This design comes from an exercise in tuning for small area on the open sky130 flow, not from production work. In this exercise RTL edits were held to simulation tests only and were not proved equivalent to the original. The series may have gaps, and a smaller design here may also do less where the tests do not look. Power figures rest on the tool's default switching activity, not on a simulated workload.

==> flow/config.mk <==
export PLATFORM = sky130hd
export DESIGN_NAME = channel_avg
export DESIGN_NICKNAME = channel_avg
export VERILOG_FILES = /design/flow/design.v
export SDC_FILE = /design/flow/constraint.sdc
export NUM_CORES = 4
export LEC_CHECK = 0
export CAP_MARGIN = 20
export CORE_MARGIN = 2
export CORE_UTILIZATION = 40
export PLACE_DENSITY = 0.6
export SLEW_MARGIN = 20
==> flow/run.sh <==
#!/bin/bash
# synth_recipe.tcl (not shown) runs the flow's synth.tcl, then flattens the netlist and writes it again
# the make line also repeats each setting of config.mk as NAME=value (left out here)
make -C /OpenROAD-flow-scripts/flow DESIGN_CONFIG=/design/flow/config.mk WORK_HOME=/design/flow/orfs CLKGATE_MAP_FILE= SYNTH_SCRIPT=/design/flow/synth_recipe.tcl finish
==> flow/design.v <==
`timescale 1ns / 1ps
module channel_avg #(
  parameter NCH            = 16,
  parameter OUTCH_WIDTH    = 16,
  parameter INTERNAL_WIDTH = 32,
  parameter INDATA_WIDTH   = 256,
  parameter OUTDATA_WIDTH  = 256
) (
  input                          RESET,
  input                          CLK,
  input      [7:0]               CONFIG,
  input                          TRIG,
  input      [INDATA_WIDTH-1:0]  INDATA_Q,
  output reg                     OUTVALID,
  output     [OUTDATA_WIDTH-1:0] OUTDATA_Q
);
  reg trig_prev;
  reg trig_prev1;
  reg trig_prev2;
  wire trig_synced = (trig_prev2 == 1'b0) && (trig_prev1 == 1'b1);
  wire [3:0] avg_n = CONFIG[3:0];
  reg  [15:0] j;
  wire [15:0] j_now = trig_synced ? ({12'd0, CONFIG[7:4]} + 16'd1) : j;
  genvar g;
  generate
    for (g = 0; g < NCH; g = g + 1) begin : ch
      wire [INTERNAL_WIDTH-1:0] inch_val = {{(INTERNAL_WIDTH-16){INDATA_Q[16*g+15]}}, INDATA_Q[16*g +: 16]};
      reg  [INTERNAL_WIDTH-1:0] internal_val;
      always @(posedge CLK or posedge RESET) begin
        if (RESET) begin
          internal_val <= {INTERNAL_WIDTH{1'b0}};
        end else if (j_now == 16'd1) begin
          internal_val <= inch_val;
        end else begin
          internal_val <= internal_val + inch_val;
        end
      end
      assign OUTDATA_Q[OUTCH_WIDTH*g +: OUTCH_WIDTH] = internal_val[avg_n +: OUTCH_WIDTH];
    end
  endgenerate
  always @(posedge CLK or posedge RESET) begin
    if (RESET) begin
      trig_prev  <= 1'b0;
      trig_prev1 <= 1'b0;
      trig_prev2 <= 1'b0;
    end else begin
      trig_prev  <= TRIG;
      trig_prev1 <= trig_prev;
      trig_prev2 <= trig_prev1;
    end
  end
  always @(posedge CLK or posedge RESET) begin
    if (RESET) begin
      OUTVALID <= 1'b0;
      j        <= 16'd0;
    end else if (j_now[avg_n]) begin
      j        <= 16'd1;
      OUTVALID <= 1'b1;
    end else begin
      j        <= j_now + 16'd1;
      OUTVALID <= 1'b0;
    end
  end
endmodule
==> flow/constraint.sdc <==
create_clock -name core_clock -period 10.0 [get_ports {CLK}]
set_input_delay 2.0000 -clock core_clock [delete_from_list [all_inputs] [get_ports {CLK}]]
set_output_delay 2.0000 -clock core_clock [all_outputs]
set_load 0.01 [all_outputs]
==> results.yml, run 1 <==
run_status:
  status: "no timing/DRC/antenna violations"
clock_tree:
  cts.sinks: 516
  hold_buffers: 0
  cts_resized: 0
  cts.clk_slew.worst_paths_ns: 0.06
  clkLatencyLatePin_ns: 0.68
  cts_max_level: 3
  clockBufferDepth: 3
  cts_tree: "done"
  cts_buffers: 76
finish:
  fin_nets: 7999
  drive_above_1_share_pct: 7.28
  fill_cells: 13700
  final-seq-area_mm2: 0.0129
  multiInputGateArea_mm2: 0.0420
global_route:
  busiest_layer: "met2"
  grt_pass1_wl_mm: 298
  use_met2_pct: 40.5
  grt_max_degree: 163
  met1_usage_pct: 35.3
  antenna_found_initial: 5
sta:
  clock.fmax_mhz: 133
  grt_setup_unrepaired: "no"
  worst_slew_pin_slew_ns: 1.29
  fin_crit_ns: 7.50
  tns_ns: 0
  hold_violations: 0
worst_setup_path:
  r2r_end: "ch[10].internal_val[15]"
  worst_ep_arrival_time_ns: 5.50
  r2r_cells: 10
  reg2reg_from: "trig_prev2"
  startpoint: "CONFIG[2]"
  required_ns: 8.00
  cp_max_fo: 126
  path_class: "primary input to primary output"
  crit_path_end: "OUTDATA_Q[229]"
  cp-end-kind: "primary output"
floorplanning:
  die-area_mm2: 0.145
  initial_core_util_pct: 40.3
  die_y_um: 381
  pin_count: 524
  fp.coreArea_mm2: 0.141
  die_width_um: 381
synth:
  synth_area_leader_cell: "dfrtp_1"
  synth.distinct_cells: 87
  synth_seq_cells: 516
  seq_area_frac_synth_pct: 22.7
  yosysTopAreaCellShare_pct: 22.7
  synth-async-reset-ratio_pct: 100
  syn_area_per_cell_um2: 8.15
  ys_top_cells_by_area: "dfrtp_1 23%, ha_1 11%, mux4_2 8.1%, a21oi_1 6.6%, nand2_1 6.4%"
  syn_area_mm2: 0.0570
worst_hold_path:
  hp-start: "trig_prev"
  hold-path-cell-count: 0
  min_path_type: "flop to flop"
routing:
  wl_met3_mm: 13.6
  highest_layer: "met5"
  wl_met1_mm: 86.9
  wire_per_inst_um: 20.7
  firstDrtPassIters: 5
  post-route-drc-count: 0
  vias_per_cell: 5.82
placed_design:
  gp_congestion: 0.908
  hpwl_mm: 143
  port-buffer-count: 523
pwr:
  ir_drop_v: 0.000170
run:
  max-cap-violations: 0
[run 1: Yosys cell counts (12+ instances only)]
cell,n
nand2_1,971
a21oi_1,747
o21ai_0,657
nor2_1,567
dfrtp_1,516
ha_1,483
mux2i_1,307
clkbuf_1,295
a21o_1,283
xnor2_1,233
mux4_2,204
xor2_1,200
inv_1,132
nand3_1,115
a211oi_1,106
mux2_2,106
a31oi_1,104
nor2b_1,102
buf_1,69
nor3_1,68
o21bai_1,65
o21a_1,61
and3_1,59
nand2b_1,47
and2_1,45
o31ai_1,41
nand4_1,39
buf_2,31
a211o_1,26
or3_1,26
or2_2,24
o211ai_1,20
a221oi_1,16
fa_1,16
nor3b_1,15
a21boi_0,12
[run 1: cell families (layout without fill, tap and decap cells)]
group	after synthesis	count (layout)	synth area share [%]
AO/OA/AOI/OAI	2275	2275	24.1
XOR/XNOR	433	433	6.66
adder cells (fa/ha/maj)	499	499	11.2
buffers and inverters	529	829	3.55
flip-flops	516	516	22.7
multiplexers	617	617	15.6
other	0	1	0
AND/OR/NAND/NOR	2122	2122	16.3
[run 1: sequential cells by signal, indices dropped and copies added (netlist names)]
register,flops
OUTVALID,1
ch.internal_val,496
j,16
trig_prev,1
trig_prev1,1
trig_prev2,1
[run 1: final cells by class]
class                   count  area share (%)
well taps                1890            3.57
repair buffers            559            8.63
clock inverters            29           0.643
flip-flops and latches    516            19.5
diodes                      1         0.00378
clock buffers             107            3.35
multi-input cells        5946            63.5
inverters                 134           0.788
[run 1: worst max-delay path, cell delays in order]
cell and delay (ns):
buf_8 0.58, inv_8 0.41, buf_4 0.44, mux2i_1 0.18, o21ai_0 1.01, clkdlybuf4s50_1 0.73
[run 1: where the power goes]
group	total (mW)	internal (mW)	leakage (nW)	switching, mW
Combinational	14.8	6.74	21.7	8.02
Clock	2.95	1.80	1.29	1.15
Sequential	4.52	3.26	6.08	1.26
Total	22.2	11.8	29.1	10.4
[run 1: per-stage QoR]
step | total power [mW] | instance area [um2] | setup slack, ns | std cells | hold slack [ns]
global route | 24.2 | 66200 | 2.42 | 9181 | 0.358
finish | 22.2 | 66200 | 2.50 | 9182 | 0.355
global placement | 18.9 | 63600 | 2.32 | 9045 | 0.337
CTS | 22.2 | 66200 | 2.54 | 9181 | 0.357
detailed placement | 19.1 | 63600 | 2.54 | 9045 | 0.338
floorplan | 14.9 | 57000 | 0.992 | 6991 | 0.331
Run 1, track usage over the die:
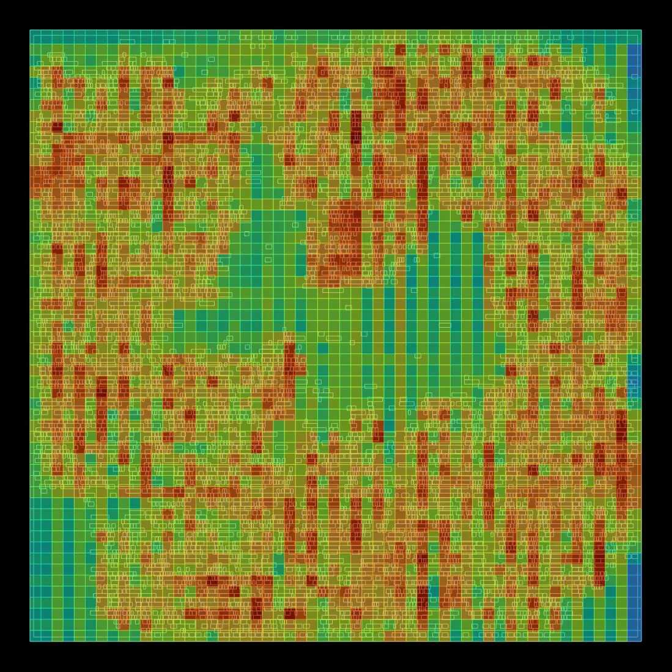
final core occ: 46.8%
Total GRT Usage: 25.5%
met3 Resource Use GR: 5.69%

Run 1, routed clock nets over the placement:
Scale bar: 100 um.
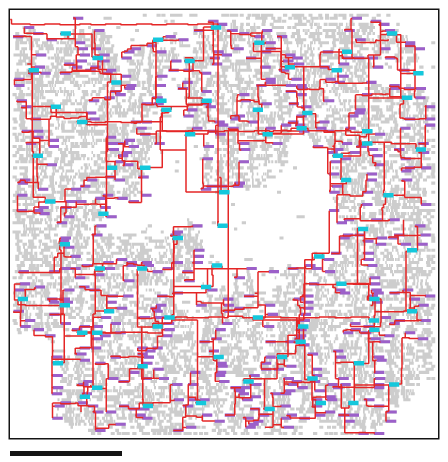
- flip-flops: purple (count 516)
- clock wires: red (length 10900 um)
- clock-net drivers: cyan (count 76)
- routed clock nets: 77
- flops lie: widely spread

Run 1, met3 routing:
Scale bar: 100 um. Cells faint in the background.
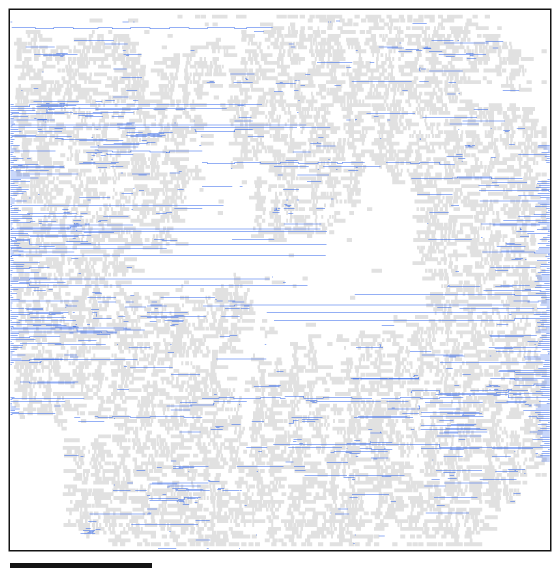
- nets with wire on the layer: 690
- share of all routed wire: 7.2%
- longest straight run: 223 um
- main direction: horizontal
final WL: 190 mm
DR vias: 53400

==> run 2, diff against run 1 <==
--- a/flow/design.v
+++ b/flow/design.v
@@ -14,6 +14,7 @@
   output reg                     OUTVALID,
   output     [OUTDATA_WIDTH-1:0] OUTDATA_Q
 );
+  localparam AW = 31;
   reg trig_prev;
   reg trig_prev1;
   reg trig_prev2;
@@ -21,21 +22,27 @@
   wire [3:0] avg_n = CONFIG[3:0];
   reg  [15:0] j;
   wire [15:0] j_now = trig_synced ? ({12'd0, CONFIG[7:4]} + 16'd1) : j;
-  genvar g;
+  wire        load  = (j_now == 16'd1);
+  genvar g, b;
   generate
     for (g = 0; g < NCH; g = g + 1) begin : ch
-      wire [INTERNAL_WIDTH-1:0] inch_val = {{(INTERNAL_WIDTH-16){INDATA_Q[16*g+15]}}, INDATA_Q[16*g +: 16]};
-      reg  [INTERNAL_WIDTH-1:0] internal_val;
-      always @(posedge CLK or posedge RESET) begin
-        if (RESET) begin
-          internal_val <= {INTERNAL_WIDTH{1'b0}};
-        end else if (j_now == 16'd1) begin
-          internal_val <= inch_val;
-        end else begin
-          internal_val <= internal_val + inch_val;
-        end
+      wire [15:0]   x = INDATA_Q[16*g +: 16];
+      reg  [AW-1:0] acc;
+      wire [AW-1:0] a = acc & {AW{~load}};
+      wire [AW-1:0] s;
+      wire [AW:0]   c;
+      assign c[0] = 1'b0;
+      for (b = 0; b < AW; b = b + 1) begin : bit_
+        wire xb = (b < 16) ? x[b] : x[15];
+        assign s[b]   = a[b] ^ xb ^ c[b];
+        assign c[b+1] = (a[b] & xb) | (c[b] & (a[b] ^ xb));
       end
-      assign OUTDATA_Q[OUTCH_WIDTH*g +: OUTCH_WIDTH] = internal_val[avg_n +: OUTCH_WIDTH];
+      always @(posedge CLK) acc <= s;
+      wire [22:0] u3 = avg_n[3] ? acc[30:8] : acc[22:0];
+      wire [18:0] u2 = avg_n[2] ? u3[22:4]  : u3[18:0];
+      wire [16:0] u1 = avg_n[1] ? u2[18:2]  : u2[16:0];
+      wire [15:0] u0 = avg_n[0] ? u1[16:1]  : u1[15:0];
+      assign OUTDATA_Q[OUTCH_WIDTH*g +: OUTCH_WIDTH] = u0;
     end
   endgenerate
   always @(posedge CLK or posedge RESET) begin
Run 2, routed clock nets over the placement:
Scale bar: 100 um.
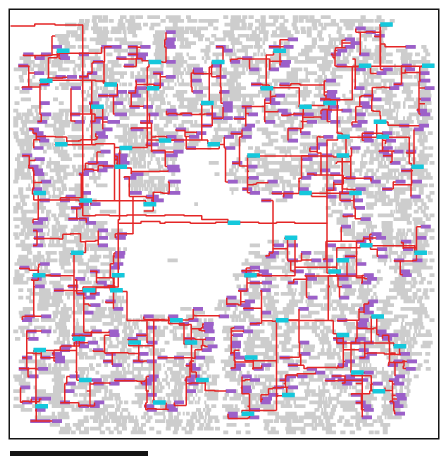
- clock wires: red (length 7990 um)
- clock-net drivers: cyan (count 61)
- flip-flops: purple (count 516)
- flops lie: widely spread

Run 2, track usage over the die:
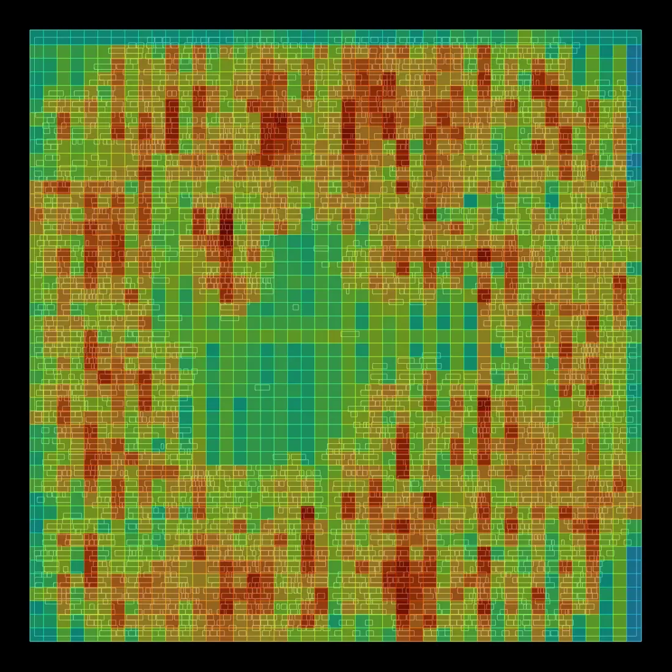
gr busiest metal: met2
final core occ: 52.3%
met3 Resource Use GR: 3.85%

Run 2, met3 routing:
Scale bar: 100 um. Cells faint in the background.
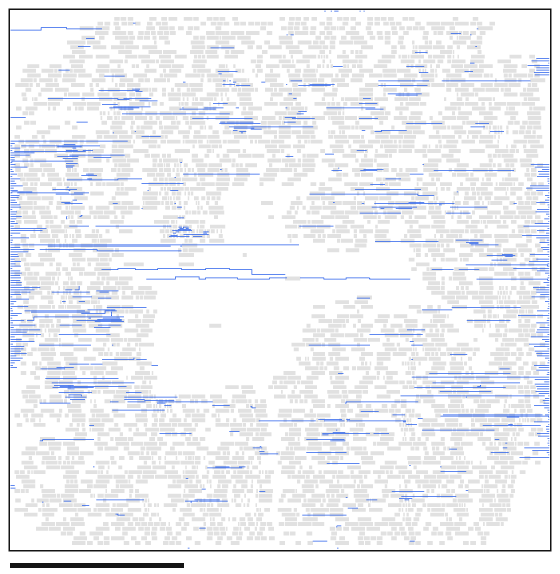
- main direction: horizontal
- wire length on this layer: 6210 um
- nets with wire on the layer: 438
DR vias: 26000
final WL: 111 mm

Run 2, pin placement:
Scale bar: 100 um. Pins as bars across the die edge, other pins in grey.
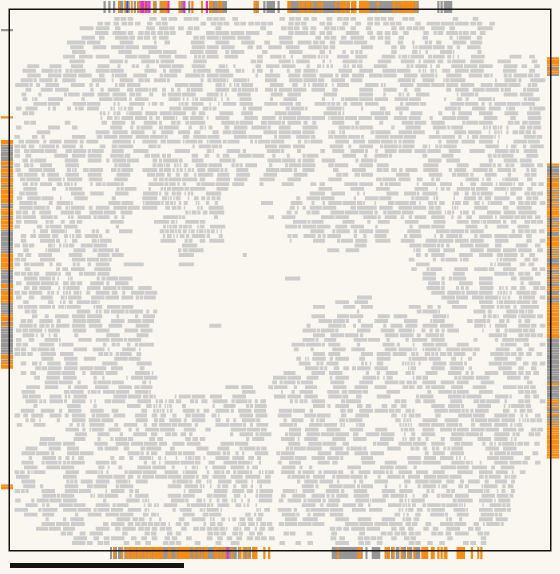
- `CONFIG`: magenta (pins 8; direction input; edge 7 top, 1 bottom)
- `INDATA_Q`: orange (pins 256; direction input; edge 76 bottom, 72 right, 57 top, 51 left)
- `RESET`: blue (pins 1; direction input; edge top)
- all pins by edge: 148 bottom, 142 top, 133 right, 101 left

==> results.yml, run 2 <==
run_status:
  so.violations: "negative setup slack"
  status: "failed layout checks"
run:
  max-cap-violations: 0
worst_setup_path:
  reg2reg_from: "j[8]"
  crit_path_end: "ch[7].acc[30]"
  cp_max_fo: 6
  required_ns: 10.52
  crit_path_frequent_cell: "fa_2"
  startpoint: "CONFIG[5]"
  path_class: "primary input to flop"
pwr:
  p_comb_share_pct: 58.9
  p_sw_share_pct: 38.7
synth:
  seq_area_frac_synth_pct: 27.6
  ys_top_cells_by_area: "dfxtp_1 26%, fa_1 25%, mux4_2 22%, and2_1 8.0%, mux2i_1 5.1%"
  synth-simple-area-share_pct: 11.0
  synth_xor_xnor_area_share_pct: 1.09
floorplanning:
  fp.coreArea_mm2: 0.0933
  die-area_mm2: 0.0968
  die_width_um: 311
sta:
  worst_slack_ns: -3.64
  whs_ns: 0.350
  tns_ns: -347.26
  finalSetupViolCount: 177
clock_tree:
  hold_buffers: 0
  clkLatencyLatePin_ns: 0.64
routing:
  firstDrtPassIters: 5
  wire_per_inst_um: 23.3
  wl_met1_mm: 46.5
  post-route-drc-count: 0
finish:
  drive_above_1_share_pct: 35.7
  fin_cells: 4782
  top_regs: "ch.acc x496, j x16"
  largest_reg_flops: 496
  fin_nets: 4221
placed_design:
  port-buffer-count: 523
  post-place-ws_ns: -5.63
  place_inst: 4642
  hpwl_mm: 83.2
global_route:
  grt_max_degree: 177
## run 2: cell types whose count changed after synthesis, moves of 211 or more
cell | before | now
and2_1 | 45 | 480
o21ai_0 | 657 | 38
a21oi_1 | 747 | 137
nor2_1 | 567 | 127
fa_1 | 16 | 464
xnor2_1 | 233 | 22
dfxtp_1 | 0 | 496
a21o_1 | 283 | 0
nand2_1 | 971 | 99
dfrtp_1 | 516 | 20
ha_1 | 483 | 19
## run 2: cells by family after synthesis
kind of cell / Yosys count
mux: 605
compound gates: 216
flops: 516
fa+ha+maj: 483
buf+inv: 291
simple gates: 753
xor+xnor: 47
## run 2: how the worst min path moves through the flow
stage               depth (start not counted)  startpoint         end  slack [ns]
floorplan                                   0   trig_prev  trig_prev1        0.33
finish                                      0   trig_prev  trig_prev1        0.35
detailed placement                          0   trig_prev  trig_prev1        0.34
CTS                                         0   trig_prev  trig_prev1        0.35
global route                                0   trig_prev  trig_prev1        0.35
global placement                            0   trig_prev  trig_prev1        0.33
## run 2: layout make-up
class | instances | area [um2]
fill | 7885 | 44500
clock buffer | 90 | 1810
clock inverter | 25 | 292
sequential | 516 | 10400
timing repair buffer | 713 | 6930
multi-input combinational | 2104 | 27500
inverter | 75 | 290
antenna | 5 | 12.5
tap | 1254 | 1570
## run 2: routing by layer
| metal | track usage (%) | vias up |
|---|---|---|
| met3 | 3.85 | 150 |
| met5 | 0 | - |
| met2 | 39.5 | 829 |
| li1 | - | 11400 |
| met4 | 6.12 | 6 |
| met1 | 31.2 | 13600 |
## run 2: repair_timing
action | CTS | global route
setup endpoints to repair | 224 | 190
setup buffers | 16 | 1
gates cloned | 3 | 0
gates resized for setup | 95 | 10
pin swaps | 493 | 4
## run 2: worst reg2reg max path: cells and delay by family, from the launching register on
family,cells,cell delay (ns)
AO/OA/AOI/OAI,1,0.29
XOR/XNOR,2,0.31
adder cells (fa/ha/maj),30,10.05
buffers and inverters,5,0.66
flip-flops,1,0.38
AND/OR/NAND/NOR,4,0.81
## run 2: power by group through the flow
| stage | logic (mW) | clock network [mW] | registers (mW) |
|---|---|---|---|
| after floorplan | 6.25 | 0 | 3.84 |
| after global placement | 9.10 | 0 | 4.33 |
| after detailed placement | 9.59 | 0 | 4.34 |
| after CTS | 9.72 | 2.40 | 4.34 |
| after global routing | 10.7 | 2.48 | 4.50 |
| final | 9.59 | 2.34 | 4.36 |
==> run 3, diff against run 2 <==
--- a/flow/design.v
+++ b/flow/design.v
@@ -15,33 +15,62 @@
   output     [OUTDATA_WIDTH-1:0] OUTDATA_Q
 );
   localparam AW = 31;
+  localparam TB = 18;
   reg trig_prev;
   reg trig_prev1;
   reg trig_prev2;
   wire trig_synced = (trig_prev2 == 1'b0) && (trig_prev1 == 1'b1);
   wire [3:0] avg_n = CONFIG[3:0];
+  reg [3:0] sh, sh_n;
+  always @(posedge CLK) begin
+    sh   <= avg_n;
+    sh_n <= ~avg_n;
+  end
   reg  [15:0] j;
   wire [15:0] j_now = trig_synced ? ({12'd0, CONFIG[7:4]} + 16'd1) : j;
-  wire        load  = (j_now == 16'd1);
+  wire        wrap  = j_now[avg_n];
+  wire [15:0] j_nxt = wrap ? 16'd1 : j_now + 16'd1;
+  wire trig_synced_nxt = trig_prev & ~trig_prev1;
+  wire load_nxt = trig_synced_nxt ? (CONFIG[7:4] == 4'd0) : (j_nxt == 16'd1);
+  reg  load;
   genvar g, b;
   generate
     for (g = 0; g < NCH; g = g + 1) begin : ch
       wire [15:0]   x = INDATA_Q[16*g +: 16];
+      wire          sg = x[15];
       reg  [AW-1:0] acc;
       wire [AW-1:0] a = acc & {AW{~load}};
       wire [AW-1:0] s;
-      wire [AW:0]   c;
+      wire [TB:0]   c;
       assign c[0] = 1'b0;
-      for (b = 0; b < AW; b = b + 1) begin : bit_
-        wire xb = (b < 16) ? x[b] : x[15];
+      for (b = 0; b < TB; b = b + 1) begin : lo
+        wire xb = (b < 16) ? x[b] : sg;
         assign s[b]   = a[b] ^ xb ^ c[b];
         assign c[b+1] = (a[b] & xb) | (c[b] & (a[b] ^ xb));
       end
+      wire          e = c[TB] ^ sg;
+      wire [AW:TB]  p;
+      assign p[TB] = 1'b1;
+      for (b = TB; b < AW; b = b + 1) begin : hi
+        ca_hbit u (.a(a[b]), .sg(sg), .e(e), .p_in(p[b]), .s(s[b]), .p_out(p[b+1]));
+      end
       always @(posedge CLK) acc <= s;
-      wire [22:0] u3 = avg_n[3] ? acc[30:8] : acc[22:0];
-      wire [18:0] u2 = avg_n[2] ? u3[22:4]  : u3[18:0];
-      wire [16:0] u1 = avg_n[1] ? u2[18:2]  : u2[16:0];
-      wire [15:0] u0 = avg_n[0] ? u1[16:1]  : u1[15:0];
+      wire [22:0] u3;
+      wire [18:0] u2;
+      wire [16:0] u1;
+      wire [15:0] u0;
+      for (b = 0; b < 23; b = b + 1) begin : m3
+        ca_sel u (.sn(sh_n[3]), .hi(acc[b+8]), .s(sh[3]), .lo(acc[b]), .y(u3[b]));
+      end
+      for (b = 0; b < 19; b = b + 1) begin : m2
+        ca_sel u (.sn(sh_n[2]), .hi(u3[b+4]), .s(sh[2]), .lo(u3[b]), .y(u2[b]));
+      end
+      for (b = 0; b < 17; b = b + 1) begin : m1
+        ca_sel u (.sn(sh_n[1]), .hi(u2[b+2]), .s(sh[1]), .lo(u2[b]), .y(u1[b]));
+      end
+      for (b = 0; b < 16; b = b + 1) begin : m0
+        ca_sel u (.sn(sh_n[0]), .hi(u1[b+1]), .s(sh[0]), .lo(u1[b]), .y(u0[b]));
+      end
       assign OUTDATA_Q[OUTCH_WIDTH*g +: OUTCH_WIDTH] = u0;
     end
   endgenerate
@@ -60,12 +89,18 @@
     if (RESET) begin
       OUTVALID <= 1'b0;
       j        <= 16'd0;
-    end else if (j_now[avg_n]) begin
-      j        <= 16'd1;
-      OUTVALID <= 1'b1;
+      load     <= 1'b0;
     end else begin
-      j        <= j_now + 16'd1;
-      OUTVALID <= 1'b0;
+      OUTVALID <= wrap;
+      j        <= j_nxt;
+      load     <= load_nxt;
     end
   end
 endmodule
+module ca_hbit (input a, input sg, input e, input p_in, output s, output p_out);
+  assign p_out = p_in & (a ^ sg);
+  assign s     = a ^ (e & p_in);
+endmodule
+module ca_sel (input sn, input hi, input s, input lo, output y);
+  assign y = ~((sn | hi) & (s | lo));
+endmodule
--- a/flow/config.mk
+++ b/flow/config.mk
@@ -10,3 +10,4 @@
 export CORE_UTILIZATION = 40
 export PLACE_DENSITY = 0.6
 export SLEW_MARGIN = 20
+export SYNTH_HIERARCHICAL = 1
Run 3, track usage over the die:
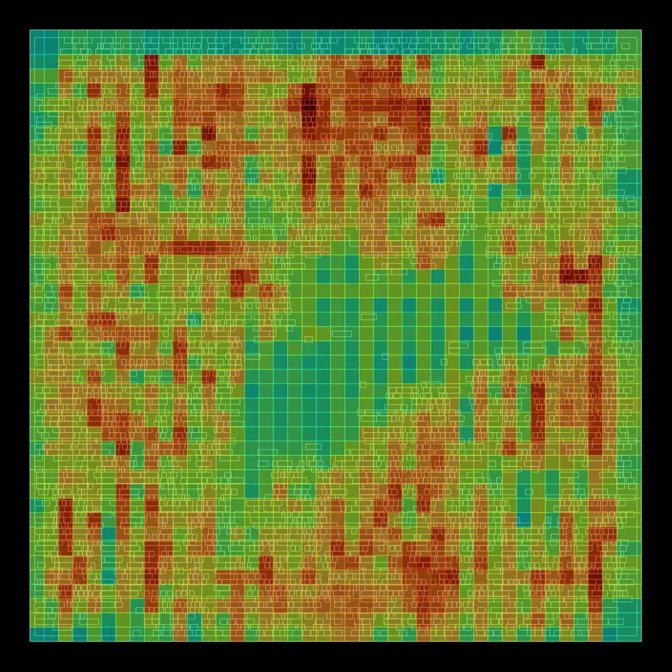
final core occ: 52.1%
met3 Resource Use GR: 4.44%
Total GRT Usage: 23.7%
Routed WL per cell: 19.6 um

Run 3, pin placement:
Scale bar: 100 um. Pins as bars across the die edge, other pins in grey.
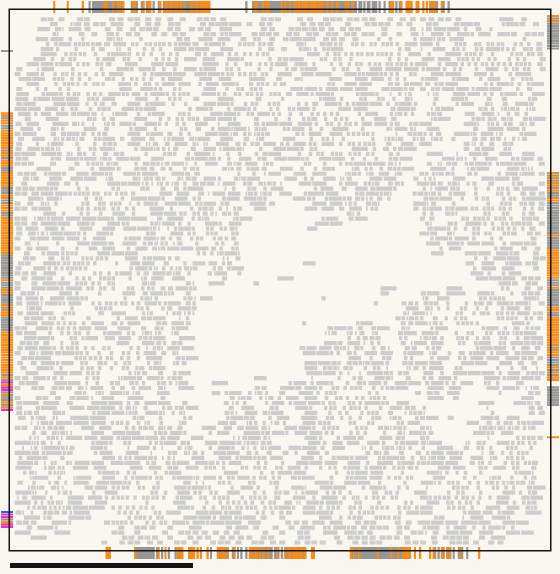
- `CONFIG`: magenta (pins 8; direction input; edge left)
- `INDATA_Q`: orange (pins 256; direction input; edge 76 top, 73 left, 62 bottom, 45 right)
- `RESET`: blue (pins 1; direction input; edge left)
- all pins by edge: 158 top, 131 bottom, 128 left, 107 right
Die Wd: 295 um
Die Span Y: 295 um

Run 3, met3 routing:
Scale bar: 100 um. Cells faint in the background.
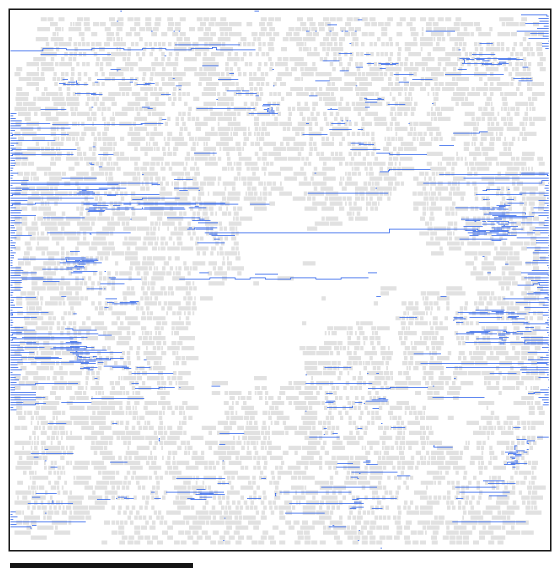
- nets with wire on the layer: 482
- main direction: horizontal
DR vias: 30200
final WL: 106 mm

Run 3, routed clock nets over the placement:
Scale bar: 100 um.
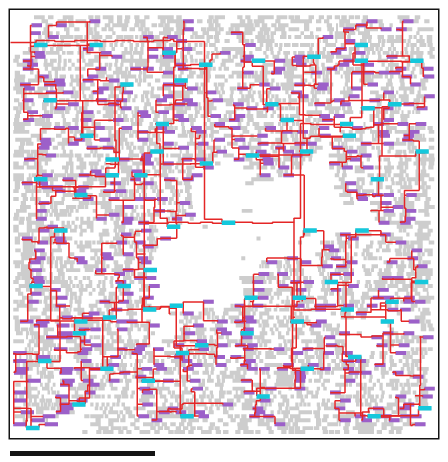
- clock-net drivers: cyan (count 66)
- clock wires: red (length 8500 um)
- flip-flops: purple (count 525)
- flops lie: widely spread

==> results.yml, run 3 <==
worst_setup_path:
  cp_max_fo: 13
  rrSetupSlack_ns: 1.05
  critPathMaxStageDelay_ns: 0.45
  crit_family: "adder cells"
  cpMaxStageDelayCell: "fa_1"
  required_ns: 10.46
  path_class: "primary input to flop"
  start_kind: "primary input"
  critical_path_buf_inv_count: 4
  worst_ep_arrival_time_ns: 10.20
  cp-end-kind: "flop"
  crit_path_frequent_cell: "fa_1"
finish:
  top_register: "ch.acc"
  layout_common_cells: "1201 x o22ai_1, 523 x clkdlybuf4s50_1, 496 x dfxtp_1, 481 x nor2b_1, 222 x nand2_1"
  drive_above_1_share_pct: 6.44
  fin_cells: 5391
  largest_reg_flops: 496
  fill_cells: 7766
  area_growth_pct: 29.0
  top_regs: "ch.acc x496, j x16"
  final_common_cell: "o22ai_1"
  multiInputGateArea_mm2: 0.0231
  fin_nets: 4764
  final-seq-area_mm2: 0.0106
sta:
  fin_crit_ns: 9.73
  grt_setup_unrepaired: "no"
  slew_headroom_pct: 27.0
  clock.fmax_mhz: 103
  finalMaxSlewViolations: 0
  worst_slew_pin_slew_ns: 1.09
  fin_worst_skew_ns: 0.0382
  hold_violations: 0
  finalCritPeriodShare_pct: 97.3
  tns_ns: 0
  finalSetupViolCount: 0
  whs_ns: 0.366
placed_design:
  gp_congestion: 0.861
  place_inst: 5271
  port-buffer-count: 523
  hpwl_mm: 77.4
run:
  max-cap-violations: 0
synth:
  syn_area_per_cell_um2: 9.45
  syn_inst: 3576
  ys_warn_count: 7
  syn_area_mm2: 0.0338
routing:
  firstDrtPassIters: 6
  post-route-drc-count: 0
  drt-initial-drc-count: 2215
  drtAntennaViolNets: 0
  vias_per_cell: 5.60
worst_hold_path:
  min_path_type: "flop to flop"
run_status:
  status: "no timing/DRC/antenna violations"
pwr:
  ir_drop_v: 0.000125
  p_per_area_mw_per_mm2: 251
  power_mw: 10.9
  p_leak_nw: 16.1
clock_tree:
  clkLatencyLatePin_ns: 0.61
  clockBufferDepth: 3
  cts_tree: "done"
  cts_max_level: 3
  cts-root-buf: "clkbuf_16"
  cts_buffers: 66
  cts.sinks: 525
  cts.clk_slew.worst_paths_ns: 0.06
global_route:
  antenna_found_initial: 8
  grt_pass1_wl_mm: 164
  grt.overflow.total: 0
  grt_max_degree: 185
  grt_pass1_vias: 29200
floorplanning:
  pin_count: 524
  die-area_mm2: 0.0869
  num_rows: 106
  fp.coreArea_mm2: 0.0837
  initial_core_util_pct: 40.4
-- run 3: worst paths after layout --
check | endpoint | depth (start not counted) | startpoint
min in group asynchronous | j[7] | 2 | RESET
min reg2reg | trig_prev1 | 0 | trig_prev
min | trig_prev1 | 0 | trig_prev
max | ch[1].acc[25] | 25 | INDATA_Q[16]
max in group asynchronous | load | 2 | RESET
max reg2reg | ch[0].acc[28] | 26 | load
-- run 3: power breakdown --
group,internal (mW),switching (mW)
clock network,1.40,0.989
registers,2.95,0.694
logic,2.46,2.44
total,6.81,4.12
-- run 3: stage by stage --
step,worst slack (ns),cell area (um2),utilization (%)
after floorplan,0.0977,34000,-
after global placement,-0.643,41200,49.3
after detailed placement,-0.655,41200,49.3
after CTS,0.00213,43400,51.9
after global routing,0.00223,43600,52.1
final,0.265,43600,52.1
-- run 3: layout make-up --
| type | count | area share (%) |
|---|---|---|
| Inverter | 73 | 0.628 |
| Clock inverter | 23 | 0.479 |
| Clock buffer | 95 | 4.43 |
| Multi-Input combinational cell | 2947 | 52.9 |
| Timing Repair Buffer | 593 | 13.8 |
| Tap cell | 1134 | 3.25 |
| Sequential cell | 525 | 24.4 |
| Antenna cell | 1 | 0.00574 |
-- run 3: timing repair --
action,CTS,global route
buffers inserted,0,0
endpoints found under the setup margin,64,208
gates resized for setup,6,68
hold buffers,0,0
pin swaps,1,4
-- run 3: per-layer routing --
metal	vias to the layer above	GRT usage, %	share of wire (%)
li1	14600	-	-
met3	183	4.44	6.3
met5	-	0	0.071
met1	14400	31.5	43
met2	1057	39.1	48
met4	12	6.84	2.5
--- run 4 (changed files replaced; the others as in run 3) ---
removed: flow/run.sh
==> flow/design.v <==
`timescale 1ns / 1ps
module channel_avg #(
  parameter NCH            = 16,
  parameter OUTCH_WIDTH    = 16,
  parameter INTERNAL_WIDTH = 32,
  parameter INDATA_WIDTH   = 256,
  parameter OUTDATA_WIDTH  = 256
) (
  input                          RESET,
  input                          CLK,
  input      [7:0]               CONFIG,
  input                          TRIG,
  input      [INDATA_WIDTH-1:0]  INDATA_Q,
  output reg                     OUTVALID,
  output     [OUTDATA_WIDTH-1:0] OUTDATA_Q
);
  localparam AW = 31;
  localparam TB = 19;
  reg trig_prev;
  reg trig_prev1;
  reg trig_prev2;
  wire trig_synced = (trig_prev2 == 1'b0) && (trig_prev1 == 1'b1);
  wire [3:0] avg_n = CONFIG[3:0];
  wire [3:0] sh   = avg_n;
  wire [3:0] sh_n = ~avg_n;
  reg  [15:0] j;
  wire [4:0]  cfg1 = {1'b0, CONFIG[7:4]} + 5'd1;
  wire [4:0]  cfg2 = {1'b0, CONFIG[7:4]} + 5'd2;
  wire [15:0] cfg1_w = {11'd0, cfg1};
  wire        wrap  = trig_synced ? cfg1_w[avg_n] : j[avg_n];
  wire [15:0] j_inc = j + 16'd1;
  wire [15:0] j_nxt = wrap ? 16'd1 : (trig_synced ? {11'd0, cfg2} : j_inc);
  wire trig_synced_nxt = trig_prev & ~trig_prev1;
  wire load_nxt = trig_synced_nxt ? (CONFIG[7:4] == 4'd0)
                                  : (wrap | (~trig_synced & (j == 16'd0)));
  reg  load;
  genvar g, b;
  generate
    for (g = 0; g < NCH; g = g + 1) begin : ch
      wire [15:0]   x = INDATA_Q[16*g +: 16];
      wire          sg = x[15];
      reg  [AW-1:0] acc;
      wire [AW-1:0] a = acc & {AW{~load}};
      wire [AW-1:0] s;
      wire [TB:1]   c;
      ca_fbit0 ub (.a(a[0]), .x(x[0]), .s(s[0]), .co(c[1]));
      for (b = 1; b < TB; b = b + 1) begin : lo
        ca_fbit u (.a(a[b]), .x((b < 16) ? x[b] : sg), .ci(c[b]), .s(s[b]), .co(c[b+1]));
      end
      wire          e = c[TB] ^ sg;
      wire          e_n = ~e;
      wire [AW-1:TB+1] p;
      ca_hfirst uh (.a(a[TB]), .sg(sg), .e(e), .s(s[TB]), .p_out(p[TB+1]));
      for (b = TB + 1; b < AW - 1; b = b + 1) begin : hi
        if ((b - TB) % 2 == 1) begin : odd
          ca_hodd u (.a(a[b]), .sg(sg), .e(e), .p_in(p[b]), .s(s[b]), .p_out(p[b+1]));
        end else begin : even
          ca_heven u (.a(a[b]), .sg(sg), .e_n(e_n), .p_in_n(p[b]), .s(s[b]), .p_out(p[b+1]));
        end
      end
      if ((AW - 1 - TB) % 2 == 1) begin : last_odd
        ca_hlast_odd ul (.a(a[AW-1]), .e(e), .p_in(p[AW-1]), .s(s[AW-1]));
      end else begin : last_even
        ca_hlast_even ul (.a(a[AW-1]), .e_n(e_n), .p_in_n(p[AW-1]), .s(s[AW-1]));
      end
      always @(posedge CLK) acc <= s;
      wire [22:0] u3;
      wire [18:0] u2;
      wire [16:0] u1;
      wire [15:0] u0;
      for (b = 0; b < 23; b = b + 1) begin : m3
        ca_sel u (.sn(sh_n[3]), .hi(acc[b+8]), .s(sh[3]), .lo(acc[b]), .y(u3[b]));
      end
      for (b = 0; b < 19; b = b + 1) begin : m2
        ca_sel u (.sn(sh_n[2]), .hi(u3[b+4]), .s(sh[2]), .lo(u3[b]), .y(u2[b]));
      end
      for (b = 0; b < 17; b = b + 1) begin : m1
        ca_sel u (.sn(sh_n[1]), .hi(u2[b+2]), .s(sh[1]), .lo(u2[b]), .y(u1[b]));
      end
      for (b = 0; b < 16; b = b + 1) begin : m0
        ca_sel u (.sn(sh_n[0]), .hi(u1[b+1]), .s(sh[0]), .lo(u1[b]), .y(u0[b]));
      end
      assign OUTDATA_Q[OUTCH_WIDTH*g +: OUTCH_WIDTH] = u0;
    end
  endgenerate
  always @(posedge CLK or posedge RESET) begin
    if (RESET) begin
      trig_prev  <= 1'b0;
      trig_prev1 <= 1'b0;
      trig_prev2 <= 1'b0;
    end else begin
      trig_prev  <= TRIG;
      trig_prev1 <= trig_prev;
      trig_prev2 <= trig_prev1;
    end
  end
  always @(posedge CLK or posedge RESET) begin
    if (RESET) begin
      OUTVALID <= 1'b0;
      j        <= 16'd0;
      load     <= 1'b0;
    end else begin
      OUTVALID <= wrap;
      j        <= j_nxt;
      load     <= load_nxt;
    end
  end
endmodule
module ca_fbit (input a, input x, input ci, output s, output co);
  assign s  = a ^ x ^ ci;
  assign co = (a & x) | (ci & (a ^ x));
endmodule
module ca_fbit0 (input a, input x, output s, output co);
  assign s  = a ^ x;
  assign co = a & x;
endmodule
module ca_hfirst (input a, input sg, input e, output s, output p_out);
  assign p_out = a ^ sg;
  assign s     = a ^ e;
endmodule
module ca_hodd (input a, input sg, input e, input p_in, output s, output p_out);
  assign p_out = ~(p_in & (a ^ sg));
  assign s     = a ^ (e & p_in);
endmodule
module ca_heven (input a, input sg, input e_n, input p_in_n, output s, output p_out);
  assign p_out = ~(p_in_n | ~(a ^ sg));
  assign s     = a ^ ~(e_n | p_in_n);
endmodule
module ca_hlast_odd (input a, input e, input p_in, output s);
  assign s = a ^ (e & p_in);
endmodule
module ca_hlast_even (input a, input e_n, input p_in_n, output s);
  assign s = a ^ ~(e_n | p_in_n);
endmodule
module ca_sel (input sn, input hi, input s, input lo, output y);
  assign y = ~((sn | hi) & (s | lo));
endmodule
==> flow/flow/run.sh <==
#!/bin/bash
set -e
export BUFFER_PORTS_ARGS="-buffer_cell sky130_fd_sc_hd__buf_1"
export CTS_ARGS="-sink_clustering_enable -repair_clock_nets -sink_clustering_size 10 -sink_clustering_max_diameter 45 -buf_list sky130_fd_sc_hd__clkbuf_4 -dont_use_dummy_load"
bash standard.sh > standard.log 2>&1
==> flow/standard.sh <==
#!/bin/bash
# synth_recipe.tcl (not shown) runs the flow's synth.tcl, then flattens the netlist and writes it again
# the make line also repeats each setting of config.mk as NAME=value (left out here)
make -C /OpenROAD-flow-scripts/flow DESIGN_CONFIG=/design/flow/config.mk WORK_HOME=/design/flow/orfs CLKGATE_MAP_FILE= SYNTH_SCRIPT=/design/flow/synth_recipe.tcl "${@:-finish}"
==> flow/config.mk <==
export PLATFORM = sky130hd
export DESIGN_NAME = channel_avg
export DESIGN_NICKNAME = channel_avg
export VERILOG_FILES = /design/flow/design.v
export SDC_FILE = /design/flow/constraint.sdc
export NUM_CORES = 4
export LEC_CHECK = 0
export CAP_MARGIN = 20
export CORE_MARGIN = 2
export CORE_UTILIZATION = 60
export CTS_BUF_LIST = sky130_fd_sc_hd__clkbuf_4
export CTS_CLUSTER_DIAMETER = 45
export CTS_CLUSTER_SIZE = 10
export PLACE_DENSITY = 0.75
export SLEW_MARGIN = 20
export SYNTH_HIERARCHICAL = 1
Run 4, port wiring:
Scale bar: 50 um.
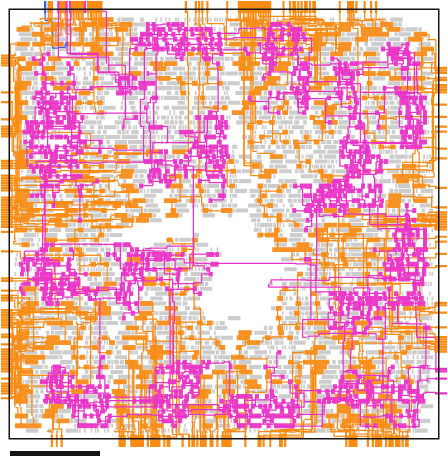
- `CONFIG`: magenta (bits 8; direction input; end cells 1226; wire 9610 um)
- `INDATA_Q`: orange (bits 256; direction input; end cells 496; wire 13100 um)
- `RESET`: blue (bits 1; direction input; end cells 1; wire 34.0 um)

Run 4, pin placement:
Scale bar: 50 um. Pins as bars across the die edge, other pins in grey.
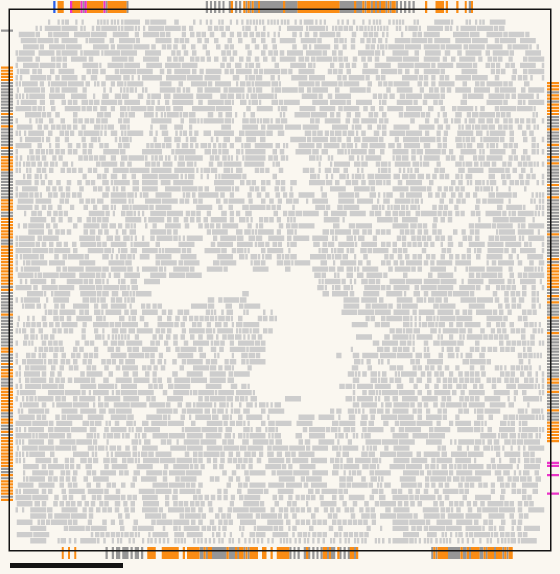
- `RESET`: blue (pins 1; direction input; edge top)
- `CONFIG`: magenta (pins 8; direction input; edge 4 right, 4 top)
- `INDATA_Q`: orange (pins 256; direction input; edge 73 bottom, 73 left, 70 top, 40 right)
Die Wd: 238 um
Port Buf Inserts: 523
Die Span Y: 238 um

Run 4, routed clock nets over the placement:
Scale bar: 50 um.
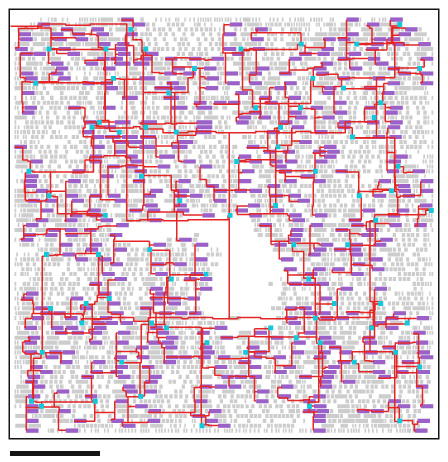
- clock-net drivers: cyan (count 77)
- flip-flops: purple (count 517)
- clock wires: red (length 6960 um)
- routed clock nets: 78
- flops lie: widely spread

Run 4, track usage over the die:
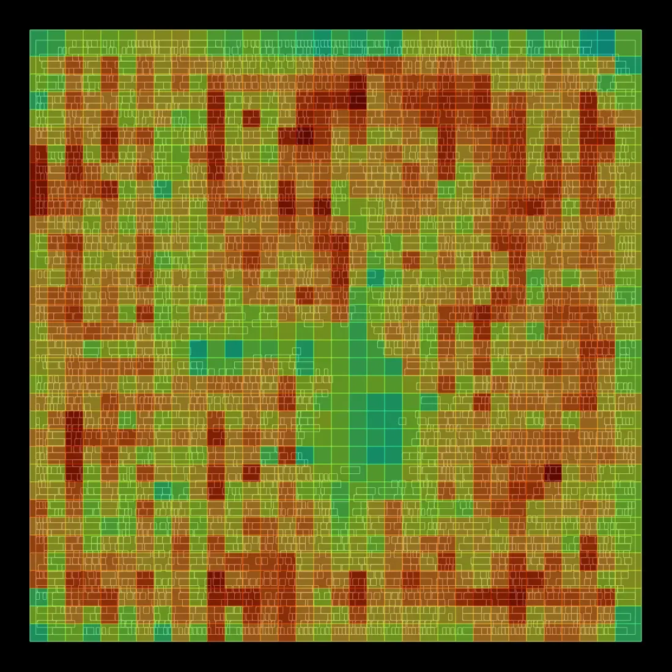
met3 Resource Use GR: 7.53%
Routed WL per cell: 20.3 um
grt met1 use: 46.5%
GR Layer Usage met2: 52.7%
Total GRT Usage: 33.5%

==> results.yml, run 4 <==
run_status:
  status: "no timing/DRC/antenna violations"
worst_setup_path:
  cp_max_fo: 5
  worst_ep_arrival_time_ns: 10.21
  required_ns: 10.75
  rrSetupSlack_ns: 0.73
  reg2reg_from: "load"
  r2r_end: "ch[8].acc[21]"
  r2r_cells: 25
routing:
  totalWireLength_mm: 96.6
  vias_per_cell: 6.35
  drt-initial-drc-count: 3215
  firstDrtPassIters: 8
  drtAntennaViolNets: 0
  post-route-drc-count: 0
sta:
  fin_crit_ns: 9.46
  slew_headroom_pct: 19.4
  fin_worst_skew_ns: 0.108
  grt_setup_unrepaired: "no"
  finalCritPeriodShare_pct: 94.6
  worst_slew_pin_slew_ns: 1.21
  clock.fmax_mhz: 106
  whs_ns: 0.347
  finalSetupViolCount: 0
  tns_ns: 0
  hold_violations: 0
pwr:
  ir_drop_v: 0.000150
  p_per_area_mw_per_mm2: 252
  power_mw: 9.25
synth:
  seq_area_frac_synth_pct: 31.8
  yosysTopAreaCellShare_pct: 30.2
  synth.distinct_cells: 45
  synth.most_common_cell: "o22ai_1"
  syn_area_per_cell_um2: 9.55
  syn_area_mm2: 0.0328
  netlist_top_cells_count: "1200 x o22ai_1, 498 x nor2b_1, 496 x dfxtp_1, 288 x fa_1, 214 x xor2_1"
  ys_top_cells_by_area: "dfxtp_1 30%, o22ai_1 23%, fa_1 18%, nor2b_1 9.5%, xor2_1 5.7%"
  syn_inst: 3438
  synth_seq_cells: 517
  ys_warn_count: 7
  synth-async-reset-ratio_pct: 4.06
  synth_area_leader_cell: "dfxtp_1"
clock_tree:
  cts_buffers: 77
  cts.clk_slew.worst_paths_ns: 0.10
  cts-root-buf: "clkbuf_4"
  cts.sinks: 517
  cts_resized: 0
  clkLatencyLatePin_ns: 0.86
  hold_buffers: 0
  clockBufferDepth: 3
  cts_max_level: 3
  cts_tree: "done"
finish:
  top_register: "ch.acc"
  drive_above_1_share_pct: 4.11
  largest_reg_flops: 496
  final_common_cell: "o22ai_1"
  final_util_pct: 67.9
  area_growth_pct: 11.6
  top_regs: "ch.acc x496, j x16"
  fin_nets: 4621
  fin_area_mm2: 0.0366
  fill_cells: 4537
global_route:
  grt_max_degree: 207
  grt.overflow.total: 0
  grt_pass1_wl_mm: 153
  grt_pass1_vias: 28000
floorplanning:
  die-area_mm2: 0.0566
  initial_core_util_pct: 60.9
  fp.coreArea_mm2: 0.0539
worst_hold_path:
  hp-start: "trig_prev1"
  min_to: "trig_prev2"
  min_path_type: "flop to flop"
  hold-path-cell-count: 0
placed_design:
  gp_congestion: 0.936
  placed_area_mm2: 0.0360
  hpwl_mm: 69.1
==> run 4: cells by family after synthesis <==
kind of cell,after synthesis,share of synthesized area [%]
xor gates and xnor gates,399,10.6
AOI/OAI and AO/OA,1220,23.4
and+or+nand+nor,899,14.4
adders and majority gates,309,18.4
buffers and inverters,88,1.07
muxes,6,0.312
DFF,517,31.8
==> run 4: area by class of cell <==
cell class | count | area [um2] | share of cell area (%)
antenna | 8 | 20.0 | 0.0546
multi-input combinational | 2833 | 22000 | 60.1
clock buffer | 77 | 578 | 1.58
tap | 696 | 871 | 2.38
inverter | 26 | 124 | 0.338
timing repair buffer | 590 | 2560 | 6.98
sequential | 517 | 10500 | 28.6
==> run 4: report_power, final <==
| part | total (mW) | switching, mW | internal, mW |
|---|---|---|---|
| Clock | 1.08 | 0.729 | 0.353 |
| Combinational | 4.54 | 2.54 | 2.00 |
| Sequential | 3.62 | 0.677 | 2.95 |
==> run 4: routing by layer <==
metal | part of all wire, % | track usage, % | up-vias
li1 | - | - | 14100
met1 | 42 | 46.5 | 14200
met2 | 45 | 52.7 | 1575
met3 | 9.5 | 7.53 | 247
met4 | 3.2 | 10.1 | 22
met5 | 0.15 | 0 | -
==> run 4: critical path: stages <==
cell and delay [ns]:
buf_1 0.11, ha_1 0.20, fa_1 0.39, fa_1 0.39
fa_1 0.39, fa_1 0.39, fa_1 0.38, fa_1 0.42
fa_1 0.40, fa_1 0.40, fa_1 0.42, fa_1 0.39
fa_1 0.40, fa_1 0.43, fa_1 0.40, fa_1 0.39
fa_1 0.43, fa_1 0.43, fa_1 0.40, fa_1 0.40
xor2_1 0.19, inv_1 0.14, nor2_1 0.16, xor2_1 0.15
==> run 4: modules after synthesis, one instance, submodules excluded <==
| module | flip-flops and latches | cell area (um2) |
|---|---|---|
| ca_sel | 0 | 6.26 |
| ca_fbit0 | 0 | 12.5 |
| ca_hodd | 0 | 25.0 |
| ca_heven | 0 | 25.0 |
| channel_avg | 517 | 14900 |
| ca_fbit | 0 | 20.0 |
| ca_hlast_odd | 0 | 12.5 |
| ca_hfirst | 0 | 17.5 |
==> run 4: stage by stage <==
| stage | std cells | worst slack, ns |
|---|---|---|
| finish | 4747 | 0.537 |
| global route | 4747 | 0.279 |
| CTS | 4739 | 0.688 |
| detailed placement | 4662 | -0.182 |
| global placement | 4662 | -0.0705 |
| floorplan | 3438 | 0.113 |
==> run 5, diff against run 4 <==
==> flow/flow/run.sh (replaced) <==
#!/bin/bash
set -e
export BUFFER_PORTS_ARGS="-buffer_cell sky130_fd_sc_hd__buf_1"
export CTS_ARGS="-sink_clustering_enable -repair_clock_nets -sink_clustering_size 8 -sink_clustering_max_diameter 50 -buf_list sky130_fd_sc_hd__clkbuf_4 -dont_use_dummy_load"
bash standard.sh > standard.log 2>&1
--- a/flow/config.mk
+++ b/flow/config.mk
@@ -7,10 +7,10 @@
 export LEC_CHECK = 0
 export CAP_MARGIN = 20
 export CORE_MARGIN = 2
-export CORE_UTILIZATION = 60
+export CORE_UTILIZATION = 65
 export CTS_BUF_LIST = sky130_fd_sc_hd__clkbuf_4
-export CTS_CLUSTER_DIAMETER = 45
-export CTS_CLUSTER_SIZE = 10
-export PLACE_DENSITY = 0.75
+export CTS_CLUSTER_DIAMETER = 50
+export CTS_CLUSTER_SIZE = 8
+export PLACE_DENSITY = 0.8
 export SLEW_MARGIN = 20
 export SYNTH_HIERARCHICAL = 1
Run 5, pin placement:
Scale bar: 50 um. Pins as bars across the die edge, other pins in grey.
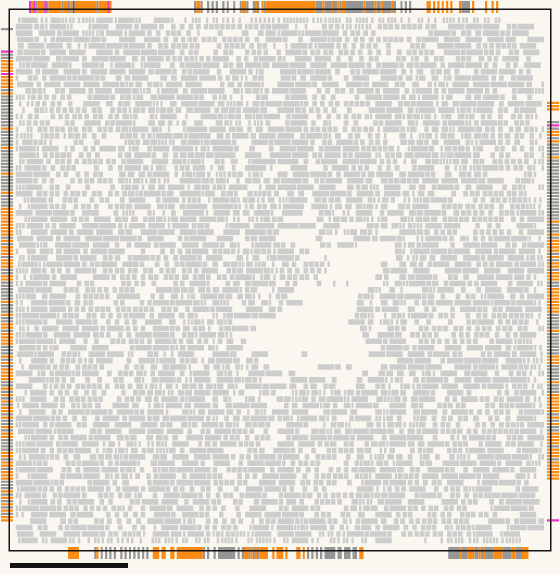
- `INDATA_Q`: orange (pins 256; direction input; edge 78 top, 67 left, 58 bottom, 53 right)
- `CONFIG`: magenta (pins 8; direction input; edge 4 top, 2 left, 2 right)
- `RESET`: blue (pins 1; direction input; edge top)
- all pins by edge: 148 left, 136 top, 124 bottom, 116 right
Die Wd: 229 um
Die Span Y: 229 um

Run 5, routed clock nets over the placement:
Scale bar: 50 um.
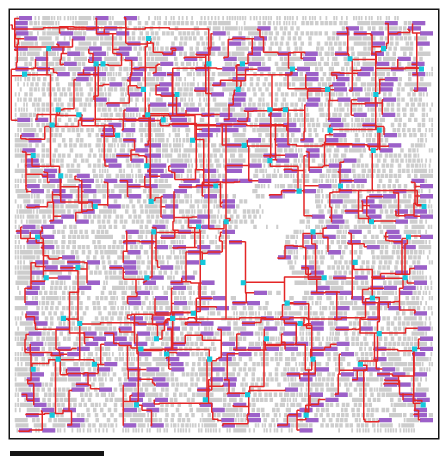
- clock-net drivers: cyan (count 79)
- flip-flops: purple (count 517)
- clock wires: red (length 7070 um)
- flops lie: widely spread
- routed clock nets: 80
Clk network pwr share: 11.9%
clock-net power: 1.11 mW

Run 5, track usage over the die:
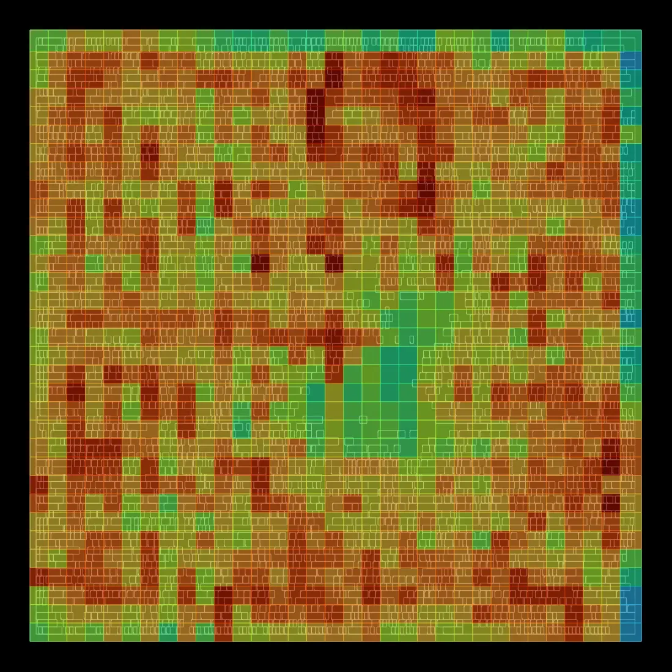
Routed WL per cell: 20.2 um
Total GRT Usage: 36.1%
final core occ: 73.3%
GR Layer Usage met2: 56.0%
met3 Resource Use GR: 7.22%

Run 5, met3 routing:
Scale bar: 50 um. Cells faint in the background.
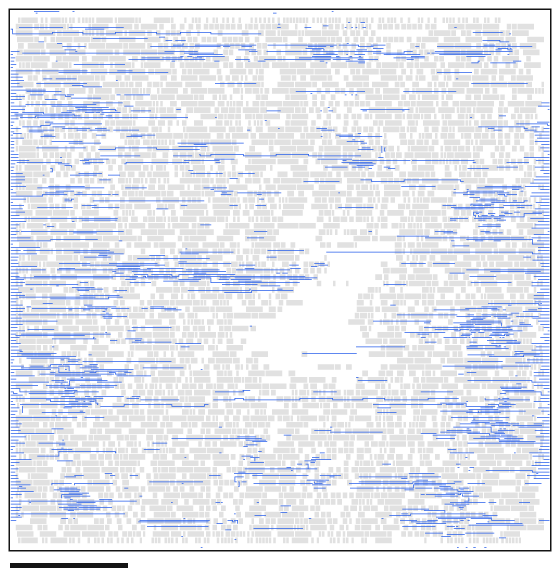
- nets with wire on the layer: 703
- longest straight run: 87.2 um
- share of all routed wire: 10%
- main direction: horizontal

==> results.yml, run 5 <==
clock_tree:
  cts.sinks: 517
  cts_max_level: 3
  cts_tree: "done"
  cts_buffers: 79
  cts_resized: 0
  cts-root-buf: "clkbuf_4"
  hold_buffers: 0
  clockBufferDepth: 3
  clkLatencyLatePin_ns: 0.88
  cts_setup_buffers: 0
  cts.clk_slew.worst_paths_ns: 0.09
synth:
  synth.most_common_cell: "o22ai_1"
  seq_area_frac_synth_pct: 31.8
  syn_area_per_cell_um2: 9.55
  synth-async-reset-ratio_pct: 4.06
  ys.flop_type: "dfxtp_1"
  syn_area_mm2: 0.0328
  syn_inst: 3438
  ys_top_cells_by_area: "dfxtp_1 30%, o22ai_1 23%, fa_1 18%, nor2b_1 9.5%, xor2_1 5.7%"
  netlist_top_cells_count: "1200 x o22ai_1, 498 x nor2b_1, 496 x dfxtp_1, 288 x fa_1, 214 x xor2_1"
  synth.distinct_cells: 45
  synth_seq_cells: 517
  synth_edf_count: 0
  ys_warn_count: 7
  synth_area_leader_cell: "dfxtp_1"
  yosysTopAreaCellShare_pct: 30.2
floorplanning:
  pin_count: 524
  die-area_mm2: 0.0523
  fp.coreArea_mm2: 0.0500
  initial_core_util_pct: 65.7
  num_rows: 82
finish:
  layout_common_cells: "1200 x o22ai_1, 515 x buf_1, 498 x nor2b_1, 496 x dfxtp_1, 288 x fa_1"
  fin_cells: 4730
  largest_reg_flops: 496
  fin_area_mm2: 0.0366
  top_regs: "ch.acc x496, j x16"
  fill_cells: 3909
  drive_above_1_share_pct: 4.23
  final_common_cell: "o22ai_1"
  top_register: "ch.acc"
  fin_nets: 4624
  area_growth_pct: 11.6
pwr:
  p_switching_mw: 3.97
  p_leak_nw: 13.6
  p_seq_share_pct: 39.3
  p_comb_share_pct: 48.8
  ir_drop_v: 0.000179
  power_mw: 9.28
  p_per_area_mw_per_mm2: 253
  p_sw_share_pct: 42.8
  p_int_mw: 5.31
placed_design:
  placed_area_mm2: 0.0360
  gp_congestion: 0.942
  port-buffer-count: 523
  place_inst: 4638
  post-place-ws_ns: -0.258
  hpwl_mm: 67.9
global_route:
  grt_max_degree: 193
  busiest_layer: "met2"
  grt_pass1_wl_mm: 153
  met1_usage_pct: 51.0
  grt_pass1_vias: 28700
  grt.overflow.total: 0
  antenna_found_initial: 10
sta:
  hold_violations: 0
  finalCritPeriodShare_pct: 94.5
  fin_crit_ns: 9.45
  tns_ns: 0
  worst_slew_pin_slew_ns: 1.15
  grt_setup_unrepaired: "no"
  whs_ns: 0.389
  finalMaxSlewViolations: 0
  slew_headroom_pct: 23.3
  fin_worst_skew_ns: 0.0959
  clock.fmax_mhz: 106
  finalSetupViolCount: 0
  worst_slack_ns: 0.549
worst_setup_path:
  cp_max_fo: 5
  start_kind: "primary input"
  worst_ep_arrival_time_ns: 10.20
  required_ns: 10.75
  cp-end-kind: "flop"
  path_class: "primary input to flop"
routing:
  post-route-drc-count: 0
  drtAntennaViolNets: 0
  wl_met3_mm: 9.61
  drt-initial-drc-count: 4039
  totalWireLength_mm: 95.5
  firstDrtPassIters: 6
  highest_layer: "met5"
  wl_met1_mm: 39.5
  vias_per_cell: 6.45
  via_count: 30500
  wl_met2_mm: 43.0
run_status:
  status: "no timing/DRC/antenna violations"
run:
  max-cap-violations: 0
worst_hold_path:
  min_path_type: "flop to flop"
-- run 5: path summary, 6_finish.rpt --
path / startpoint / endpoint / slack [ns] / cells past startpoint
min in group asynchronous: RESET / j[4] / 1.26 / 2
max in group asynchronous: RESET / load / 8.17 / 2
worst min register to register: trig_prev / trig_prev1 / 0.39 / 0
worst max register to register: load / ch[9].acc[29] / 0.77 / 25
worst min-delay path: trig_prev / trig_prev1 / 0.39 / 0
worst max-delay path: INDATA_Q[144] / ch[9].acc[29] / 0.55 / 24
-- run 5: power groups by stage --
stage          combinational [mW]  clock [mW]  sequential [mW]
2_1_floorplan                3.32           0             3.33
5_1_grt                      5.10        1.19             3.73
6_report                     4.52        1.11             3.65
4_1_cts                      4.48        1.12             3.61
3_5_place_dp                 4.45           0             3.64
3_3_place_gp                 4.26           0             3.65
-- run 5: cells by family after synthesis --
| family | Yosys count | synth area share, % |
|---|---|---|
| xor gates and xnor gates | 399 | 10.6 |
| adders and majority gates | 309 | 18.4 |
| DFF | 517 | 31.8 |
| buffers and inverters | 88 | 1.07 |
| muxes | 6 | 0.312 |
| and+or+nand+nor | 899 | 14.4 |
| AOI/OAI and AO/OA | 1220 | 23.4 |
-- run 5: modules after synthesis (local to each module, per instance) --
module | cell area [um2] | copies in the design
ca_hlast_odd | 12.5 | 16
ca_hfirst | 17.5 | 16
ca_hodd | 25.0 | 80
ca_sel | 6.26 | 1200
ca_heven | 25.0 | 80
channel_avg | 14900 | 1
ca_fbit0 | 12.5 | 16
ca_fbit | 20.0 | 288
-- run 5: layout make-up --
cell class / count / area [um2] / area share, %
antenna: 12 / 30.0 / 0.0819
clock buffer: 79 / 593 / 1.62
inverter: 26 / 124 / 0.338
multi-input combinational: 2833 / 22000 / 60.1
sequential: 517 / 10500 / 28.5
tap: 672 / 841 / 2.29
timing repair buffer: 591 / 2580 / 7.04
-- run 5: critical path: stages --
cell and delay [ns]:
buf_1 0.07, ha_1 0.18, fa_1 0.38, fa_1 0.42, fa_1 0.41, fa_1 0.41, fa_1 0.40, fa_1 0.38
fa_1 0.39, fa_1 0.41, fa_1 0.41, fa_1 0.40, fa_1 0.40, fa_1 0.45, fa_1 0.40, fa_1 0.39
fa_1 0.40, fa_1 0.39, fa_1 0.40, fa_1 0.40, xor2_1 0.23, inv_1 0.15, nor2_1 0.16, xor2_1 0.14
==> run 6, diff against run 5 <==
--- a/flow/config.mk
+++ b/flow/config.mk
@@ -7,10 +7,10 @@
 export LEC_CHECK = 0
 export CAP_MARGIN = 20
 export CORE_MARGIN = 2
-export CORE_UTILIZATION = 65
+export CORE_UTILIZATION = 50
 export CTS_BUF_LIST = sky130_fd_sc_hd__clkbuf_4
 export CTS_CLUSTER_DIAMETER = 50
 export CTS_CLUSTER_SIZE = 8
-export PLACE_DENSITY = 0.8
+export PLACE_DENSITY = 0.7
 export SLEW_MARGIN = 20
 export SYNTH_HIERARCHICAL = 1
Run 6, port wiring:
Scale bar: 100 um.
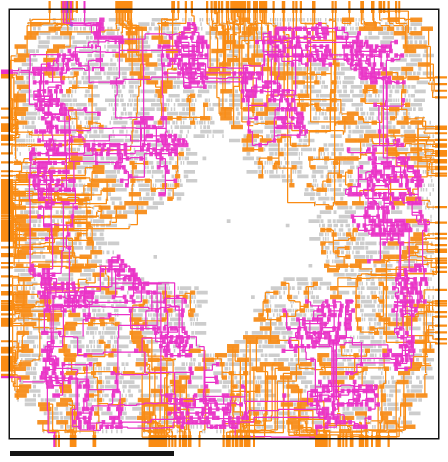
- `RESET`: blue (bits 1; direction input; end cells 1; wire 10.3 um)
- `CONFIG`: magenta (bits 8; direction input; end cells 1226; wire 10100 um)
- `INDATA_Q`: orange (bits 256; direction input; end cells 496; wire 12300 um)
I/O Pins: 524

Run 6, pin placement:
Scale bar: 100 um. Pins as bars across the die edge, other pins in grey.
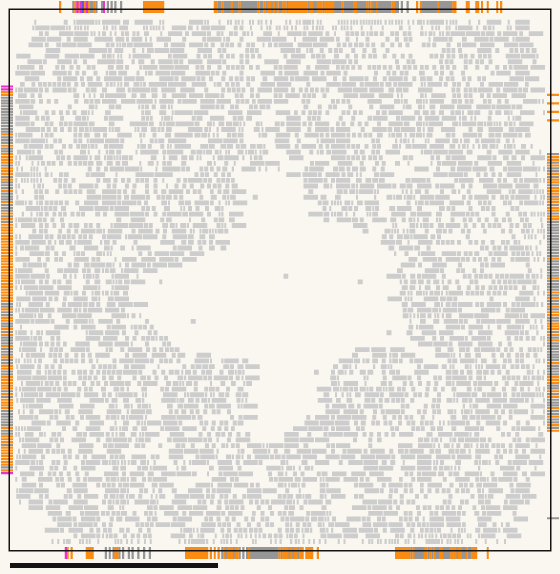
- `CONFIG`: magenta (pins 8; direction input; edge 4 top, 3 left, 1 bottom)
- `RESET`: blue (pins 1; direction input; edge top)
- `INDATA_Q`: orange (pins 256; direction input; edge 75 left, 71 top, 69 bottom, 41 right)
- all pins by edge: 158 top, 138 left, 124 bottom, 104 right
Die Wd: 260 um
Die Span Y: 260 um

Run 6, met3 routing:
Scale bar: 100 um. Cells faint in the background.
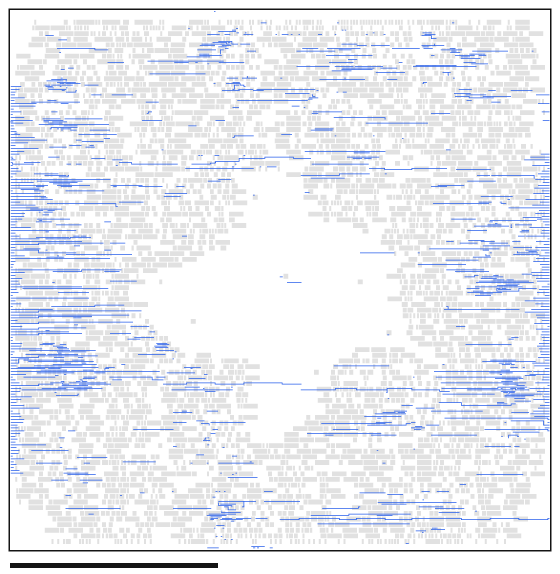
- share of all routed wire: 7.6%
- nets with wire on the layer: 578
- main direction: horizontal

Run 6, track usage over the die:
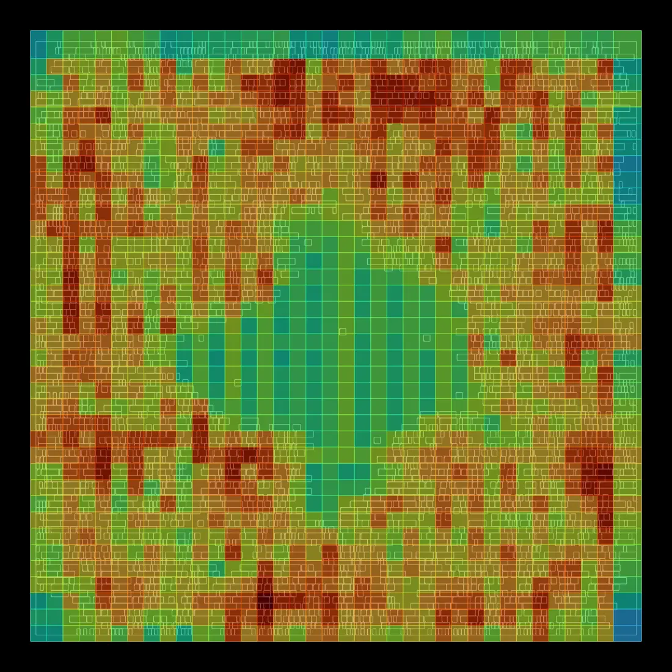
GR Layer Usage met2: 45.6%
Routed WL per cell: 20.1 um
grt met1 use: 38.8%
Total GRT Usage: 28.7%

==> results.yml, run 6 <==
run_status:
  status: "no timing/DRC/antenna violations"
pwr:
  p_leak_nw: 13.7
  p_per_area_mw_per_mm2: 252
  p_int_mw: 5.32
  p_switching_mw: 3.99
  power_mw: 9.31
  clkPwrFrac_pct: 12.2
  ir_drop_v: 0.000134
synth:
  synth.distinct_cells: 45
  yosysTopAreaCellShare_pct: 30.2
  synth-async-reset-ratio_pct: 4.06
  synth_top_family_by_area: "compound AO/OA/AOI/OAI gates"
  seq_area_frac_synth_pct: 31.8
  netlist_top_cells_count: "1200 x o22ai_1, 498 x nor2b_1, 496 x dfxtp_1, 288 x fa_1, 214 x xor2_1"
  synth-simple-area-share_pct: 14.4
  synth_seq_cells: 517
  synth_compound_area_share_pct: 23.4
  syn_area_mm2: 0.0328
sta:
  finalMaxSlewViolations: 0
  grt_setup_unrepaired: "no"
  finalCritPeriodShare_pct: 94.4
  slew_headroom_pct: 25.6
  fin_crit_ns: 9.44
  clock.fmax_mhz: 106
worst_setup_path:
  start_kind: "primary input"
  cp-end-kind: "flop"
routing:
  firstDrtPassIters: 6
  post-route-drc-count: 0
  drtAntennaViolNets: 0
finish:
  fin_area_mm2: 0.0369
  top_register: "ch.acc"
  area_growth_pct: 12.5
  final_common_cell: "o22ai_1"
  fill_cells: 5931
  fin_cells: 4922
clock_tree:
  hold_buffers: 0
  cts.clk_slew.worst_paths_ns: 0.10
  cts_resized: 0
  cts-root-buf: "clkbuf_4"
  cts_max_level: 3
placed_design:
  post-place-ws_ns: -0.227
  hpwl_mm: 71.5
floorplanning:
  initial_core_util_pct: 50.7
  num_rows: 93
-- run 6: power groups by stage --
stage | Clock (mW) | Sequential, mW | Combinational, mW
3_3_place_gp | 0 | 3.65 | 4.33
5_1_grt | 1.24 | 3.71 | 5.13
4_1_cts | 1.16 | 3.62 | 4.52
2_1_floorplan | 0 | 3.33 | 3.32
3_5_place_dp | 0 | 3.64 | 4.51
6_report | 1.13 | 3.64 | 4.54
-- run 6: critical path, stage by stage --
cell and delay (ns):
buf_1 0.07, ha_1 0.21, fa_1 0.40, fa_1 0.39, fa_1 0.39, fa_1 0.42
fa_1 0.40, fa_1 0.41, fa_1 0.39, fa_1 0.40, fa_1 0.42, fa_1 0.41
fa_1 0.41, fa_1 0.39, fa_1 0.41, fa_1 0.39, fa_1 0.39, fa_1 0.41
fa_1 0.39, fa_1 0.38, xor2_1 0.22, inv_1 0.14, nor2_1 0.14, xor2_1 0.15
-- run 6: final cells by class --
type	count	area share (%)
Multi-Input combinational cell	2833	59.6
Clock buffer	83	1.69
Sequential cell	517	28.3
Antenna cell	11	0.0745
Inverter	26	0.335
Timing Repair Buffer	597	7.07
Tap cell	855	2.90
-- run 6: modules after synthesis (local to each module, per instance) --
module | flops+latches | copies in the design | cells | cell area (um2)
ca_hlast_odd | 0 | 16 | 2 | 12.5
ca_sel | 0 | 1200 | 1 | 6.26
ca_heven | 0 | 80 | 4 | 25.0
ca_hodd | 0 | 80 | 4 | 25.0
ca_hfirst | 0 | 16 | 2 | 17.5
channel_avg | 517 | 1 | 1230 | 14900
ca_fbit | 0 | 288 | 1 | 20.0
ca_fbit0 | 0 | 16 | 1 | 12.5
-- run 6: per-layer routing --
layer  wire length (um)  share of wire (%)  global-route usage (%)  up-vias
met5                128               0.13                       0        -
met2              45800                 46                    45.6     1339
met1              41900                 42                    38.8    14300
met4               3720                3.8                    10.4       18
met3               7520                7.6                    6.01      268
li1                   -                  -                       -    14200
-- run 6: final timing paths --
check,start,end,slack [ns],cells after the start
worst max register to register,load,ch[5].acc[25],0.70,25
max in group asynchronous,RESET,load,8.12,2
worst max-delay path,INDATA_Q[176],ch[11].acc[29],0.56,24
min in group asynchronous,RESET,OUTVALID,1.27,2
worst min-delay path,trig_prev,trig_prev1,0.38,0
worst min register to register,trig_prev,trig_prev1,0.38,0
==> run 7, diff against run 6 <==
--- a/flow/config.mk
+++ b/flow/config.mk
@@ -7,10 +7,10 @@
 export LEC_CHECK = 0
 export CAP_MARGIN = 20
 export CORE_MARGIN = 2
-export CORE_UTILIZATION = 50
+export CORE_UTILIZATION = 60
 export CTS_BUF_LIST = sky130_fd_sc_hd__clkbuf_4
 export CTS_CLUSTER_DIAMETER = 50
 export CTS_CLUSTER_SIZE = 8
-export PLACE_DENSITY = 0.7
+export PLACE_DENSITY = 0.75
 export SLEW_MARGIN = 20
 export SYNTH_HIERARCHICAL = 1
Run 7, port wiring:
Scale bar: 50 um.
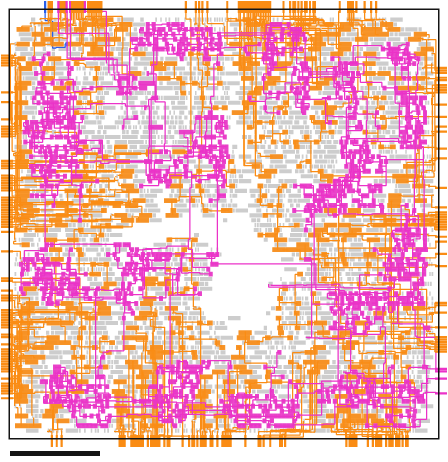
- `CONFIG`: magenta (bits 8; direction input; end cells 1226; wire 9690 um)
- `RESET`: blue (bits 1; direction input; end cells 1; wire 34.0 um)
- `INDATA_Q`: orange (bits 256; direction input; end cells 496; wire 13100 um)

Run 7, track usage over the die:
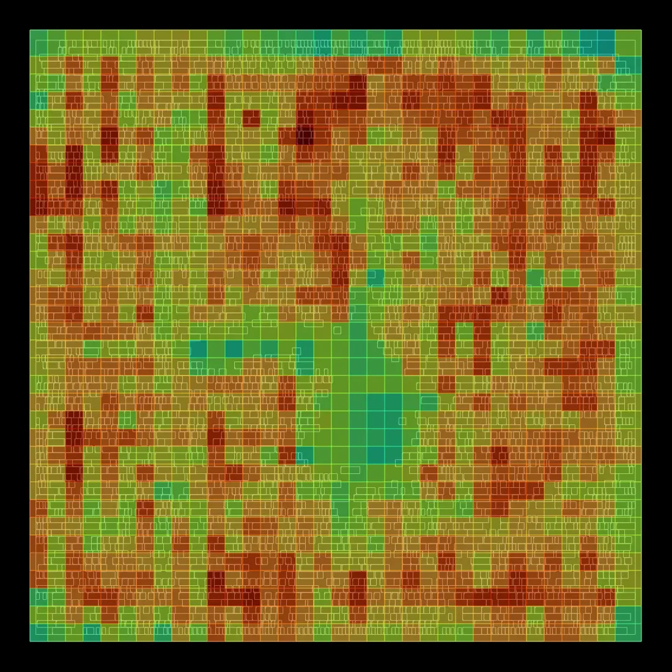
met3 Resource Use GR: 7.40%
final core occ: 68.0%

Run 7, met3 routing:
Scale bar: 50 um. Cells faint in the background.
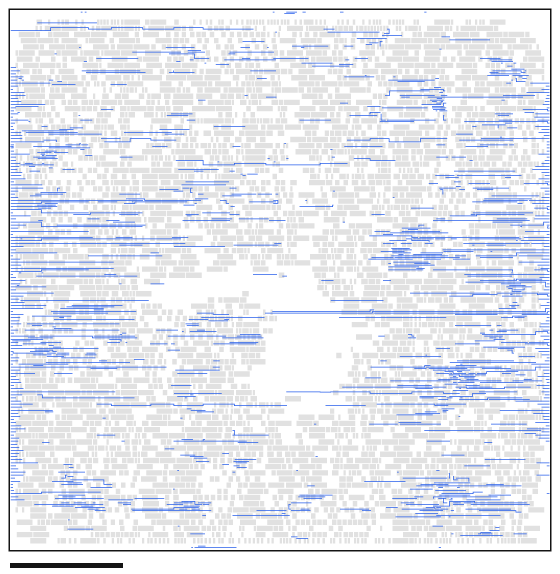
- wire length on this layer: 9170 um
- main direction: horizontal
- share of all routed wire: 9.5%

Run 7, routed clock nets over the placement:
Scale bar: 50 um.
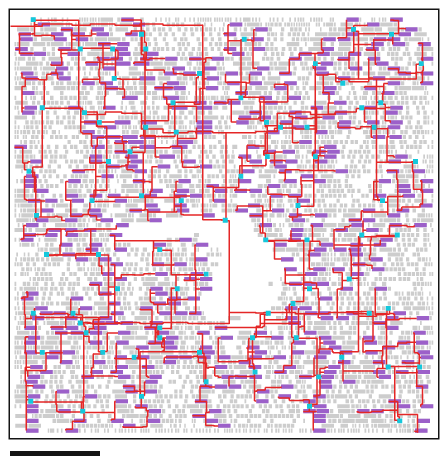
- clock-net drivers: cyan (count 79)
- flip-flops: purple (count 517)
- clock wires: red (length 7120 um)
- flops lie: widely spread

==> results.yml, run 7 <==
run_status:
  status: "no timing/DRC/antenna violations"
clock_tree:
  cts_setup_buffers: 0
  cts-root-buf: "clkbuf_4"
  clockBufferDepth: 3
  cts_max_level: 3
  cts_resized: 0
  cts.clk_slew.worst_paths_ns: 0.09
  cts_buffers: 79
  clkLatencyLatePin_ns: 0.87
synth:
  ys.flop_type: "dfxtp_1"
  synth_area_leader_cell: "dfxtp_1"
  synth.distinct_cells: 45
  synth-async-reset-ratio_pct: 4.06
  synth_seq_cells: 517
  syn_area_per_cell_um2: 9.55
  synth.most_common_cell: "o22ai_1"
  syn_inst: 3438
  syn_area_mm2: 0.0328
  seq_area_frac_synth_pct: 31.8
  ys_warn_count: 7
  ys_top_cells_by_area: "dfxtp_1 30%, o22ai_1 23%, fa_1 18%, nor2b_1 9.5%, xor2_1 5.7%"
routing:
  wire_per_inst_um: 20.3
  firstDrtPassIters: 8
  totalWireLength_mm: 96.6
  vias_per_cell: 6.34
  drtAntennaViolNets: 0
  via_count: 30100
sta:
  slew_headroom_pct: 22.8
  worst_slew_pin_slew_ns: 1.16
  fin_worst_skew_ns: 0.0801
  fin_crit_ns: 9.42
  finalCritPeriodShare_pct: 94.2
  grt_setup_unrepaired: "no"
  finalMaxSlewViolations: 0
  finalSetupViolCount: 0
pwr:
  p_leak_nw: 13.6
worst_setup_path:
  crit_path_frequent_cell: "fa_1"
  path_class: "primary input to flop"
  cp_cell_sequence: "buf_1, ha_1, fa_1, fa_1, fa_1, fa_1, fa_1, fa_1, fa_1, fa_1, fa_1, fa_1, fa_1, fa_1, fa_1, fa_1, fa_1, fa_1, fa_1, fa_1, xor2_1, inv_1, nor2_1, xor2_1"
  startpoint: "INDATA_Q[176]"
  required_ns: 10.74
  rrSetupSlack_ns: 0.74
  reg2reg_from: "load"
  start_kind: "primary input"
  critical_path_buf_inv_count: 2
  critPathMaxStageDelay_ns: 0.42
  cp_max_fo: 5
  worst_ep_arrival_time_ns: 10.15
  cp-end-kind: "flop"
global_route:
  grtUsageTotal_pct: 33.7
  grt.overflow.total: 0
  met1_usage_pct: 46.6
  use_met2_pct: 52.7
  grt_pass1_vias: 28100
  antenna_found_initial: 18
  grt_max_degree: 207
  busiest_layer: "met2"
  grt_pass1_wl_mm: 153
placed_design:
  placed_area_mm2: 0.0360
  gp_congestion: 0.936
  hpwl_mm: 69.1
  port-buffer-count: 523
  place_inst: 4662
finish:
  largest_reg_flops: 496
  multiInputGateArea_mm2: 0.0220
  fin_area_mm2: 0.0367
  fin_cells: 4752
  top_register: "ch.acc"
  fin_nets: 4623
  area_growth_pct: 11.7
  fill_cells: 4526
  drive_above_1_share_pct: 4.15
  top_regs: "ch.acc x496, j x16"
  final_common_cell: "o22ai_1"
floorplanning:
  pin_count: 524
  initial_core_util_pct: 60.9
  die_width_um: 238
  fp.coreArea_mm2: 0.0539
  num_rows: 85
  die_y_um: 238
  die-area_mm2: 0.0566
worst_hold_path:
  min_path_type: "flop to flop"
run:
  max-cap-violations: 0
-- run 7: final timing paths --
check                           depth (start not counted)        endpoint
max in group asynchronous                               2            load
worst min-delay path                                    0      trig_prev2
worst max register to register                         25  ch[11].acc[27]
min in group asynchronous                               2            j[0]
worst min register to register                          0      trig_prev2
worst max-delay path                                   24  ch[11].acc[27]
-- run 7: per-module statistics from Yosys, one instance, submodules excluded --
module        flip-flops and latches  copies in the design
ca_hlast_odd                       0                    16
ca_heven                           0                    80
channel_avg                      517                     1
ca_hfirst                          0                    16
ca_sel                             0                  1200
ca_fbit                            0                   288
ca_fbit0                           0                    16
ca_hodd                            0                    80
-- run 7: layout make-up --
cell class	count	area share [%]
Multi-Input combinational cell	2833	60.1
Sequential cell	517	28.5
Timing Repair Buffer	590	6.98
Tap cell	696	2.38
Clock buffer	79	1.62
Inverter	26	0.338
Antenna cell	11	0.0751
-- run 7: logic make-up (layout without fill, tap and decap cells) --
family                     after synthesis  count (layout)  share of synthesized area [%]
AOI/OAI and AO/OA                     1220            1220                           23.4
and+or+nand+nor                        899             899                           14.4
DFF                                    517             517                           31.8
xor gates and xnor gates               399             399                           10.6
adders and majority gates              309             309                           18.4
buffers and inverters                   88             695                           1.07
muxes                                    6               6                          0.312
other                                    0              11                              0
-- run 7: metrics by stage --
step | hold slack (ns) | total power [mW] | worst slack, ns | TNS [ns]
after global routing | 0.371 | 10.0 | 0.321 | 0
after floorplan | 0.347 | 6.65 | 0.113 | 0
after CTS | 0.341 | 9.23 | 0.695 | 0
after global placement | 0.358 | 7.95 | -0.0705 | -3.86
after detailed placement | 0.361 | 8.10 | -0.182 | -16.38
final | 0.355 | 9.26 | 0.584 | 0
-- run 7: power by group --
part           internal, mW  leakage (nW)  switching, mW
clock                 0.362         0.364          0.735
combinational          2.00          8.84           2.54
sequential             2.95          4.41          0.675
total                  5.31          13.6           3.95
-- run 7: routing by layer --
| layer | routed length, um | part of all wire [%] |
|---|---|---|
| met5 | 144 | 0.15 |
| met4 | 3470 | 3.6 |
| met3 | 9170 | 9.5 |
| met2 | 43400 | 45 |
| met1 | 40500 | 42 |
==> run 8, diff against run 7 <==
--- a/flow/design.v
+++ b/flow/design.v
@@ -25,11 +25,10 @@
   wire [3:0] sh_n = ~avg_n;
   reg  [15:0] j;
   wire [4:0]  cfg1 = {1'b0, CONFIG[7:4]} + 5'd1;
-  wire [4:0]  cfg2 = {1'b0, CONFIG[7:4]} + 5'd2;
   wire [15:0] cfg1_w = {11'd0, cfg1};
   wire        wrap  = trig_synced ? cfg1_w[avg_n] : j[avg_n];
-  wire [15:0] j_inc = j + 16'd1;
-  wire [15:0] j_nxt = wrap ? 16'd1 : (trig_synced ? {11'd0, cfg2} : j_inc);
+  wire [15:0] j_now = trig_synced ? cfg1_w : j;
+  wire [15:0] j_nxt = wrap ? 16'd1 : j_now + 16'd1;
   wire trig_synced_nxt = trig_prev & ~trig_prev1;
   wire load_nxt = trig_synced_nxt ? (CONFIG[7:4] == 4'd0)
                                   : (wrap | (~trig_synced & (j == 16'd0)));
Run 8, pin placement:
Scale bar: 50 um. Pins as bars across the die edge, other pins in grey.
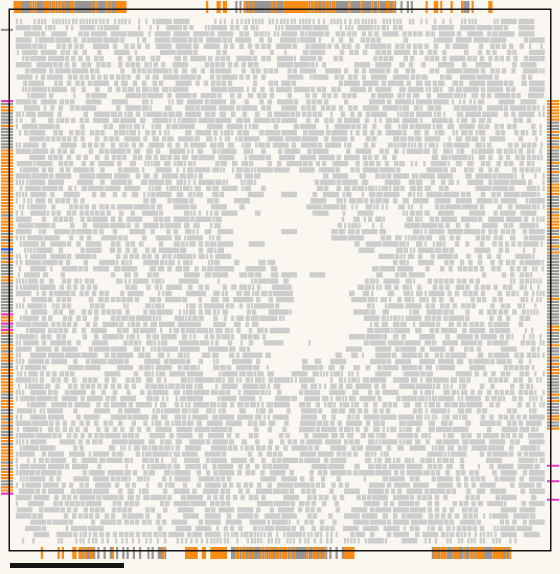
- `INDATA_Q`: orange (pins 256; direction input; edge 77 bottom, 71 top, 70 left, 38 right)
- `CONFIG`: magenta (pins 8; direction input; edge 5 left, 3 right)
- `RESET`: blue (pins 1; direction input; edge left)
- all pins by edge: 149 top, 136 bottom, 129 left, 110 right

Run 8, met3 routing:
Scale bar: 50 um. Cells faint in the background.
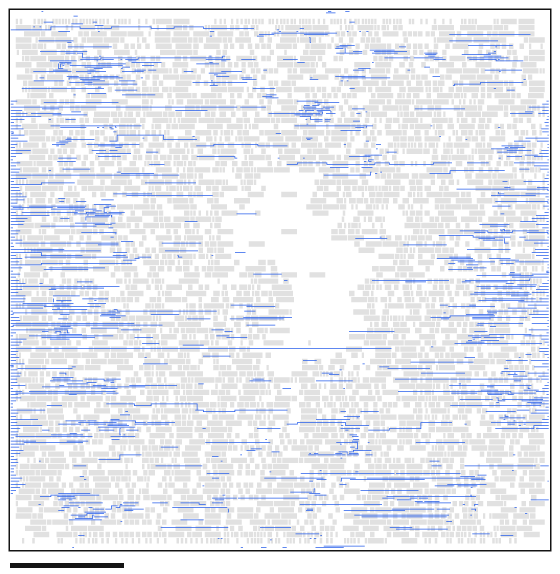
- longest straight run: 167 um
- wire length on this layer: 8260 um
- nets with wire on the layer: 616
- main direction: horizontal
- share of all routed wire: 8.7%

Run 8, port wiring:
Scale bar: 50 um.
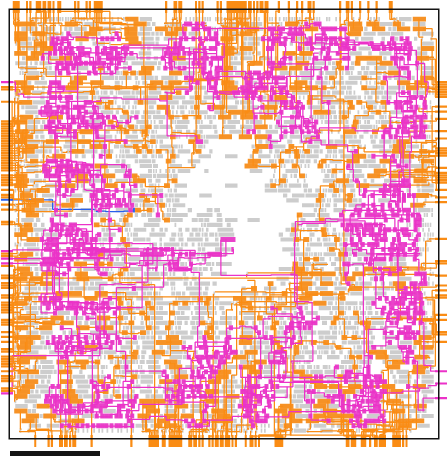
- `CONFIG`: magenta (bits 8; direction input; end cells 1230; wire 10200 um)
- `INDATA_Q`: orange (bits 256; direction input; end cells 496; wire 11500 um)
- `RESET`: blue (bits 1; direction input; end cells 1; wire 74.4 um)

Run 8, track usage over the die:
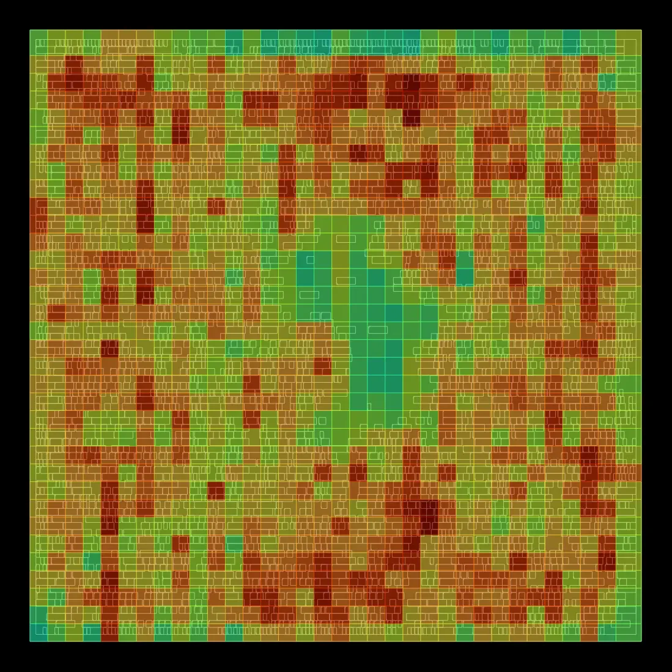
GR Layer Usage met2: 51.4%
Total GRT Usage: 33.3%
Routed WL per cell: 20.1 um
grt met1 use: 46.2%
met3 Resource Use GR: 6.91%

==> results.yml, run 8 <==
worst_setup_path:
  critPathMaxStageDelay_ns: 0.44
  path_class: "primary input to flop"
  cp_max_fo: 5
  cpMaxStageDelayCell: "fa_1"
  worst_ep_arrival_time_ns: 10.19
  required_ns: 10.73
  start_kind: "primary input"
  cp-end-kind: "flop"
  crit_path_frequent_cell: "fa_1"
synth:
  synth_mux_area_share_pct: 0.283
  ys.flop_type: "dfxtp_1"
  synth.most_common_cell: "o22ai_1"
  yosysTopAreaCellShare_pct: 30.3
  netlist_top_cells_count: "1200 x o22ai_1, 498 x nor2b_1, 496 x dfxtp_1, 288 x fa_1, 216 x xor2_1"
  syn_inst: 3428
  synth_seq_cells: 517
  synth_compound_area_share_pct: 23.3
  syn_area_per_cell_um2: 9.55
  ys_top_cells_by_area: "dfxtp_1 30%, o22ai_1 23%, fa_1 18%, nor2b_1 9.5%, xor2_1 5.8%"
  synth_area_leader_cell: "dfxtp_1"
  synth.distinct_cells: 41
  synth_edf_count: 0
  synthAdderAreaFrac_pct: 18.3
  seq_area_frac_synth_pct: 31.9
  syn_area_mm2: 0.0327
  synth-simple-area-share_pct: 14.5
  synth_xor_xnor_area_share_pct: 10.7
  synth-async-reset-ratio_pct: 4.06
global_route:
  grt_pass1_wl_mm: 152
  antenna_found_initial: 16
  grt_max_degree: 187
  grt_pass1_vias: 28800
run:
  max-cap-violations: 0
sta:
  clock.fmax_mhz: 106
  fin_worst_skew_ns: 0.0696
  finalCritPeriodShare_pct: 94.6
  whs_ns: 0.404
  finalMaxSlewViolations: 0
  tns_ns: 0
  grt_setup_unrepaired: "no"
  fin_crit_ns: 9.46
  finalSetupViolCount: 0
  hold_violations: 0
  slew_headroom_pct: 27.5
clock_tree:
  cts_tree: "done"
  cts_resized: 0
  hold_buffers: 0
  cts_max_level: 3
  cts.clk_slew.worst_paths_ns: 0.10
  cts.sinks: 517
  cts-root-buf: "clkbuf_4"
  cts_setup_buffers: 0
  clockBufferDepth: 3
  cts_buffers: 79
pwr:
  p_per_area_mw_per_mm2: 263
  ir_drop_v: 0.000160
placed_design:
  gp_congestion: 0.923
  placed_area_mm2: 0.0360
  port-buffer-count: 523
  place_inst: 4652
  post-place-ws_ns: -0.256
run_status:
  status: "no timing/DRC/antenna violations"
finish:
  final_common_cell: "o22ai_1"
  fin_area_mm2: 0.0366
  top_regs: "ch.acc x496, j x16"
  drive_above_1_share_pct: 4.19
  fin_cells: 4744
  layout_common_cells: "1200 x o22ai_1, 516 x buf_1, 498 x nor2b_1, 496 x dfxtp_1, 288 x fa_1"
  top_register: "ch.acc"
  largest_reg_flops: 496
  area_growth_pct: 11.8
routing:
  via_count: 30200
  firstDrtPassIters: 8
  vias_per_cell: 6.37
  drtAntennaViolNets: 0
  drt-initial-drc-count: 3152
  post-route-drc-count: 0
floorplanning:
  die_width_um: 238
  die_y_um: 238
  initial_core_util_pct: 60.7
  pin_count: 524
  num_rows: 85
  die-area_mm2: 0.0565
[run 8: changes by cell type after synthesis, moves of 3 or more]
cell,delta
nor3_2,+5
nand3_1,+5
nor2_1,-6
nand2_1,-5
a21oi_1,-3
[run 8: area by class of cell]
class / instances / area (um2)
multi-input combinational: 2826 / 22000
timing repair buffer: 589 / 2590
clock buffer: 79 / 593
tap: 696 / 871
sequential: 517 / 10500
inverter: 24 / 116
fill: 4520 / 17300
antenna: 13 / 32.5
[run 8: worst max-delay path: cells and delay by family]
kind	cells	cell delay [ns]
fa+ha+maj	19	7.44
buf+inv	2	0.25
xor+xnor	2	0.35
simple gates	1	0.17
[run 8: path summary, 6_finish.rpt]
path / end / slack, ns / cells past startpoint / from
worst max-delay path: ch[7].acc[27] / 0.54 / 24 / INDATA_Q[112]
max in group asynchronous: load / 8.05 / 2 / RESET
min in group asynchronous: trig_prev / 1.32 / 2 / RESET
worst min-delay path: trig_prev1 / 0.40 / 0 / trig_prev
worst min register to register: trig_prev1 / 0.40 / 0 / trig_prev
worst max register to register: ch[14].acc[21] / 0.63 / 25 / load
[run 8: cell families after synthesis]
group / count (synthesis)
AO/OA/AOI/OAI: 1214
AND/OR/NAND/NOR: 900
flip-flops: 517
XOR/XNOR: 399
adder cells (fa/ha/maj): 307
buffers and inverters: 85
multiplexers: 6
[run 8: metal layers]
layer	vias to the layer above	track usage [%]	wire, um
met1	14300	46.2	40500
met3	260	6.91	8260
li1	14100	-	-
met2	1540	51.4	43000
met4	6	12.6	3410
met5	-	0	40
[run 8: power breakdown]
| part | internal (mW) | total, mW | switching, mW |
|---|---|---|---|
| clock network | 0.363 | 1.10 | 0.742 |
| logic | 2.14 | 4.84 | 2.69 |
| registers | 2.99 | 3.69 | 0.693 |
| total | 5.50 | 9.63 | 4.13 |
[run 8: per-stage QoR]
step	utilization, %	power, mW
after floorplan	-	6.94
after global placement	66.7	8.28
after detailed placement	66.7	8.47
after CTS	67.8	9.60
after global routing	67.9	10.4
final	67.9	9.63
[run 8: Yosys stat by module, one instance, submodules excluded]
module | times used | flops+latches
ca_hfirst | 16 | 0
ca_heven | 80 | 0
channel_avg | 1 | 517
ca_fbit0 | 16 | 0
ca_sel | 1200 | 0
ca_fbit | 288 | 0
ca_hlast_odd | 16 | 0
ca_hodd | 80 | 0

## Gallery

Port wiring.
image #1
Scale bar: 100 um.
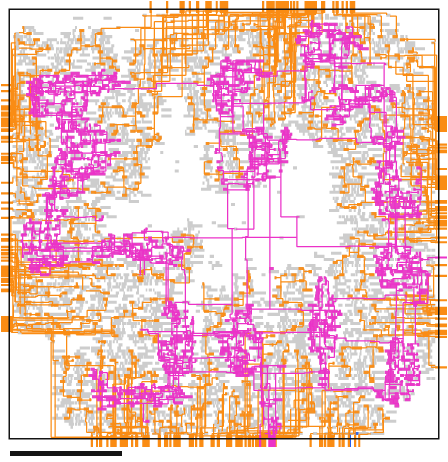
image #2
Scale bar: 100 um.
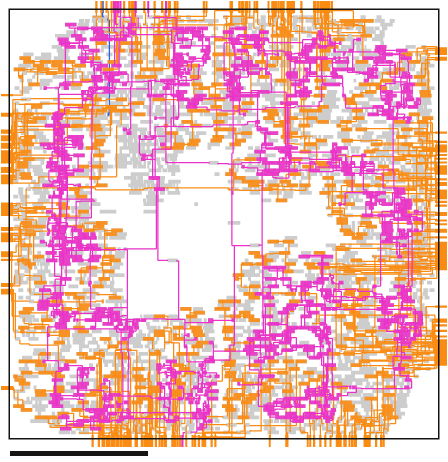
image #3
Scale bar: 50 um.
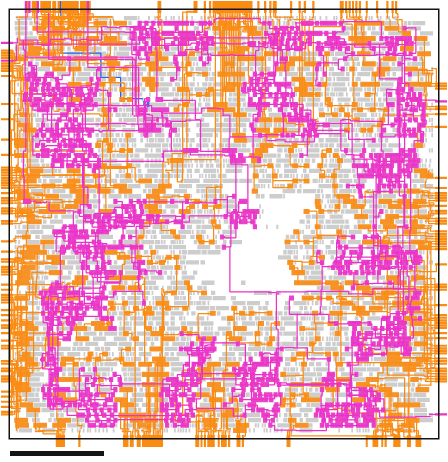
image #4
Scale bar: 100 um.
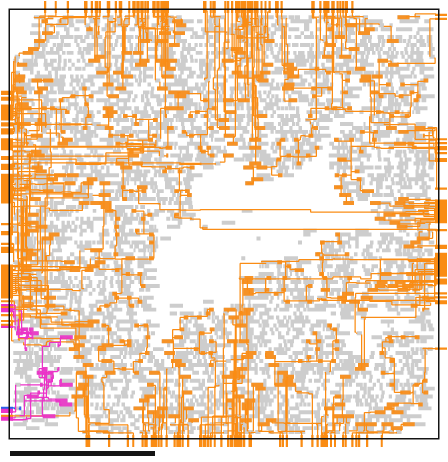
image #2: run 2
image #1: run 1
image #3: run 5
image #4: run 3
Of these, most cells: image #1
Of these, smallest die: image #3

-- afterwards: timing with drivers on the ports --
The flow's constraints put no driver on any port. The routed layouts listed below were extracted and timed again, unchanged, in two steps. Step 1 assumes that a clkbuf_16 drives the clock port and a buf_2 every other input. Step 2 adds t to the input delays and takes it off the output delays; t is the mean of the earliest and latest rising clock arrival at the registers after step 1. Input paths then give back, and output paths get back, about the clock's delay inside the block. Slacks: ideal / step 1 / step 2; pairs: ideal / step 1.
run | shift t [ns] | setup slack, ns | hold WS [ns] | worst setup path at the end | latest minus earliest clock arrival (ns)
run 1 | 0.743 | 2.503 / 2.455 / 2.455 | 0.355 / 0.355 / 0.355 | input to output | 0.046 / 0.046
run 2 | 0.695 | -3.642 / -3.617 / -4.312 | 0.350 / 0.350 / 0.350 | input to register | 0.030 / 0.030
run 3 | 0.661 | 0.265 / 0.282 / -0.379 | 0.366 / 0.366 / 0.366 | input to register | 0.039 / 0.039
run 4 | 0.865 | 0.537 / 0.563 / -0.302 | 0.347 / 0.347 / 0.347 | input to register | 0.108 / 0.108
run 5 | 0.893 | 0.549 / 0.569 / -0.324 | 0.389 / 0.389 / 0.389 | input to register | 0.096 / 0.096
run 6 | 0.883 | 0.558 / 0.590 / -0.293 | 0.385 / 0.385 / 0.385 | input to register | 0.113 / 0.112
run 7 | 0.889 | 0.584 / 0.622 / -0.267 | 0.355 / 0.355 / 0.355 | input to register | 0.094 / 0.094
run 8 | 0.882 | 0.541 / 0.578 / -0.304 | 0.404 / 0.404 / 0.404 | input to register | 0.110 / 0.110
With both steps, setup timing fails in 6 of these runs, where it was met with ideal ports. For run 5, which loses most, drivers alone change the setup slack by +0.020 ns; drivers and shift together by -0.873 ns.
